From an optimization exercise on the open Yosys and OpenROAD flow, aimed at a short achievable clock period and few clock cycles; shortcuts taken in it are not production practice.
The RTL was checked by simulation tests, not by an equivalence proof against the original design.
Some runs may be left out. An edit can pass the tests and still lose a function that they never use.
Power is estimated from default activity; no workload was simulated.

run_1/cts_layout.png
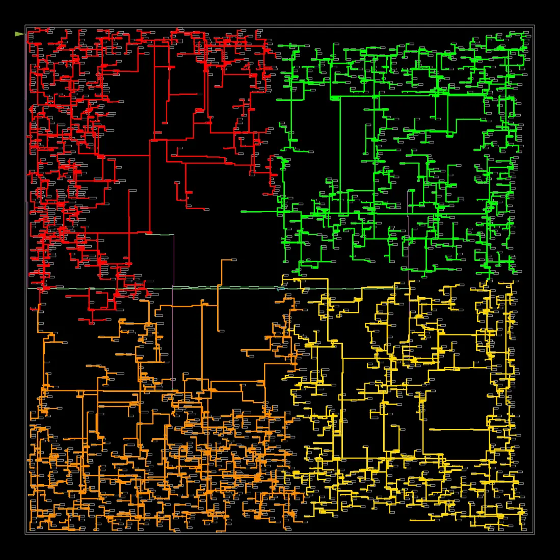
run_1/met3.png
Cells faint in the background.
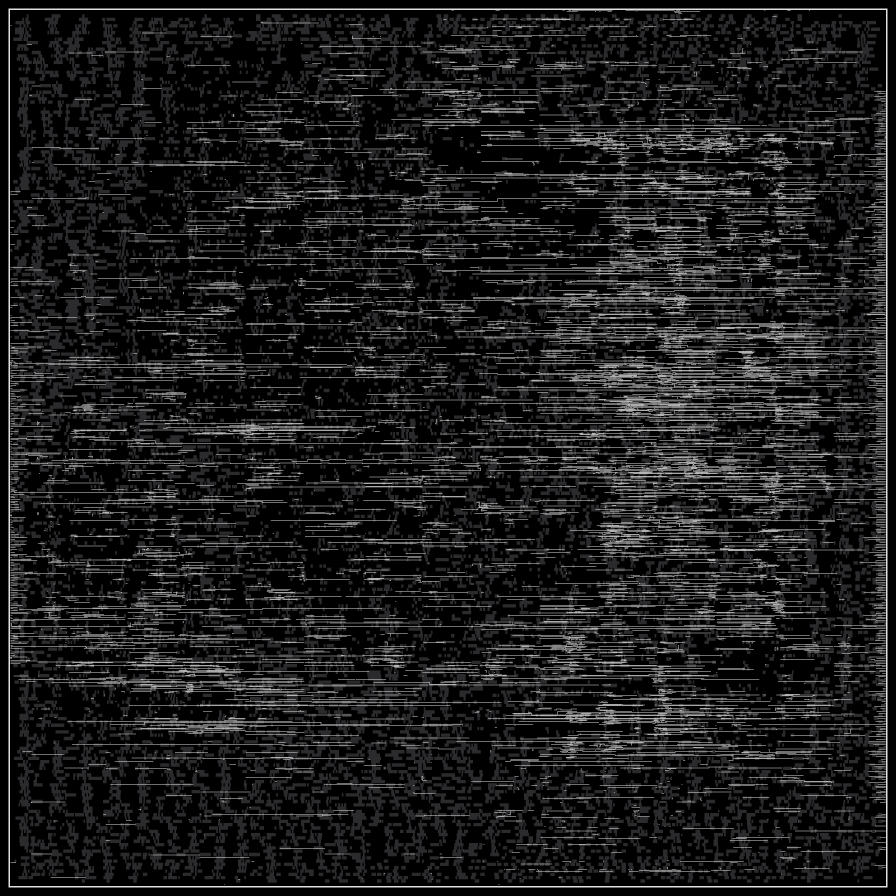
run_1/met1.png
Bar = 200 um. Supply wires on this layer in gray. Cells faint in the background.
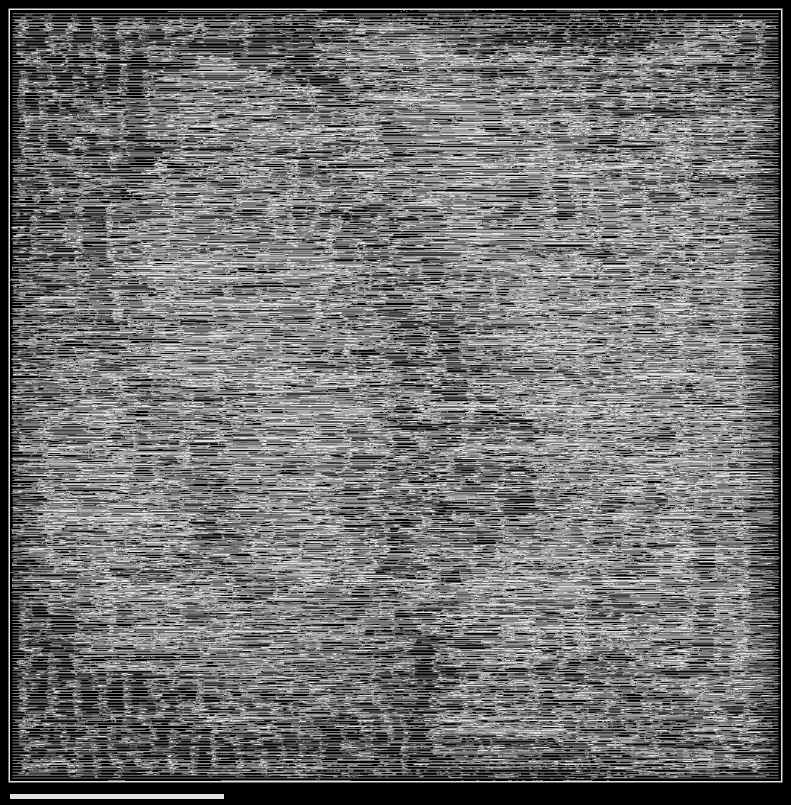
run_1/pdn.png
Bar = 200 um. Pins as bars on the die edge.
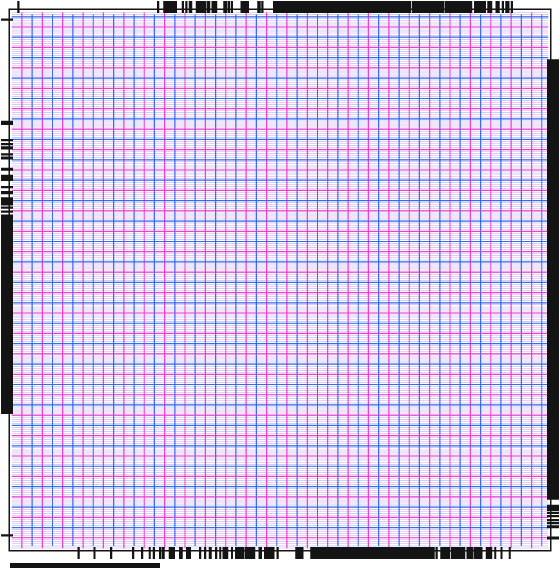
==> flow/design.v <==
module y86_pipe(clk, rst, pc, instr, dmem_addr, dmem_wdata, dmem_we, dmem_rdata, stat,
    register_memory0 , register_memory1 , register_memory2 ,register_memory3 , register_memory4 , register_memory5 ,register_memory6 ,register_memory7 ,register_memory8 , register_memory9 , register_memory10 ,register_memory11 , register_memory12 , register_memory13 , register_memory14);
    input clk;
    input rst;
    output [63:0] pc;
    input [79:0] instr;           
    output [63:0] dmem_addr;
    output [63:0] dmem_wdata;
    output dmem_we;
    input [63:0] dmem_rdata;
    output [3:0] stat;
    output signed [63:0] register_memory0 , register_memory1 , register_memory2 ,register_memory3 , register_memory4 , register_memory5 ,register_memory6 ,register_memory7 ,register_memory8 , register_memory9 , register_memory10 ,register_memory11 , register_memory12 , register_memory13 , register_memory14;
    localparam RNONE = 4'hF;
    localparam RSP = 4'd4;
    reg [63:0] R [0:14];                  
    reg [63:0] PC;                        
    reg [63:0] ras [0:7];                 
    reg        X_valid;
    reg [79:0] X_ins;
    reg [63:0] X_pc9;                     
    reg [63:0] X_pred;                    
    reg [2:0]  CC;                        
    reg        M_valid, M_we, M_isret, M_halt;
    reg [63:0] M_addr, M_wdata, M_valE, M_pred;
    reg [3:0]  M_destE, M_destM;
    reg [2:0]  M_cc;
    reg        W_retbad;
    reg [63:0] W_valE, W_valM;
    reg [3:0]  W_destE, W_destM;
    reg [2:0]  W_cc;
    reg        S_aok, S_hlt;              
    assign pc = PC;
    assign dmem_addr = M_addr;
    assign dmem_wdata = M_wdata;
    assign dmem_we = M_we;
    assign stat = {S_aok, S_hlt, 2'b00};
    assign register_memory0 = R[0];
    assign register_memory1 = R[1];
    assign register_memory2 = R[2];
    assign register_memory3 = R[3];
    assign register_memory4 = R[4];
    assign register_memory5 = R[5];
    assign register_memory6 = R[6];
    assign register_memory7 = R[7];
    assign register_memory8 = R[8];
    assign register_memory9 = R[9];
    assign register_memory10 = R[10];
    assign register_memory11 = R[11];
    assign register_memory12 = R[12];
    assign register_memory13 = R[13];
    assign register_memory14 = R[14];
    wire redirect = W_retbad;
    function cond;
        input [3:0] f;
        input [2:0] cc;
        reg zf, sf, of;
        begin
            zf = cc[0]; sf = cc[1]; of = cc[2];
            case (f)
                4'h0: cond = 1'b1;
                4'h1: cond = (sf ^ of) | zf;
                4'h2: cond = sf ^ of;
                4'h3: cond = zf;
                4'h4: cond = ~zf;
                4'h5: cond = ~(sf ^ of);
                4'h6: cond = ~(sf ^ of) & ~zf;
                default: cond = 1'b0;
            endcase
        end
    endfunction
    wire [3:0] x_icode = X_ins[79:76];
    wire [3:0] x_ifun  = X_ins[75:72];
    wire [3:0] x_rA    = X_ins[71:68];
    wire [3:0] x_rB    = X_ins[67:64];
    wire [63:0] x_valC = X_ins[63:0];
    wire x_halt = x_icode == 4'h0;
    wire x_cmov = x_icode == 4'h2;
    wire x_irm  = x_icode == 4'h3;
    wire x_rm   = x_icode == 4'h4;
    wire x_mr   = x_icode == 4'h5;
    wire x_op   = x_icode == 4'h6;
    wire x_call = x_icode == 4'h8;
    wire x_ret  = x_icode == 4'h9;
    wire x_push = x_icode == 4'hA;
    wire x_pop  = x_icode == 4'hB;
    wire x_stk  = x_call | x_ret | x_push | x_pop;
    wire [3:0] x_srcA = (x_cmov | x_rm | x_op | x_push) ? x_rA : (x_ret | x_pop) ? RSP : RNONE;
    wire [3:0] x_srcB = (x_rm | x_mr | x_op) ? x_rB : x_stk ? RSP : RNONE;
    wire stall = X_valid & (M_destM != RNONE) & ((x_srcA == M_destM) | (x_srcB == M_destM));
    function [63:0] fwd;
        input [3:0] s;
        begin
            if (s == M_destE)      fwd = M_valE;
            else if (s == W_destM) fwd = W_valM;
            else if (s == W_destE) fwd = W_valE;
            else if (s == RNONE)   fwd = 64'd0;
            else                   fwd = R[s];
        end
    endfunction
    wire [63:0] valA = fwd(x_srcA);
    wire [63:0] valB = fwd(x_srcB);
    wire x_cnd = cond(x_ifun, CC);
    wire [63:0] op_add = valA + valB;
    wire [63:0] op_sub = valA - valB;
    wire [63:0] op_and = valA & valB;
    wire [63:0] op_xor = valA ^ valB;
    reg [63:0] op_res;
    reg op_of, op_zf;
    always @(*) begin
        case (x_ifun[1:0])
            2'd0: begin op_res = op_add; op_of = (valA[63] == valB[63]) & (op_add[63] != valA[63]);
                        op_zf = ((valA ^ valB) == ((valA | valB) << 1)); end
            2'd1: begin op_res = op_sub; op_of = (valA[63] != valB[63]) & (op_sub[63] != valA[63]);
                        op_zf = (valA == valB); end
            2'd2: begin op_res = op_and; op_of = 1'b0; op_zf = (op_and == 64'd0); end
            default: begin op_res = op_xor; op_of = 1'b0; op_zf = (valA == valB); end
        endcase
    end
    wire [2:0] op_flags = {op_of, op_res[63], op_zf};
    wire [63:0] b_plus_c = valB + x_valC;
    wire [63:0] b_inc = valB + 64'd1;
    wire [63:0] b_dec = valB - 64'd1;
    reg [63:0] x_valE;
    always @(*) begin
        if (x_op) x_valE = op_res;
        else if (x_rm | x_mr) x_valE = b_plus_c;
        else if (x_call | x_push) x_valE = b_dec;
        else if (x_ret | x_pop) x_valE = b_inc;
        else if (x_irm) x_valE = x_valC;
        else x_valE = valA;                       
    end
    wire [63:0] x_addr = (x_ret | x_pop) ? valB : x_valE;
    wire [63:0] x_wdata = x_call ? X_pc9 : valA;
    wire [3:0] x_destE = (x_irm | x_op | (x_cmov & x_cnd)) ? x_rB : x_stk ? RSP : RNONE;
    wire [3:0] x_destM = (x_mr | x_pop) ? x_rA : RNONE;
    wire x_go = X_valid & ~stall & ~redirect;    
    wire x_setcc = X_valid & ~stall & x_op;
    wire [2:0] cc_now = x_setcc ? op_flags : CC;
    wire retbad = M_isret & (dmem_rdata != M_pred);
    wire [3:0] f_icode = instr[79:76];
    wire [3:0] f_ifun  = instr[75:72];
    wire [63:0] f_valC = instr[71:8];
    wire [63:0] pc1 = PC + 64'd1;
    wire [63:0] pc2 = PC + 64'd2;
    wire [63:0] pc9 = PC + 64'd9;
    wire [63:0] pc10 = PC + 64'd10;
    wire [7:0] cnd_vec;
    genvar gi;
    generate for (gi = 0; gi < 8; gi = gi + 1) begin : g_cnd
        assign cnd_vec[gi] = cond(gi, cc_now);
    end endgenerate
    reg [63:0] f_next;
    always @(*) begin
        case (f_icode)
            4'h0: f_next = PC;
            4'h1: f_next = pc1;
            4'h2, 4'h6, 4'hA, 4'hB: f_next = pc2;
            4'h3, 4'h4, 4'h5: f_next = pc10;
            4'h7: f_next = cnd_vec[f_ifun[2:0]] ? f_valC : pc9;
            4'h8: f_next = f_valC;
            4'h9: f_next = ras[0];
            default: f_next = pc1;
        endcase
    end
    wire f_go = ~stall & ~redirect;
    wire ras_push = f_go & (f_icode == 4'h8);
    wire ras_pop = f_go & (f_icode == 4'h9);
    integer i;
    always @(posedge clk) begin
        if (rst) begin
            PC <= 64'd0;
            for (i = 0; i < 8; i = i + 1) ras[i] <= 64'd0;
            X_valid <= 1'b0;
        end else begin
            if (redirect) PC <= W_valM;
            else if (!stall) PC <= f_next;
            if (ras_push) begin
                ras[0] <= pc9;
                for (i = 1; i < 8; i = i + 1) ras[i] <= ras[i-1];
            end else if (ras_pop) begin
                for (i = 0; i < 7; i = i + 1) ras[i] <= ras[i+1];
            end
            if (redirect) X_valid <= 1'b0;
            else if (!stall) X_valid <= 1'b1;
        end
        if (!stall) begin
            X_ins <= instr;
            X_pc9 <= pc9;
            X_pred <= ras[0];
        end
    end
    always @(posedge clk) begin
        if (rst) begin
            CC <= 3'b000;
            M_valid <= 1'b0;
            M_we <= 1'b0;
            M_isret <= 1'b0;
            M_halt <= 1'b0;
            M_destE <= RNONE;
            M_destM <= RNONE;
        end else begin
            if (redirect) CC <= W_cc;
            else if (x_setcc) CC <= op_flags;
            M_valid <= x_go;
            M_we <= x_go & (x_rm | x_call | x_push) & ~retbad & ~S_hlt & ~(M_valid & M_halt);
            M_isret <= x_go & x_ret;
            M_halt <= x_go & x_halt;
            M_destE <= x_go ? x_destE : RNONE;
            M_destM <= x_go ? x_destM : RNONE;
        end
        M_valE <= x_valE;
        M_addr <= x_addr;
        M_wdata <= x_wdata;
        M_pred <= X_pred;
        M_cc <= CC;
    end
    wire m_go = M_valid & ~redirect;
    always @(posedge clk) begin
        if (rst) begin
            W_retbad <= 1'b0;
            W_destE <= RNONE;
            W_destM <= RNONE;
            S_aok <= 1'b1;
            S_hlt <= 1'b0;
        end else begin
            W_retbad <= m_go & retbad;
            W_destE <= m_go ? M_destE : RNONE;
            W_destM <= m_go ? M_destM : RNONE;
            if (m_go & M_halt) begin
                S_aok <= 1'b0;
                S_hlt <= 1'b1;
            end
        end
        W_valE <= M_valE;
        W_valM <= dmem_rdata;
        W_cc <= M_cc;
    end
    always @(posedge clk) begin
        if (rst) begin
            R[0] <= 64'd12;
            R[1] <= 64'd10;
            R[2] <= 64'd101;
            R[3] <= 64'd3;
            R[4] <= 64'd254;
            R[5] <= 64'd50;
            R[6] <= -64'd143;
            R[7] <= 64'd10000;
            R[8] <= 64'd990000;
            R[9] <= -64'd12345;
            R[10] <= 64'd12345;
            R[11] <= 64'd10112;
            R[12] <= 64'd0;
            R[13] <= 64'd1567;
            R[14] <= 64'd8643;
        end else if (!S_hlt) begin
            for (i = 0; i < 15; i = i + 1) begin
                if (W_destM == i) R[i] <= W_valM;
                else if (W_destE == i) R[i] <= W_valE;
            end
        end
    end
endmodule
==> flow/run.sh <==
#!/bin/bash
# synth_recipe.tcl (not shown) runs the flow's synth.tcl, then flattens the netlist and writes it again
# the make line also repeats each setting of config.mk as NAME=value (left out here)
make -C /OpenROAD-flow-scripts/flow DESIGN_CONFIG=/design/flow/config.mk WORK_HOME=/design/flow/orfs CLKGATE_MAP_FILE= SYNTH_SCRIPT=/design/flow/synth_recipe.tcl finish
==> flow/config.mk <==
export PLATFORM = sky130hd
export DESIGN_NAME = y86_pipe
export DESIGN_NICKNAME = y86_pipe
export VERILOG_FILES = /design/flow/design.v
export SDC_FILE = /design/flow/constraint.sdc
export NUM_CORES = 4
export LEC_CHECK = 0
export CAP_MARGIN = 20
export CELL_PAD_IN_SITES_DETAIL_PLACEMENT = 1
export CELL_PAD_IN_SITES_GLOBAL_PLACEMENT = 2
export CORE_MARGIN = 2
export CORE_UTILIZATION = 25
export PLACE_DENSITY = 0.4
export SLEW_MARGIN = 20
==> flow/constraint.sdc <==
create_clock -name core_clock -period 30.0 [get_ports {clk}]
set_input_delay 6.0000 -clock core_clock [delete_from_list [all_inputs] [get_ports {clk}]]
set_output_delay 6.0000 -clock core_clock [all_outputs]
set_load 0.01 [all_outputs]
==> impl_metrics.toml, run 1 <==
[run]
cap_violations = 2

[cells_and_area]
largest_registers = "R (960), ras (512), X_ins (80)"
fillers = 58500
regMostFlops = "R"
syn2layout_area_growth_pct = 24.2

[timing]
hold_viol_final = 0
worst_pin_slew_ns = 1.54
maxSlewViolCount = 3
min_period_ns = 14.32

[routing]
num_vias = 144000

[critical_path]
endpoint_kind = "register"
path_class = "register to register"
critPathArrivalTime_ns = 15.14
slowest_delay_ns = 1.20
path_common_cell = "buf_4"
start_kind = "register"

[die]
die_width_um = 719
start_util = 0.251

[synth]
yosys_warnings = 3
synth.most_common_cell = "nor2_1"
synth_seq_cells = 2161
syn_area_per_cell_um2 = 8.37
synthAdderAreaFrac = 0.0269

[placed_design]
dp_cells = 22300
io_buffers = 1300

[run_status]
so.violations = "capacitance limit, slew limit"
status = "finished with violations"

[cts]
ctsResizeCount = 0
clkTransAtPathRegs_ns = 0.07
ctsHoldBuffers = 0

[grt]
grt_usage = 0.403
grt_pass1_vias = 138000
Testbench counts for the RTL of run 1, summed over its fixed seeds: cycles 22,132.
-- cts_layout.png (at the start) --
CTS Buf Count: 292
seq_cells: 2,161
clk sinks: 2,161
H-tree Lvls: 5

-- met3.png (at the start) --
2,797 nets have wire on it. The layer holds 8.4% of the routed length. The longest straight run is 277 um.

-- met1.png (at the start) --
The wires run mostly horizontal. The layer carries 446 mm of wire. The layer holds 41% of the routed length.

-- pdn.png (at the start) --
Key: blue = VDD; magenta = VSS
52 straps on met5. The core has 262 rows.

run 1: stage by stage:
step           setup WS [ns]   util  hold WS [ns]
3_3_place_gp           16.74  0.292         0.313
4_1_cts                16.32  0.311         0.289
5_1_grt                15.75  0.311         0.291
3_5_place_dp           16.40  0.292         0.314
6_report               15.68  0.312         0.289
2_1_floorplan          20.87      -         0.310
run 1: worst max-delay path: cells and delay by family, from the launching register on:
family,cells,cell delay (ns)
xor+xnor,1,0.46
compound gates,15,7.94
buf+inv,4,1.54
flops,1,0.99
simple gates,6,2.34
fa+ha+maj,1,0.65
run 1: placed cells by master, fill, tap and decap left out, types with 304 or more instances in the layout:
cell type	netlist	final
a211oi_1	1375	1373
a21oi_1	893	876
buf_4	59	547
clkdlybuf4s50_1	0	1297
dfxtp_1	1953	1944
inv_1	308	304
mux2i_1	1350	1349
nand2_1	871	864
nor2_1	2265	2238
o21ai_0	444	432
run 1: power breakdown:
group | internal (mW) | switching (mW) | leakage [nW] | total, mW
clock network | 2.09 | 1.59 | 4.76 | 3.69
registers | 3.12 | 0.448 | 18.3 | 3.57
logic | 1.34 | 3.12 | 31.5 | 4.47
run 1: kinds of logic after synthesis:
group           after synthesis
flops                      2161
simple gates               4333
mux                        1438
xor+xnor                    441
fa+ha+maj                   273
compound gates             4680
buf+inv                    1947
other cells                   1
run 1: routing by layer:
layer	GRT usage	vias to the layer above	part of all wire
li1	-	58000	-
met1	0.514	75200	0.41
met2	0.623	8952	0.43
met3	0.0813	2112	0.084
met4	0.250	56	0.075
met5	0.00324	-	0.00053
run 1: cell type report:
type	instances	area (um^2)	share of cell area
clock buffer	415	8460	0.0533
inverter	326	1230	0.00776
timing repair buffer	1885	17900	0.113
tap	6732	8420	0.0531
sequential	2161	45400	0.286
clock inverter	112	1340	0.00845
antenna	82	205	0.00129
multi-input combinational	11200	75800	0.478
run 1: worst paths after layout:
path / start / end / slack, ns
hold reg to reg: M_cc[2] / W_cc[2] / 0.29
hold / removal: M_cc[2] / W_cc[2] / 0.29
setup / recovery: X_ins[79] / PC[21] / 15.68
setup reg to reg: X_ins[79] / PC[21] / 15.68
==> run 2: a larger rewrite; changed files in full <==
removed: flow/run.sh
==> flow/design.v <==
module y86_pipe(clk, rst, pc, instr, dmem_addr, dmem_wdata, dmem_we, dmem_rdata, stat,
    register_memory0 , register_memory1 , register_memory2 ,register_memory3 , register_memory4 , register_memory5 ,register_memory6 ,register_memory7 ,register_memory8 , register_memory9 , register_memory10 ,register_memory11 , register_memory12 , register_memory13 , register_memory14);
    input clk;
    input rst;
    output [63:0] pc;
    input [79:0] instr;           
    output [63:0] dmem_addr;
    output [63:0] dmem_wdata;
    output dmem_we;
    input [63:0] dmem_rdata;
    output [3:0] stat;
    output signed [63:0] register_memory0 , register_memory1 , register_memory2 ,register_memory3 , register_memory4 , register_memory5 ,register_memory6 ,register_memory7 ,register_memory8 , register_memory9 , register_memory10 ,register_memory11 , register_memory12 , register_memory13 , register_memory14;
    localparam RNONE = 4'hF;
    localparam RSP = 4'd4;
    localparam RASW = 16;                 
    reg [63:0] R [0:14];                  
    reg [63:0] PC;                        
    reg [RASW-1:0] ras [0:7];             
    reg [79:0] X_ins;
    reg X_halt, X_cmov, X_irm, X_rm, X_mr, X_op, X_call, X_ret, X_push, X_pop;
    reg [3:0]  X_srcA, X_srcB;
    reg        X_fwdA, X_fwdB;            
    reg        X_ldA, X_ldB;              
    reg [63:0] X_pc9;                     
    reg [RASW-1:0] X_pred;                
    reg [2:0]  CC;                        
    reg        M_we, M_isret;
    reg [14:0] M_enE, M_enM;              
    reg [63:0] M_addr, M_wdata, M_valE;
    reg [RASW-1:0] M_pred;
    reg [2:0]  M_cc;
    reg        W_retbad;
    reg [63:0] W_valM;
    reg [2:0]  W_cc;
    reg        S_aok, S_hlt;              
    assign pc = PC;
    assign dmem_addr = M_addr;
    assign dmem_wdata = M_wdata;
    assign dmem_we = M_we;
    assign stat = {S_aok, S_hlt, 2'b00};
    assign register_memory0 = R[0];
    assign register_memory1 = R[1];
    assign register_memory2 = R[2];
    assign register_memory3 = R[3];
    assign register_memory4 = R[4];
    assign register_memory5 = R[5];
    assign register_memory6 = R[6];
    assign register_memory7 = R[7];
    assign register_memory8 = R[8];
    assign register_memory9 = R[9];
    assign register_memory10 = R[10];
    assign register_memory11 = R[11];
    assign register_memory12 = R[12];
    assign register_memory13 = R[13];
    assign register_memory14 = R[14];
    wire redirect = W_retbad;
    function cond;
        input [3:0] f;
        input [2:0] cc;
        reg zf, sf, of;
        begin
            zf = cc[0]; sf = cc[1]; of = cc[2];
            case (f)
                4'h0: cond = 1'b1;
                4'h1: cond = (sf ^ of) | zf;
                4'h2: cond = sf ^ of;
                4'h3: cond = zf;
                4'h4: cond = ~zf;
                4'h5: cond = ~(sf ^ of);
                4'h6: cond = ~(sf ^ of) & ~zf;
                default: cond = 1'b0;
            endcase
        end
    endfunction
    function [14:0] onehot;
        input [3:0] r;
        integer k;
        begin
            for (k = 0; k < 15; k = k + 1) onehot[k] = (r == k);
        end
    endfunction
    wire [3:0] x_ifun = X_ins[75:72];
    wire [3:0] x_rA   = X_ins[71:68];
    wire [3:0] x_rB   = X_ins[67:64];
    wire [63:0] x_valC = X_ins[63:0];
    wire x_stk = X_call | X_ret | X_push | X_pop;
    wire stall = (X_ldA & ~(X_rm | X_push | X_cmov)) | X_ldB;
    wire x_go = ~stall & ~redirect;       
    wire [63:0] valA = X_fwdA ? M_valE : (X_srcA == RNONE) ? 64'd0 : R[X_srcA];
    wire [63:0] valB = X_fwdB ? M_valE : (X_srcB == RNONE) ? 64'd0 : R[X_srcB];
    wire x_cnd = cond(x_ifun, CC);
    wire [63:0] op_add = valA + valB;
    wire [63:0] op_sub = valA - valB;
    wire [63:0] op_and = valA & valB;
    wire [63:0] op_xor = valA ^ valB;
    reg [63:0] op_res;
    reg op_of, op_zf;
    always @(*) begin
        case (x_ifun[1:0])
            2'd0: begin op_res = op_add; op_of = (valA[63] == valB[63]) & (op_add[63] != valA[63]);
                        op_zf = ((valA ^ valB) == ((valA | valB) << 1)); end
            2'd1: begin op_res = op_sub; op_of = (valA[63] != valB[63]) & (op_sub[63] != valA[63]);
                        op_zf = (valA == valB); end
            2'd2: begin op_res = op_and; op_of = 1'b0; op_zf = (op_and == 64'd0); end
            default: begin op_res = op_xor; op_of = 1'b0; op_zf = (valA == valB); end
        endcase
    end
    wire [2:0] op_flags = {op_of, op_res[63], op_zf};
    wire [63:0] b_plus_c = valB + x_valC;
    wire [63:0] b_inc = valB + 64'd1;
    wire [63:0] b_dec = valB - 64'd1;
    wire [63:0] x_valE = ({64{X_op}} & op_res)
                       | ({64{X_rm | X_mr}} & b_plus_c)
                       | ({64{X_call | X_push}} & b_dec)
                       | ({64{X_ret | X_pop}} & b_inc)
                       | ({64{X_irm}} & x_valC)
                       | ({64{X_cmov}} & valA);
    wire [63:0] x_addr = (X_ret | X_pop) ? valB : x_valE;
    wire [3:0] x_destE = (X_irm | X_op | (X_cmov & x_cnd)) ? x_rB : x_stk ? RSP : RNONE;
    wire [3:0] x_destM = (X_mr | X_pop) ? x_rA : RNONE;
    wire x_setcc = X_op & ~stall;
    wire [2:0] cc_now = x_setcc ? op_flags : CC;
    wire retbad = M_isret & (dmem_rdata != {{(64-RASW){1'b0}}, M_pred});
    wire [3:0] f_icode = instr[79:76];
    wire [3:0] f_ifun  = instr[75:72];
    wire [3:0] f_rA    = instr[71:68];
    wire [3:0] f_rB    = instr[67:64];
    wire [63:0] f_valC = instr[71:8];
    wire f_halt = f_icode == 4'h0;
    wire f_nop  = f_icode == 4'h1;
    wire f_cmov = f_icode == 4'h2;
    wire f_irm  = f_icode == 4'h3;
    wire f_rm   = f_icode == 4'h4;
    wire f_mr   = f_icode == 4'h5;
    wire f_op   = f_icode == 4'h6;
    wire f_jxx  = f_icode == 4'h7;
    wire f_call = f_icode == 4'h8;
    wire f_ret  = f_icode == 4'h9;
    wire f_push = f_icode == 4'hA;
    wire f_pop  = f_icode == 4'hB;
    wire [3:0] f_srcA = (f_cmov | f_rm | f_op | f_push) ? f_rA : RNONE;
    wire [3:0] f_srcB = (f_rm | f_mr | f_op) ? f_rB : (f_call | f_ret | f_push | f_pop) ? RSP : RNONE;
    wire [3:0] n_destE = x_go ? x_destE : RNONE;
    wire [3:0] n_destM = x_go ? x_destM : RNONE;
    wire [63:0] pc1 = PC + 64'd1;
    wire [63:0] pc2 = PC + 64'd2;
    wire [63:0] pc9 = PC + 64'd9;
    wire [63:0] pc10 = PC + 64'd10;
    wire [7:0] cnd_vec;
    genvar gi;
    generate for (gi = 0; gi < 8; gi = gi + 1) begin : g_cnd
        assign cnd_vec[gi] = cond(gi, cc_now);
    end endgenerate
    wire f_take = cnd_vec[f_ifun[2:0]];
    wire s_same = f_halt;
    wire s_p1 = ~(f_halt | f_cmov | f_irm | f_rm | f_mr | f_op | f_jxx | f_call | f_ret | f_push | f_pop);
    wire s_p2 = f_cmov | f_op | f_push | f_pop;
    wire s_p10 = f_irm | f_rm | f_mr;
    wire s_p9 = f_jxx & ~f_take;
    wire s_c = f_call | (f_jxx & f_take);
    wire s_ras = f_ret;
    wire [63:0] f_next = ({64{s_same}} & PC) | ({64{s_p1}} & pc1) | ({64{s_p2}} & pc2)
                       | ({64{s_p10}} & pc10) | ({64{s_p9}} & pc9) | ({64{s_c}} & f_valC)
                       | ({64{s_ras}} & {{(64-RASW){1'b0}}, ras[0]});
    wire f_go = ~stall & ~redirect;
    wire ras_push = f_go & f_call;
    wire ras_pop = f_go & f_ret;
    integer i;
    always @(posedge clk) begin
        if (rst) begin
            PC <= 64'd0;
            for (i = 0; i < 8; i = i + 1) ras[i] <= {RASW{1'b0}};
        end else begin
            if (redirect) PC <= W_valM;
            else if (!stall) PC <= f_next;
            if (ras_push) begin
                ras[0] <= pc9[RASW-1:0];
                for (i = 1; i < 8; i = i + 1) ras[i] <= ras[i-1];
            end else if (ras_pop) begin
                for (i = 0; i < 7; i = i + 1) ras[i] <= ras[i+1];
            end
        end
    end
    always @(posedge clk) begin
        if (rst | redirect) begin
            {X_halt, X_cmov, X_irm, X_rm, X_mr, X_op, X_call, X_ret, X_push, X_pop} <= 10'd0;
            X_fwdA <= 1'b0;
            X_fwdB <= 1'b0;
            X_ldA <= 1'b0;
            X_ldB <= 1'b0;
        end else if (stall) begin
            X_fwdA <= 1'b0;
            X_fwdB <= 1'b0;
            X_ldA <= 1'b0;
            X_ldB <= 1'b0;
        end else begin
            {X_halt, X_cmov, X_irm, X_rm, X_mr, X_op, X_call, X_ret, X_push, X_pop} <=
                {f_halt, f_cmov, f_irm, f_rm, f_mr, f_op, f_call, f_ret, f_push, f_pop};
            X_fwdA <= (n_destE != RNONE) & (f_srcA == n_destE);
            X_fwdB <= (n_destE != RNONE) & (f_srcB == n_destE);
            X_ldA <= (n_destM != RNONE) & (f_srcA == n_destM);
            X_ldB <= (n_destM != RNONE) & (f_srcB == n_destM);
        end
        if (!stall) begin
            X_ins <= instr;
            X_srcA <= f_srcA;
            X_srcB <= f_srcB;
            X_pc9 <= pc9;
            X_pred <= ras[0];
        end
    end
    always @(posedge clk) begin
        if (rst) begin
            CC <= 3'b000;
            M_we <= 1'b0;
            M_isret <= 1'b0;
            M_enE <= 15'd0;
            M_enM <= 15'd0;
            S_aok <= 1'b1;
            S_hlt <= 1'b0;
        end else begin
            if (redirect) CC <= W_cc;
            else if (x_setcc) CC <= op_flags;
            M_we <= x_go & (X_rm | X_call | X_push) & ~retbad & ~S_hlt;
            M_isret <= x_go & X_ret;
            M_enE <= x_go ? onehot(x_destE) : 15'd0;
            M_enM <= x_go ? onehot(x_destM) : 15'd0;
            if (x_go & X_halt & ~retbad) begin
                S_aok <= 1'b0;
                S_hlt <= 1'b1;
            end
        end
        M_valE <= (X_cmov & X_ldA) ? dmem_rdata : x_valE;
        M_addr <= x_addr;
        M_wdata <= X_call ? X_pc9 : X_ldA ? dmem_rdata : valA;
        M_pred <= X_pred;
        M_cc <= CC;
    end
    always @(posedge clk) begin
        if (rst)
            W_retbad <= 1'b0;
        else
            W_retbad <= ~redirect & retbad;
        W_valM <= dmem_rdata;
        W_cc <= M_cc;
    end
    always @(posedge clk) begin
        if (rst) begin
            R[0] <= 64'd12;
            R[1] <= 64'd10;
            R[2] <= 64'd101;
            R[3] <= 64'd3;
            R[4] <= 64'd254;
            R[5] <= 64'd50;
            R[6] <= -64'd143;
            R[7] <= 64'd10000;
            R[8] <= 64'd990000;
            R[9] <= -64'd12345;
            R[10] <= 64'd12345;
            R[11] <= 64'd10112;
            R[12] <= 64'd0;
            R[13] <= 64'd1567;
            R[14] <= 64'd8643;
        end else if (!S_hlt & !redirect) begin
            for (i = 0; i < 15; i = i + 1) begin
                if (M_enM[i]) R[i] <= dmem_rdata;
                else if (M_enE[i]) R[i] <= M_valE;
            end
        end
    end
endmodule
==> flow/flow/run.sh <==
#!/bin/bash
# Own layout flow: the standard ORFS flow (standard.sh) unchanged, with the
# resizer's setup repair asked to leave extra slack, so that it keeps
# shortening paths beyond the design's clock period. The constraints
# (clock period, I/O delays, loads) are the design's own. Each tool's full
# output goes to ORFS's own logs under orfs/logs; make's output to make.log.
set -euo pipefail
export SETUP_SLACK_MARGIN=${SETUP_SLACK_MARGIN_OVERRIDE:-22.5}
bash standard.sh > make.log 2>&1
==> flow/standard.sh <==
#!/bin/bash
# synth_recipe.tcl (not shown) runs the flow's synth.tcl, then flattens the netlist and writes it again
# the make line also repeats each setting of config.mk as NAME=value (left out here)
make -C /OpenROAD-flow-scripts/flow DESIGN_CONFIG=/design/flow/config.mk WORK_HOME=/design/flow/orfs CLKGATE_MAP_FILE= SYNTH_SCRIPT=/design/flow/synth_recipe.tcl "${@:-finish}"
==> flow/config.mk <==
export PLATFORM = sky130hd
export DESIGN_NAME = y86_pipe
export DESIGN_NICKNAME = y86_pipe
export VERILOG_FILES = /design/flow/design.v
export SDC_FILE = /design/flow/constraint.sdc
export NUM_CORES = 4
export LEC_CHECK = 0
export CAP_MARGIN = 30
export CELL_PAD_IN_SITES_DETAIL_PLACEMENT = 1
export CELL_PAD_IN_SITES_GLOBAL_PLACEMENT = 2
export CORE_MARGIN = 2
export CORE_UTILIZATION = 25
export PLACE_DENSITY = 0.4
export SLEW_MARGIN = 30
==> impl_metrics.toml, run 2 <==
[cells_and_area]
seqCellArea_mm2 = 0.0385
layout_commonest_cell = "nor2_1"
fillers = 48500
mostFrequentLayoutCells = "nor2_1 (1,687), buf_4 (1,631), mux2i_1 (1,181)"
multi_input_area_mm2 = 0.0693
regMostFlops = "R"
syn2layout_area_growth_pct = 44.1
largest_registers = "R (960), ras (128), X_ins (76)"

[grt]
grt_usage = 0.452
met2_usage = 0.672
met1_usage = 0.548
use_met3 = 0.122
grt_first_pass_wirelength_um = 1310000
grt_pass1_vias = 127000
busiest_layer = "met2"

[routing]
highest_layer = "met5"
drt-total-wl_um = 1030000
wl_met2_um = 428000
num_vias = 133000
met1_length_um = 397000
dr_wl_met3_um = 103000

[critical_path]
endpoint_kind = "register"
reg2reg_from = "X_srcA[0]"
startpoint = "X_srcA[0]"
cp_top_family = "compound AO/OA/AOI/OAI gates"
crit_cells = 29
slowest_delay_ns = 0.77
path_common_cell = "buf_12"
path_class = "register to register"
critPathArrivalTime_ns = 8.57
crit_buf_inv = 8
start_kind = "register"

[power_and_ir_drop]
switching_power_mw = 3.50
p_int_mw = 4.85
p_clk_frac = 0.342
p_sw_frac = 0.419
p_comb_frac = 0.367
p_seq_frac = 0.291

[cts]
clkTransAtPathRegs_ns = 0.07
htree_levels = 4

[synth]
yosys_warnings = 3
syn_area_per_cell_um2 = 8.15
synth.most_common_cell = "nor2_1"
synth_seq_cells = 1646
ys_top_cells_by_area = "dfxtp_1 (28%), mux2i_1 (11%), nor2_1 (6.1%), a211oi_1 (5.9%), edfxtp_1 (4.6%)"

[run]
cap_violations = 0

[timing]
min_period_ns = 7.74
setup_slack_ns = 22.26
maxSlewViolCount = 0
worst_pin_slew_ns = 1.23

[die]
die_width_um = 656
start_util = 0.251

[placed_design]
io_buffers = 1300

[run_status]
status = "no timing/DRC/antenna violations"
Testbench counts for the RTL of run 2, summed over its fixed seeds: cycles 21,844.
[run 2: cell types whose count changed in the layout (fill, tap and decap cells not counted), sizes merged, moves of 83 or more]
cell           previous run  this run
a211oi                 1377       840
a21oi                   896       712
a222oi                  227        94
a22oi                   283       462
a311oi                   21       113
buf                     587      2946
clkbuf                  416       317
clkdlybuf4s50          1297       117
dfxtp                  1953      1482
mux2i                  1350      1198
nand4                   260       159
nor2                   2269      1736
o21ai                   458       541
[run 2: final cells by class]
type	count	share of cell area
Sequential cell	1646	0.251
Tap cell	5663	0.0462
Clock inverter	97	0.00811
Antenna cell	96	0.00157
Timing Repair Buffer	3110	0.193
Inverter	289	0.00736
Multi-Input combinational cell	9718	0.452
Clock buffer	299	0.0405
[run 2: power groups by stage]
stage,sequential [mW],clock [mW],combinational [mW]
5_1_grt,2.43,2.96,3.11
4_1_cts,2.42,2.87,2.81
3_5_place_dp,2.57,0,2.60
3_3_place_gp,2.56,0,2.58
2_1_floorplan,2.44,0,1.33
6_report,2.43,2.86,3.06
[run 2: timing repair]
item                       in CTS  in global routing
setup buffers                1093                132
resized for setup            8759                371
pin swaps                      52                 95
setup endpoints to repair    2209                775
hold buffers                    0                  0
cloned                         27                 15
[run 2: final timing paths]
check / slack [ns] / to
worst max-delay path: 22.26 / PC[45]
worst min-delay path: 0.31 / M_pred[9]
worst max register to register: 22.26 / PC[45]
worst min register to register: 0.31 / M_pred[9]
[run 2: cells by family after synthesis]
group	Yosys count	synth area share
muxes	1276	0.122
other	1	0.0000353
buffers and inverters	1696	0.0633
DFF	1646	0.325
xor gates and xnor gates	305	0.0252
adders and majority gates	271	0.0320
and+or+nand+nor	3746	0.159
AOI/OAI and AO/OA	4113	0.274
[run 2: stage by stage]
stage / instance area [um^2] / utilization / cells / hold slack (ns)
after floorplan: 107000 / - / 13100 / 0.310
after global placement: 126000 / 0.297 / 19100 / 0.312
after detailed placement: 126000 / 0.298 / 19200 / 0.313
after CTS: 150000 / 0.354 / 20700 / 0.306
after global routing: 153000 / 0.361 / 20900 / 0.312
final: 153000 / 0.362 / 20900 / 0.315
[run 2: worst register-to-register path, delay by kind of cell (launching register included)]
family,cells,cell delay [ns]
fa+ha+maj,1,0.37
simple gates,6,0.98
mux,1,0.16
xor+xnor,1,0.30
flops,1,0.52
compound gates,12,3.74
buf+inv,8,1.48
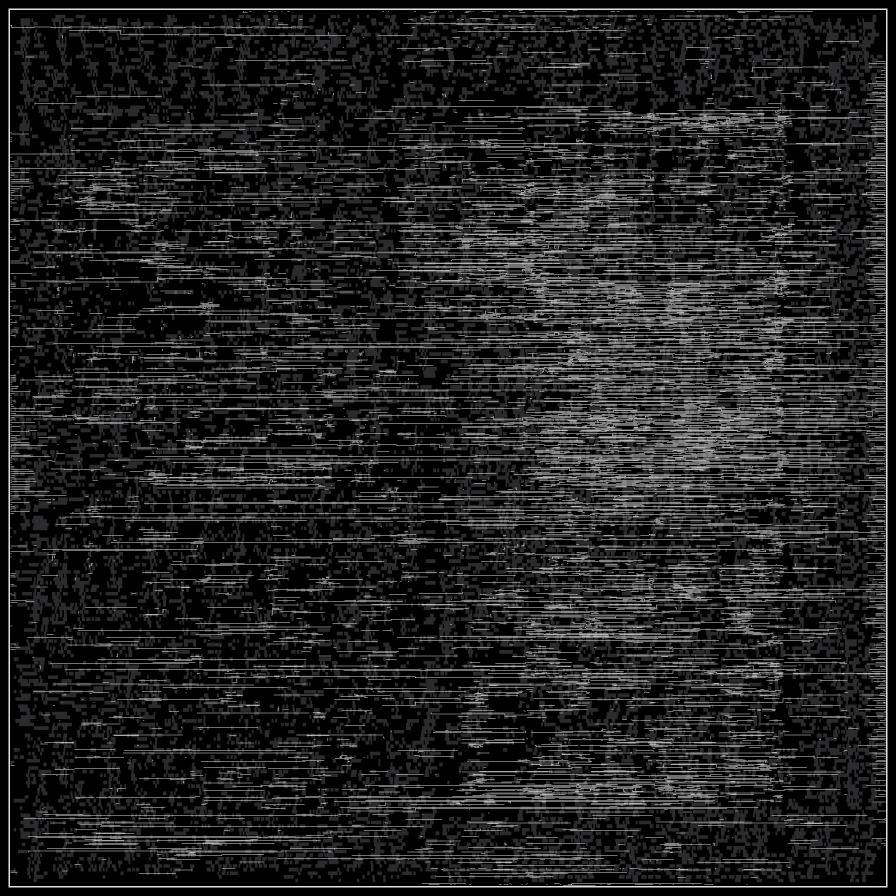
run_2/met3.png
Cells faint in the background.
The longest straight run is 341 um. The layer carries 103 mm of wire. 2,896 nets have wire on it. The wires run mostly horizontal. The layer holds 9.9% of the routed length.

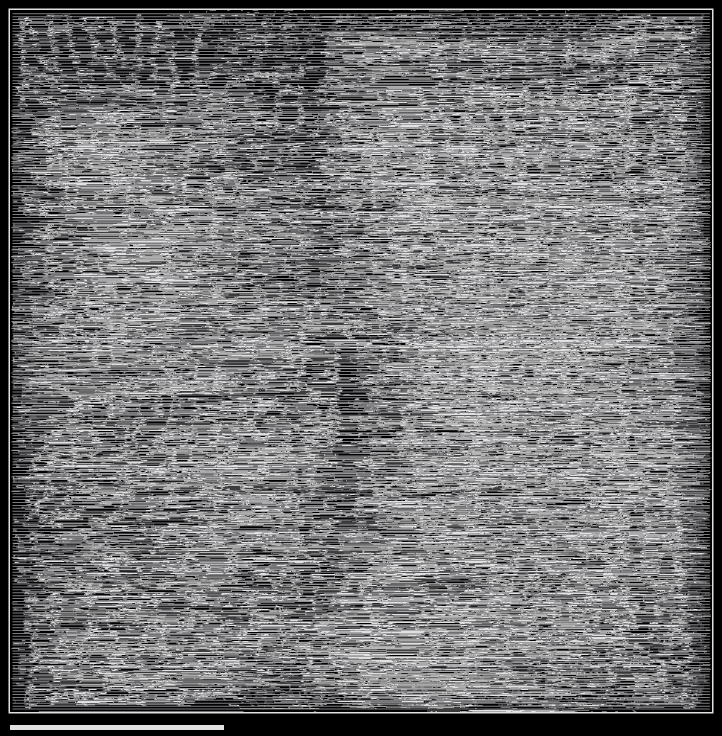
run_2/met1.png
Bar = 200 um. Supply wires on this layer in gray. Cells faint in the background.
The layer holds 38% of the routed length. The longest straight run is 273 um. The layer carries 397 mm of wire. The wires run mostly horizontal.

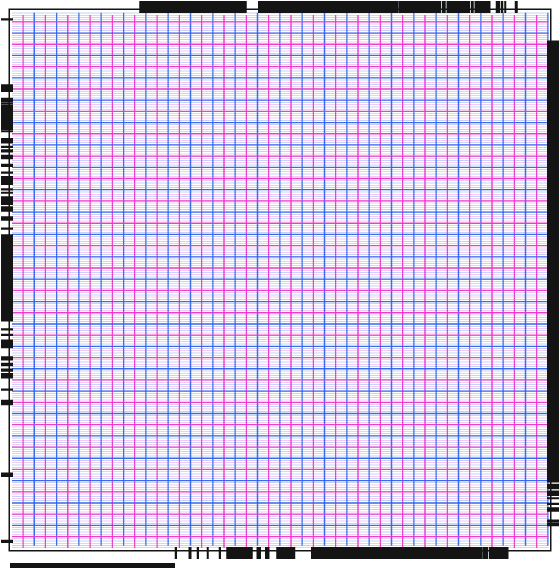
run_2/pdn.png
Bar = 200 um. Pins as bars on the die edge.
Key: blue = VDD; magenta = VSS
1,303 signal pins sit on the boundary. 47 straps on met5.

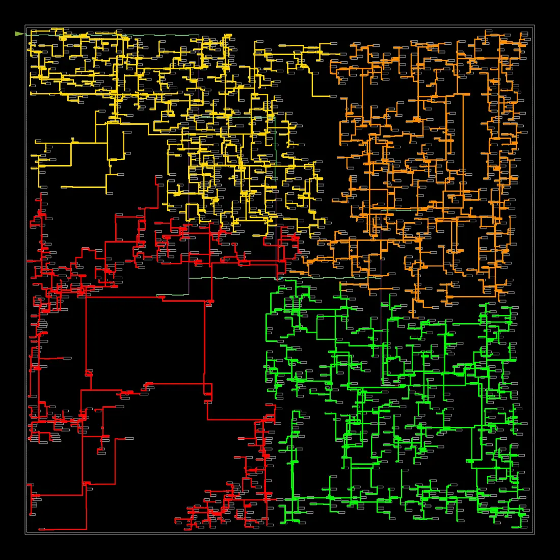
run_2/cts_layout.png
CTS Buf Count: 217
clk sinks: 1,646

--- run 3 (changed files replaced; the others as in run 2) ---
==> flow/design.v <==
module y86_pipe(clk, rst, pc, instr, dmem_addr, dmem_wdata, dmem_we, dmem_rdata, stat,
    register_memory0 , register_memory1 , register_memory2 ,register_memory3 , register_memory4 , register_memory5 ,register_memory6 ,register_memory7 ,register_memory8 , register_memory9 , register_memory10 ,register_memory11 , register_memory12 , register_memory13 , register_memory14);
    input clk;
    input rst;
    output [63:0] pc;
    input [79:0] instr;           
    output [63:0] dmem_addr;
    output [63:0] dmem_wdata;
    output dmem_we;
    input [63:0] dmem_rdata;
    output [3:0] stat;
    output signed [63:0] register_memory0 , register_memory1 , register_memory2 ,register_memory3 , register_memory4 , register_memory5 ,register_memory6 ,register_memory7 ,register_memory8 , register_memory9 , register_memory10 ,register_memory11 , register_memory12 , register_memory13 , register_memory14;
    localparam RNONE = 4'hF;
    localparam RSP = 4'd4;
    localparam RASW = 16;                 
    reg [63:0] R [0:14];                  
    reg [63:0] PC;                        
    reg [RASW-1:0] ras [0:7];             
    reg [79:0] X_ins;
    reg X_halt, X_cmov, X_irm, X_rm, X_mr, X_op, X_call, X_ret, X_push, X_pop;
    reg [3:0]  X_srcA, X_srcB;
    reg [1:0]  X_fA, X_fB;                
    reg        X_ldA, X_ldB;              
    reg [15:0] Y_ins;                     
    reg Y_cmov, Y_op, Y_ret, Y_push, Y_pop;
    reg [3:0]  Y_srcA, Y_srcB;
    reg [1:0]  Y_fA, Y_fB;
    reg [63:0] X_pc9;                     
    reg [RASW-1:0] X_pred;                
    reg [2:0]  CC;                        
    reg        M_we, M_isret;
    reg [14:0] M_enE1, M_enE2, M_enM;     
    reg [63:0] M_addr, M_wdata, M_valE1, M_valE2;
    reg [RASW-1:0] M_pred;
    reg [2:0]  M_cc;
    reg        W_retbad;
    reg [63:0] W_valM;
    reg [2:0]  W_cc;
    reg        S_aok, S_hlt;              
    assign pc = PC;
    assign dmem_addr = M_addr;
    assign dmem_wdata = M_wdata;
    assign dmem_we = M_we;
    assign stat = {S_aok, S_hlt, 2'b00};
    assign register_memory0 = R[0];
    assign register_memory1 = R[1];
    assign register_memory2 = R[2];
    assign register_memory3 = R[3];
    assign register_memory4 = R[4];
    assign register_memory5 = R[5];
    assign register_memory6 = R[6];
    assign register_memory7 = R[7];
    assign register_memory8 = R[8];
    assign register_memory9 = R[9];
    assign register_memory10 = R[10];
    assign register_memory11 = R[11];
    assign register_memory12 = R[12];
    assign register_memory13 = R[13];
    assign register_memory14 = R[14];
    wire redirect = W_retbad;
    function cond;
        input [3:0] f;
        input [2:0] cc;
        reg zf, sf, of;
        begin
            zf = cc[0]; sf = cc[1]; of = cc[2];
            case (f)
                4'h0: cond = 1'b1;
                4'h1: cond = (sf ^ of) | zf;
                4'h2: cond = sf ^ of;
                4'h3: cond = zf;
                4'h4: cond = ~zf;
                4'h5: cond = ~(sf ^ of);
                4'h6: cond = ~(sf ^ of) & ~zf;
                default: cond = 1'b0;
            endcase
        end
    endfunction
    function [14:0] onehot;
        input [3:0] r;
        integer k;
        begin
            for (k = 0; k < 15; k = k + 1) onehot[k] = (r == k);
        end
    endfunction
    function [66:0] opq;
        input [1:0] f;
        input [63:0] a, b;
        reg [63:0] s, d, r;
        reg of, zf;
        begin
            s = a + b;
            d = a - b;
            case (f)
                2'd0: begin r = s; of = (a[63] == b[63]) & (s[63] != a[63]);
                            zf = ((a ^ b) == ((a | b) << 1)); end
                2'd1: begin r = d; of = (a[63] != b[63]) & (d[63] != a[63]);
                            zf = (a == b); end
                2'd2: begin r = a & b; of = 1'b0; zf = ((a & b) == 64'd0); end
                default: begin r = a ^ b; of = 1'b0; zf = (a == b); end
            endcase
            opq = {of, r[63], zf, r};
        end
    endfunction
    wire [3:0] x_ifun = X_ins[75:72];
    wire [3:0] x_rA   = X_ins[71:68];
    wire [3:0] x_rB   = X_ins[67:64];
    wire [63:0] x_valC = X_ins[63:0];
    wire x_stk = X_call | X_ret | X_push | X_pop;
    wire [3:0] y_ifun = Y_ins[11:8];
    wire [3:0] y_rA   = Y_ins[7:4];
    wire [3:0] y_rB   = Y_ins[3:0];
    wire y_stk = Y_ret | Y_push | Y_pop;
    wire y_any = Y_cmov | Y_op | y_stk;
    wire stall = (X_ldA & ~(X_rm | X_push | X_cmov)) | X_ldB;
    reg        M_jp;
    reg [2:0]  M_jf;
    reg        M_jdir;
    reg [16:0] M_jalt;
    wire mredirect = M_jp & ~redirect & (cond({1'b0, M_jf}, CC) != M_jdir);
    wire x_go = ~stall & ~redirect & ~mredirect;    
    function [63:0] operand;
        input [1:0] f;
        input [3:0] s;
        begin
            if (f[1]) operand = M_valE2;
            else if (f[0]) operand = M_valE1;
            else if (s == RNONE) operand = 64'd0;
            else operand = R[s];
        end
    endfunction
    wire [63:0] valA = operand(X_fA, X_srcA);
    wire [63:0] valB = operand(X_fB, X_srcB);
    wire x_cnd = cond(x_ifun, CC);
    wire [66:0] op1 = opq(x_ifun[1:0], valA, valB);
    wire [2:0] flags1 = op1[66:64];
    wire [63:0] b_plus_c = valB + x_valC;
    wire [63:0] b_inc = valB + 64'd1;
    wire [63:0] b_dec = valB - 64'd1;
    wire [63:0] x_valE = ({64{X_op}} & op1[63:0])
                       | ({64{X_rm | X_mr}} & b_plus_c)
                       | ({64{X_call | X_push}} & b_dec)
                       | ({64{X_ret | X_pop}} & b_inc)
                       | ({64{X_irm}} & x_valC)
                       | ({64{X_cmov}} & valA);
    wire [3:0] x_destE = (X_irm | X_op | (X_cmov & x_cnd)) ? x_rB : x_stk ? RSP : RNONE;
    wire [3:0] x_destM = (X_mr | X_pop) ? x_rA : RNONE;
    wire [2:0] cc_mid = X_op ? flags1 : CC;
    wire chA = (x_destE != RNONE) & (Y_srcA == x_destE);
    wire [63:0] valA2 = operand(Y_fA, Y_srcA);
    wire [63:0] valB2 = operand(Y_fB, Y_srcB);
    wire [63:0] movA2 = chA ? x_valE : valA2;
    wire y_cnd = cond(y_ifun, cc_mid);
    wire [66:0] op2 = opq(y_ifun[1:0], valA2, valB2);
    wire [2:0] flags2 = op2[66:64];
    wire [63:0] b2_inc = valB2 + 64'd1;
    wire [63:0] b2_dec = valB2 - 64'd1;
    wire [63:0] y_valE = ({64{Y_op}} & op2[63:0])
                       | ({64{Y_push}} & b2_dec)
                       | ({64{Y_ret | Y_pop}} & b2_inc)
                       | ({64{Y_cmov}} & movA2);
    wire [3:0] y_destE = (Y_op | (Y_cmov & y_cnd)) ? y_rB : y_stk ? RSP : RNONE;
    wire [3:0] y_destM = Y_pop ? y_rA : RNONE;
    wire y_mem = Y_ret | Y_push | Y_pop;
    wire [63:0] x_addr = (X_ret | X_pop) ? valB : (X_rm | X_mr | X_call | X_push) ? x_valE
                       : (Y_ret | Y_pop) ? valB2 : b2_dec;
    wire x_store = X_rm | X_call | X_push | Y_push;
    wire [63:0] x_wdata = X_call ? X_pc9 : X_ldA ? dmem_rdata : (X_rm | X_push) ? valA : movA2;
    wire [3:0] x_destMe = y_mem ? y_destM : x_destM;
    wire x_setcc1 = X_op & ~stall;
    wire x_setcc2 = Y_op & ~stall;
    wire [2:0] cc_now = x_setcc2 ? flags2 : x_setcc1 ? flags1 : CC;
    wire retbad = M_isret & (dmem_rdata != {{(64-RASW){1'b0}}, M_pred});
    wire [3:0] f_icode = instr[79:76];
    wire [3:0] f_ifun  = instr[75:72];
    wire [3:0] f_rA    = instr[71:68];
    wire [3:0] f_rB    = instr[67:64];
    wire [63:0] f_valC = instr[71:8];
    wire [3:0] g_icode = instr[63:60];    
    wire [3:0] g_rA    = instr[55:52];
    wire [3:0] g_rB    = instr[51:48];
    wire f_halt = f_icode == 4'h0;
    wire f_cmov = f_icode == 4'h2;
    wire f_irm  = f_icode == 4'h3;
    wire f_rm   = f_icode == 4'h4;
    wire f_mr   = f_icode == 4'h5;
    wire f_op   = f_icode == 4'h6;
    wire f_jxx  = f_icode == 4'h7;
    wire f_call = f_icode == 4'h8;
    wire f_ret  = f_icode == 4'h9;
    wire f_push = f_icode == 4'hA;
    wire f_pop  = f_icode == 4'hB;
    wire g_nop  = g_icode == 4'h1;
    wire g_cmov = g_icode == 4'h2;
    wire g_op   = g_icode == 4'h6;
    wire g_ret  = g_icode == 4'h9;
    wire g_push = g_icode == 4'hA;
    wire g_pop  = g_icode == 4'hB;
    wire [3:0] f_srcA = (f_cmov | f_rm | f_op | f_push) ? f_rA : RNONE;
    wire [3:0] f_srcB = (f_rm | f_mr | f_op) ? f_rB : (f_call | f_ret | f_push | f_pop) ? RSP : RNONE;
    wire [3:0] g_srcA = (g_cmov | g_op | g_push) ? g_rA : RNONE;
    wire [3:0] g_srcB = g_op ? g_rB : (g_ret | g_push | g_pop) ? RSP : RNONE;
    wire [3:0] n_E1 = x_go ? x_destE : RNONE;
    wire [3:0] n_E2 = x_go ? y_destE : RNONE;
    wire [3:0] n_M = x_go ? x_destMe : RNONE;
    wire n_M2 = y_mem;                    
    function [2:0] fwdsel;
        input [3:0] s;
        reg hM2, hE2, hM1, hE1;
        begin
            hM2 = (s != RNONE) & (s == n_M) & n_M2;
            hE2 = (s != RNONE) & (s == n_E2);
            hM1 = (s != RNONE) & (s == n_M) & ~n_M2;
            hE1 = (s != RNONE) & (s == n_E1);
            fwdsel = {hM2 | (hM1 & ~hE2), hE2 & ~hM2, hE1 & ~hM2 & ~hE2 & ~hM1};
        end
    endfunction
    wire [2:0] sA = fwdsel(f_srcA);
    wire [2:0] sB = fwdsel(f_srcB);
    wire [2:0] tA = fwdsel(g_srcA);
    wire [2:0] tB = fwdsel(g_srcB);
    wire g_stk = g_ret | g_push | g_pop;
    wire ld_blk = (n_M != RNONE) & ((f_rA == n_M) | (f_rB == n_M) | (g_rA == n_M) | (g_rB == n_M)
                                    | (g_stk & (n_M == RSP)));
    wire f_pair = (f_cmov | f_op)
                & (g_nop | g_cmov | g_op | g_stk)
                & ~(g_op & ((g_rA == f_rB) | (g_rB == f_rB)))
                & ~(g_stk & (f_rB == RSP))
                & ~ld_blk;
    wire [63:0] pc1 = PC + 64'd1;
    wire [63:0] pc2 = PC + 64'd2;
    wire [63:0] pc3 = PC + 64'd3;
    wire [63:0] pc4 = PC + 64'd4;
    wire [63:0] pc9 = PC + 64'd9;
    wire [63:0] pc10 = PC + 64'd10;
    wire [63:0] pc11 = PC + 64'd11;
    wire [63:0] pc12 = PC + 64'd12;
    wire [63:0] pc13 = PC + 64'd13;
    wire [63:0] pc19 = PC + 64'd19;
    wire [7:0] cnd_vec;
    genvar gi;
    generate for (gi = 0; gi < 8; gi = gi + 1) begin : g_cnd
        assign cnd_vec[gi] = cond(gi, CC);
    end endgenerate
    wire xop = X_op | Y_op;
    wire f_spred = ~((f_ifun[2:0] == 3'd2) | (f_ifun[2:0] == 3'd3));
    wire f_take = xop ? f_spred : cnd_vec[f_ifun[2:0]];
    wire f_jv = f_jxx & xop & (f_ifun != 4'd0);
    wire s_same = f_halt;
    wire s_p1 = ~(f_halt | f_cmov | f_irm | f_rm | f_mr | f_op | f_jxx | f_call | f_ret | f_push | f_pop);
    wire s_p2 = (f_cmov | f_op | f_push | f_pop) & ~f_pair;
    wire s_p3 = f_pair & g_nop;
    wire s_p4 = f_pair & (g_cmov | g_op | g_push | g_pop);
    wire s_p10 = f_irm | f_rm | f_mr;
    wire s_p9 = f_jxx & ~f_take;
    wire s_c = f_call | (f_jxx & f_take);
    wire s_ras = f_ret | (f_pair & g_ret);
    wire [RASW-1:0] ras_top = (X_call & x_go) ? X_pc9[RASW-1:0] : ((X_ret | Y_ret) & x_go) ? ras[1] : ras[0];
    wire [4:0] gsel = {s_p10, s_p4, s_p3, s_p2, s_p1};
    wire f_setcc = f_op | (f_pair & g_op);
    localparam NJ = 8;
    reg        jc_v [0:NJ-1];
    reg [15:0] jc_a [0:NJ-1];             
    reg [4:0]  jc_g [0:NJ-1];             
    reg        jc_op [0:NJ-1];            
    reg [15:0] jc_t [0:NJ-1];             
    reg [2:0]  jc_f [0:NJ-1];             
    reg        jc_h [0:NJ-1];             
    reg [2:0]  jc_ptr;                    
    wire pc_lo = PC[63:16] == 48'd0;
    reg [4:0]  jf_hit, jf_op, jf_h;
    reg [15:0] jf_t [0:4];
    reg [2:0]  jf_f [0:4];
    integer j, k;
    always @(*) begin
        for (k = 0; k < 5; k = k + 1) begin
            jf_hit[k] = 1'b0; jf_op[k] = 1'b0; jf_h[k] = 1'b0; jf_t[k] = 16'd0; jf_f[k] = 3'd0;
            for (j = 0; j < NJ; j = j + 1)
                if (jc_v[j] & pc_lo & (jc_a[j] == PC[15:0]) & jc_g[j][k]) begin
                    jf_hit[k] = 1'b1; jf_op[k] = jc_op[j]; jf_h[k] = jc_h[j];
                    jf_t[k] = jc_t[j]; jf_f[k] = jc_f[j];
                end
        end
    end
    wire [63:0] ft [0:4];                 
    assign ft[0] = pc10;
    assign ft[1] = pc11;
    assign ft[2] = pc12;
    assign ft[3] = pc13;
    assign ft[4] = pc19;
    wire [63:0] seqn [0:4];               
    assign seqn[0] = pc1;
    assign seqn[1] = pc2;
    assign seqn[2] = pc3;
    assign seqn[3] = pc4;
    assign seqn[4] = pc10;
    wire [63:0] cand [0:4];
    wire [4:0] jtake, needp;
    genvar gk;
    generate for (gk = 0; gk < 5; gk = gk + 1) begin : g_fold
        assign needp[gk] = (jf_op[gk] | xop) & (jf_f[gk] != 3'd0);
        assign jtake[gk] = needp[gk] ? jf_h[gk] : cnd_vec[jf_f[gk]];
        assign cand[gk] = ~jf_hit[gk] ? seqn[gk] : jtake[gk] ? {48'd0, jf_t[gk]} : ft[gk];
    end endgenerate
    wire [4:0] gfold = gsel & jf_hit;
    wire fold = |gfold;
    wire fold_pred = |(gfold & needp & jf_op);      
    wire fold_predx = |(gfold & needp & ~jf_op);    
    wire [63:0] next1 = ({64{s_same}} & PC) | ({64{s_p1}} & cand[0])
                      | ({64{f_cmov | f_op | f_push | f_pop}} & cand[1])
                      | ({64{s_p10}} & cand[4]) | ({64{s_p9}} & pc9) | ({64{s_c}} & f_valC)
                      | ({64{f_ret}} & {{(64-RASW){1'b0}}, ras_top});
    wire [63:0] next2 = g_nop ? cand[2] : g_ret ? {{(64-RASW){1'b0}}, ras_top} : cand[3];
    wire [63:0] f_next = f_pair ? next2 : next1;
    reg        X_jp;                      
    reg [4:0]  X_jk;                      
    reg [16:0] X_altk [0:4];              
    reg [2:0]  X_jfk [0:4];               
    reg [4:0]  X_jhk;                     
    reg [2:0]  X_jf;
    reg        X_jdir;
    reg [16:0] X_jalt;
    always @(*) begin
        X_jf = 3'd0; X_jdir = 1'b0; X_jalt = 17'd0;
        for (k = 0; k < 5; k = k + 1) begin
            X_jf = X_jf | ({3{X_jk[k]}} & X_jfk[k]);
            X_jdir = X_jdir | (X_jk[k] & X_jhk[k]);
            X_jalt = X_jalt | ({17{X_jk[k]}} & X_altk[k]);
        end
    end
    reg        X_jv;
    reg        X_jvdir;                   
    reg        X_jpx;                     
    wire xredirect = ~redirect & ~mredirect & ~stall
                   & ((X_jv & (cond(x_ifun, CC) != X_jvdir)) | (X_jpx & (cond({1'b0, X_jf}, CC) != X_jdir)));
    wire ras_push = x_go & X_call;
    wire ras_pop = x_go & (X_ret | Y_ret);
    reg        pv_v;
    reg [15:0] pv_a;
    reg [4:0]  pv_g;
    reg        pv_op;
    wire jc_ins = f_jxx & pv_v;
    reg [NJ-1:0] jc_same;
    always @(*)
        for (j = 0; j < NJ; j = j + 1)
            jc_same[j] = jc_v[j] & (jc_a[j] == pv_a) & (jc_g[j] == pv_g);
    wire jc_dup = |jc_same;
    always @(posedge clk) begin
        if (rst) begin
            for (j = 0; j < NJ; j = j + 1) jc_v[j] <= 1'b0;
            jc_ptr <= 3'd0;
            pv_v <= 1'b0;
        end else begin
            if (jc_ins) begin
                for (j = 0; j < NJ; j = j + 1)
                    if (jc_dup ? jc_same[j] : (jc_ptr == j)) begin
                        jc_v[j] <= 1'b1;
                        jc_a[j] <= pv_a;
                        jc_g[j] <= pv_g;
                        jc_op[j] <= pv_op;
                        jc_t[j] <= f_valC[15:0];
                        jc_f[j] <= f_ifun[2:0];
                        jc_h[j] <= f_take;
                    end
                if (!jc_dup) jc_ptr <= jc_ptr + 3'd1;
            end
            if (redirect | mredirect | xredirect) pv_v <= 1'b0;
            else if (!stall) pv_v <= pc_lo & (|gsel) & ~fold;
        end
        if (!stall) begin
            pv_a <= PC[15:0];
            pv_g <= gsel;
            pv_op <= f_setcc;
        end
    end
    integer i;
    always @(posedge clk) begin
        if (rst) begin
            PC <= 64'd0;
            for (i = 0; i < 8; i = i + 1) ras[i] <= {RASW{1'b0}};
        end else begin
            if (redirect) PC <= W_valM;
            else if (mredirect) PC <= {47'd0, M_jalt};
            else if (stall) PC <= PC;
            else if (xredirect) PC <= X_jv ? (X_jvdir ? X_pc9 : X_ins[71:8]) : {47'd0, X_jalt};
            else PC <= f_next;
            if (ras_push) begin
                ras[0] <= X_pc9[RASW-1:0];
                for (i = 1; i < 8; i = i + 1) ras[i] <= ras[i-1];
            end else if (ras_pop) begin
                for (i = 0; i < 7; i = i + 1) ras[i] <= ras[i+1];
            end
        end
    end
    always @(posedge clk) begin
        if (rst | redirect | mredirect | xredirect) begin
            X_jp <= 1'b0;
            X_jpx <= 1'b0;
            X_jv <= 1'b0;
            {X_halt, X_cmov, X_irm, X_rm, X_mr, X_op, X_call, X_ret, X_push, X_pop} <= 10'd0;
            {Y_cmov, Y_op, Y_ret, Y_push, Y_pop} <= 5'd0;
            X_fA <= 2'd0;
            X_fB <= 2'd0;
            Y_fA <= 2'd0;
            Y_fB <= 2'd0;
            X_ldA <= 1'b0;
            X_ldB <= 1'b0;
        end else if (stall) begin
            X_fA <= 2'd0;
            X_fB <= 2'd0;
            X_ldA <= 1'b0;
            X_ldB <= 1'b0;
        end else begin
            X_jp <= fold_pred;
            X_jpx <= fold_predx;
            X_jv <= f_jv;
            X_jvdir <= f_spred;
            {X_halt, X_cmov, X_irm, X_rm, X_mr, X_op, X_call, X_ret, X_push, X_pop} <=
                {f_halt, f_cmov, f_irm, f_rm, f_mr, f_op, f_call, f_ret, f_push, f_pop};
            {Y_cmov, Y_op, Y_ret, Y_push, Y_pop} <=
                {5{f_pair}} & {g_cmov, g_op, g_ret, g_push, g_pop};
            X_fA <= sA[1:0];
            X_fB <= sB[1:0];
            Y_fA <= tA[1:0];
            Y_fB <= tB[1:0];
            X_ldA <= sA[2];
            X_ldB <= sB[2];
        end
        if (!stall) begin
            X_ins <= instr;
            Y_ins <= instr[63:48];
            X_srcA <= f_srcA;
            X_srcB <= f_srcB;
            Y_srcA <= g_srcA;
            Y_srcB <= g_srcB;
            X_pc9 <= pc9;
            X_pred <= ras_top;
            X_jk <= gfold & needp;
            X_jhk <= jf_h;
            for (k = 0; k < 5; k = k + 1) begin
                X_jfk[k] <= jf_f[k];
                X_altk[k] <= jf_h[k] ? ft[k][16:0] : {1'b0, jf_t[k]};
            end
        end
    end
    wire [14:0] enE2 = onehot(y_destE);
    always @(posedge clk) begin
        if (rst) begin
            CC <= 3'b000;
            M_we <= 1'b0;
            M_isret <= 1'b0;
            M_jp <= 1'b0;
            M_enE1 <= 15'd0;
            M_enE2 <= 15'd0;
            M_enM <= 15'd0;
            S_aok <= 1'b1;
            S_hlt <= 1'b0;
        end else begin
            if (redirect) CC <= W_cc;
            else if (x_go) CC <= cc_now;
            M_jp <= x_go & X_jp;
            M_we <= x_go & x_store & ~retbad & ~S_hlt;
            M_isret <= x_go & (X_ret | Y_ret);
            M_enE1 <= x_go ? onehot(x_destE) : 15'd0;
            M_enE2 <= x_go ? enE2 : 15'd0;
            M_enM <= x_go ? (onehot(x_destMe) & ~(y_mem ? 15'd0 : enE2)) : 15'd0;
            if (x_go & X_halt & ~retbad) begin
                S_aok <= 1'b0;
                S_hlt <= 1'b1;
            end
        end
        M_valE1 <= (X_cmov & X_ldA) ? dmem_rdata : x_valE;
        M_valE2 <= y_valE;
        M_addr <= x_addr;
        M_wdata <= x_wdata;
        M_pred <= X_pred;
        M_jf <= X_jf;
        M_jdir <= X_jdir;
        M_jalt <= X_jalt;
        M_cc <= Y_ret ? cc_mid : CC;
    end
    always @(posedge clk) begin
        if (rst)
            W_retbad <= 1'b0;
        else
            W_retbad <= ~redirect & retbad;
        W_valM <= dmem_rdata;
        W_cc <= M_cc;
    end
    always @(posedge clk) begin
        if (rst) begin
            R[0] <= 64'd12;
            R[1] <= 64'd10;
            R[2] <= 64'd101;
            R[3] <= 64'd3;
            R[4] <= 64'd254;
            R[5] <= 64'd50;
            R[6] <= -64'd143;
            R[7] <= 64'd10000;
            R[8] <= 64'd990000;
            R[9] <= -64'd12345;
            R[10] <= 64'd12345;
            R[11] <= 64'd10112;
            R[12] <= 64'd0;
            R[13] <= 64'd1567;
            R[14] <= 64'd8643;
        end else if (!S_hlt & !redirect) begin
            for (i = 0; i < 15; i = i + 1) begin
                if (M_enM[i]) R[i] <= dmem_rdata;
                else if (M_enE2[i]) R[i] <= M_valE2;
                else if (M_enE1[i]) R[i] <= M_valE1;
            end
        end
    end
endmodule
==> flow/config.mk <==
export PLATFORM = sky130hd
export DESIGN_NAME = y86_pipe
export DESIGN_NICKNAME = y86_pipe
export VERILOG_FILES = /design/flow/design.v
export SDC_FILE = /design/flow/constraint.sdc
export NUM_CORES = 4
export LEC_CHECK = 0
export CAP_MARGIN = 30
export CELL_PAD_IN_SITES_DETAIL_PLACEMENT = 1
export CELL_PAD_IN_SITES_GLOBAL_PLACEMENT = 2
export CORE_MARGIN = 2
export CORE_UTILIZATION = 30
export PLACE_DENSITY = 0.45
export SLEW_MARGIN = 30
==> impl_metrics.toml, run 3 <==
[grt]
grt_first_pass_wirelength_um = 3000000
grt_pass1_vias = 278000
grt-ovfl-total = 345
grt_usage = 0.696
grt_max_degree = 90

[synth]
synth_ff_type = "dfxtp_1"
yosys_warnings = 14
syn_area_per_cell_um2 = 7.34
ys_seq_area_frac = 0.271
muxShareOfSynthArea = 0.0835
yosys.area_share.xor_xnor = 0.0488
yosys.area_share.simple = 0.200
yosysTopAreaCellShare = 0.170
yosysTopAreaCell = "dfxtp_1"
netlist_area_mm2 = 0.190
synth_top_family_by_area = "compound AO/OA/AOI/OAI gates"
synth_edf_count = 641
synth.most_common_cell = "nor2_1"
postSynthCellCount = 25800
synthArstFlopShare = 0
ys_top_cells_by_count = "nor2_1 (3,837), a21oi_1 (3,359), nand2_1 (2,202)"
synth_seq_cells = 2250
ys_top_cells_by_area = "dfxtp_1 (17%), edfxtp_1 (10%), a21oi_1 (8.9%), nor2_1 (7.6%), mux2i_1 (6.7%)"
synth_compound_area_frac = 0.299
synthAdderAreaFrac = 0.0318
synth_cell_type_count = 128

[cts]
htree_levels = 5
numClockSinks = 2250
clockRootBuffer = "clkbuf_16"
cts-buffers-inserted = 301
clock_path_buffers = 4

[die]
io_pins = 1303
start_util = 0.301
die_width_um = 799
rows = 292
die_y_um = 799

[placed_design]
gp_congestion = 1.17
io_buffers = 1300
dp_cells = 34600
dp_slack_ns = 18.01
hpwl_um = 1490000

[run_status]
lastStage = "global routing"
status = "did not finish"
error = "[ERROR GRT-0116] Global routing finished with congestion. Check the congestion regions in the DRC Viewer."
Testbench counts for the RTL of run 3, summed over its fixed seeds: cycles 19,285.
==> run 3: kinds of logic after synthesis <==
family / count (synthesis)
xor gates and xnor gates: 1056
other: 1
and+or+nand+nor: 8539
buffers and inverters: 3203
DFF: 2250
AOI/OAI and AO/OA: 8779
adders and majority gates: 479
muxes: 1529
==> run 3: worst max-delay path by stage <==
stage	startpoint	to	slack [ns]	cells after the start
after global placement	rst	R[5][20]	17.99	10
after CTS	instr[72]	PC[56]	22.00	17
after floorplan	instr[74]	PC[7]	21.60	14
after detailed placement	rst	R[8][22]	18.01	10
==> run 3: per-stage QoR <==
step	instance area (um^2)	power (mW)
2_1_floorplan	191000	6.64
3_3_place_gp	218000	9.73
3_5_place_dp	219000	9.78
4_1_cts	263000	14.6
==> run 3: power groups by stage <==
stage	Sequential (mW)	Clock [mW]	Combinational, mW
3_3_place_gp	3.66	0	6.07
2_1_floorplan	3.50	0	3.14
3_5_place_dp	3.67	0	6.11
4_1_cts	3.54	4.00	7.03
==> run 3: timing repair <==
action                     4_1_cts
resized for setup            11200
setup endpoints to repair     2567
cloned                          96
hold buffers                     0
setup buffers                 1706
pin swaps                      478
==> run 3: per-layer routing <==
layer,global-route usage,GRT overflow
met1,0.706,1
met2,0.877,174
met3,0.507,5
met4,0.707,165
met5,0.172,0

-- static timing again, ports no longer ideal --
Ports are ideal in the flow. The routed layouts listed here were re-timed in OpenROAD.
Step 1 (the two cells are an assumption about what drives the block):
set clk [get_ports {clk}]
set_driving_cell -lib_cell sky130_fd_sc_hd__clkbuf_16 $clk
set_driving_cell -lib_cell sky130_fd_sc_hd__buf_2 [delete_from_list [all_inputs] $clk]
Step 2 moves the port delays by t, midway between the first and last clock arrival at a register: inputs arrive t later, outputs are due t later. That takes back most of the time a late clock gives input paths.
Slacks: ideal / step 1 / step 2; pairs: ideal / step 1.
run	t (ns)	setup slack, ns	latest minus earliest clock arrival (ns)	worst data-port slew with drivers (ns)	cell pins on the clock port's net
run 1	1.141	15.682 / 15.682 / 15.682	0.078 / 0.078	0.17	1
run 2	1.105	22.256 / 22.177 / 21.386	0.116 / 0.117	0.20	1
For run 2, which loses most, drivers alone change the setup slack by -0.079 ns; drivers and shift together by -0.870 ns.
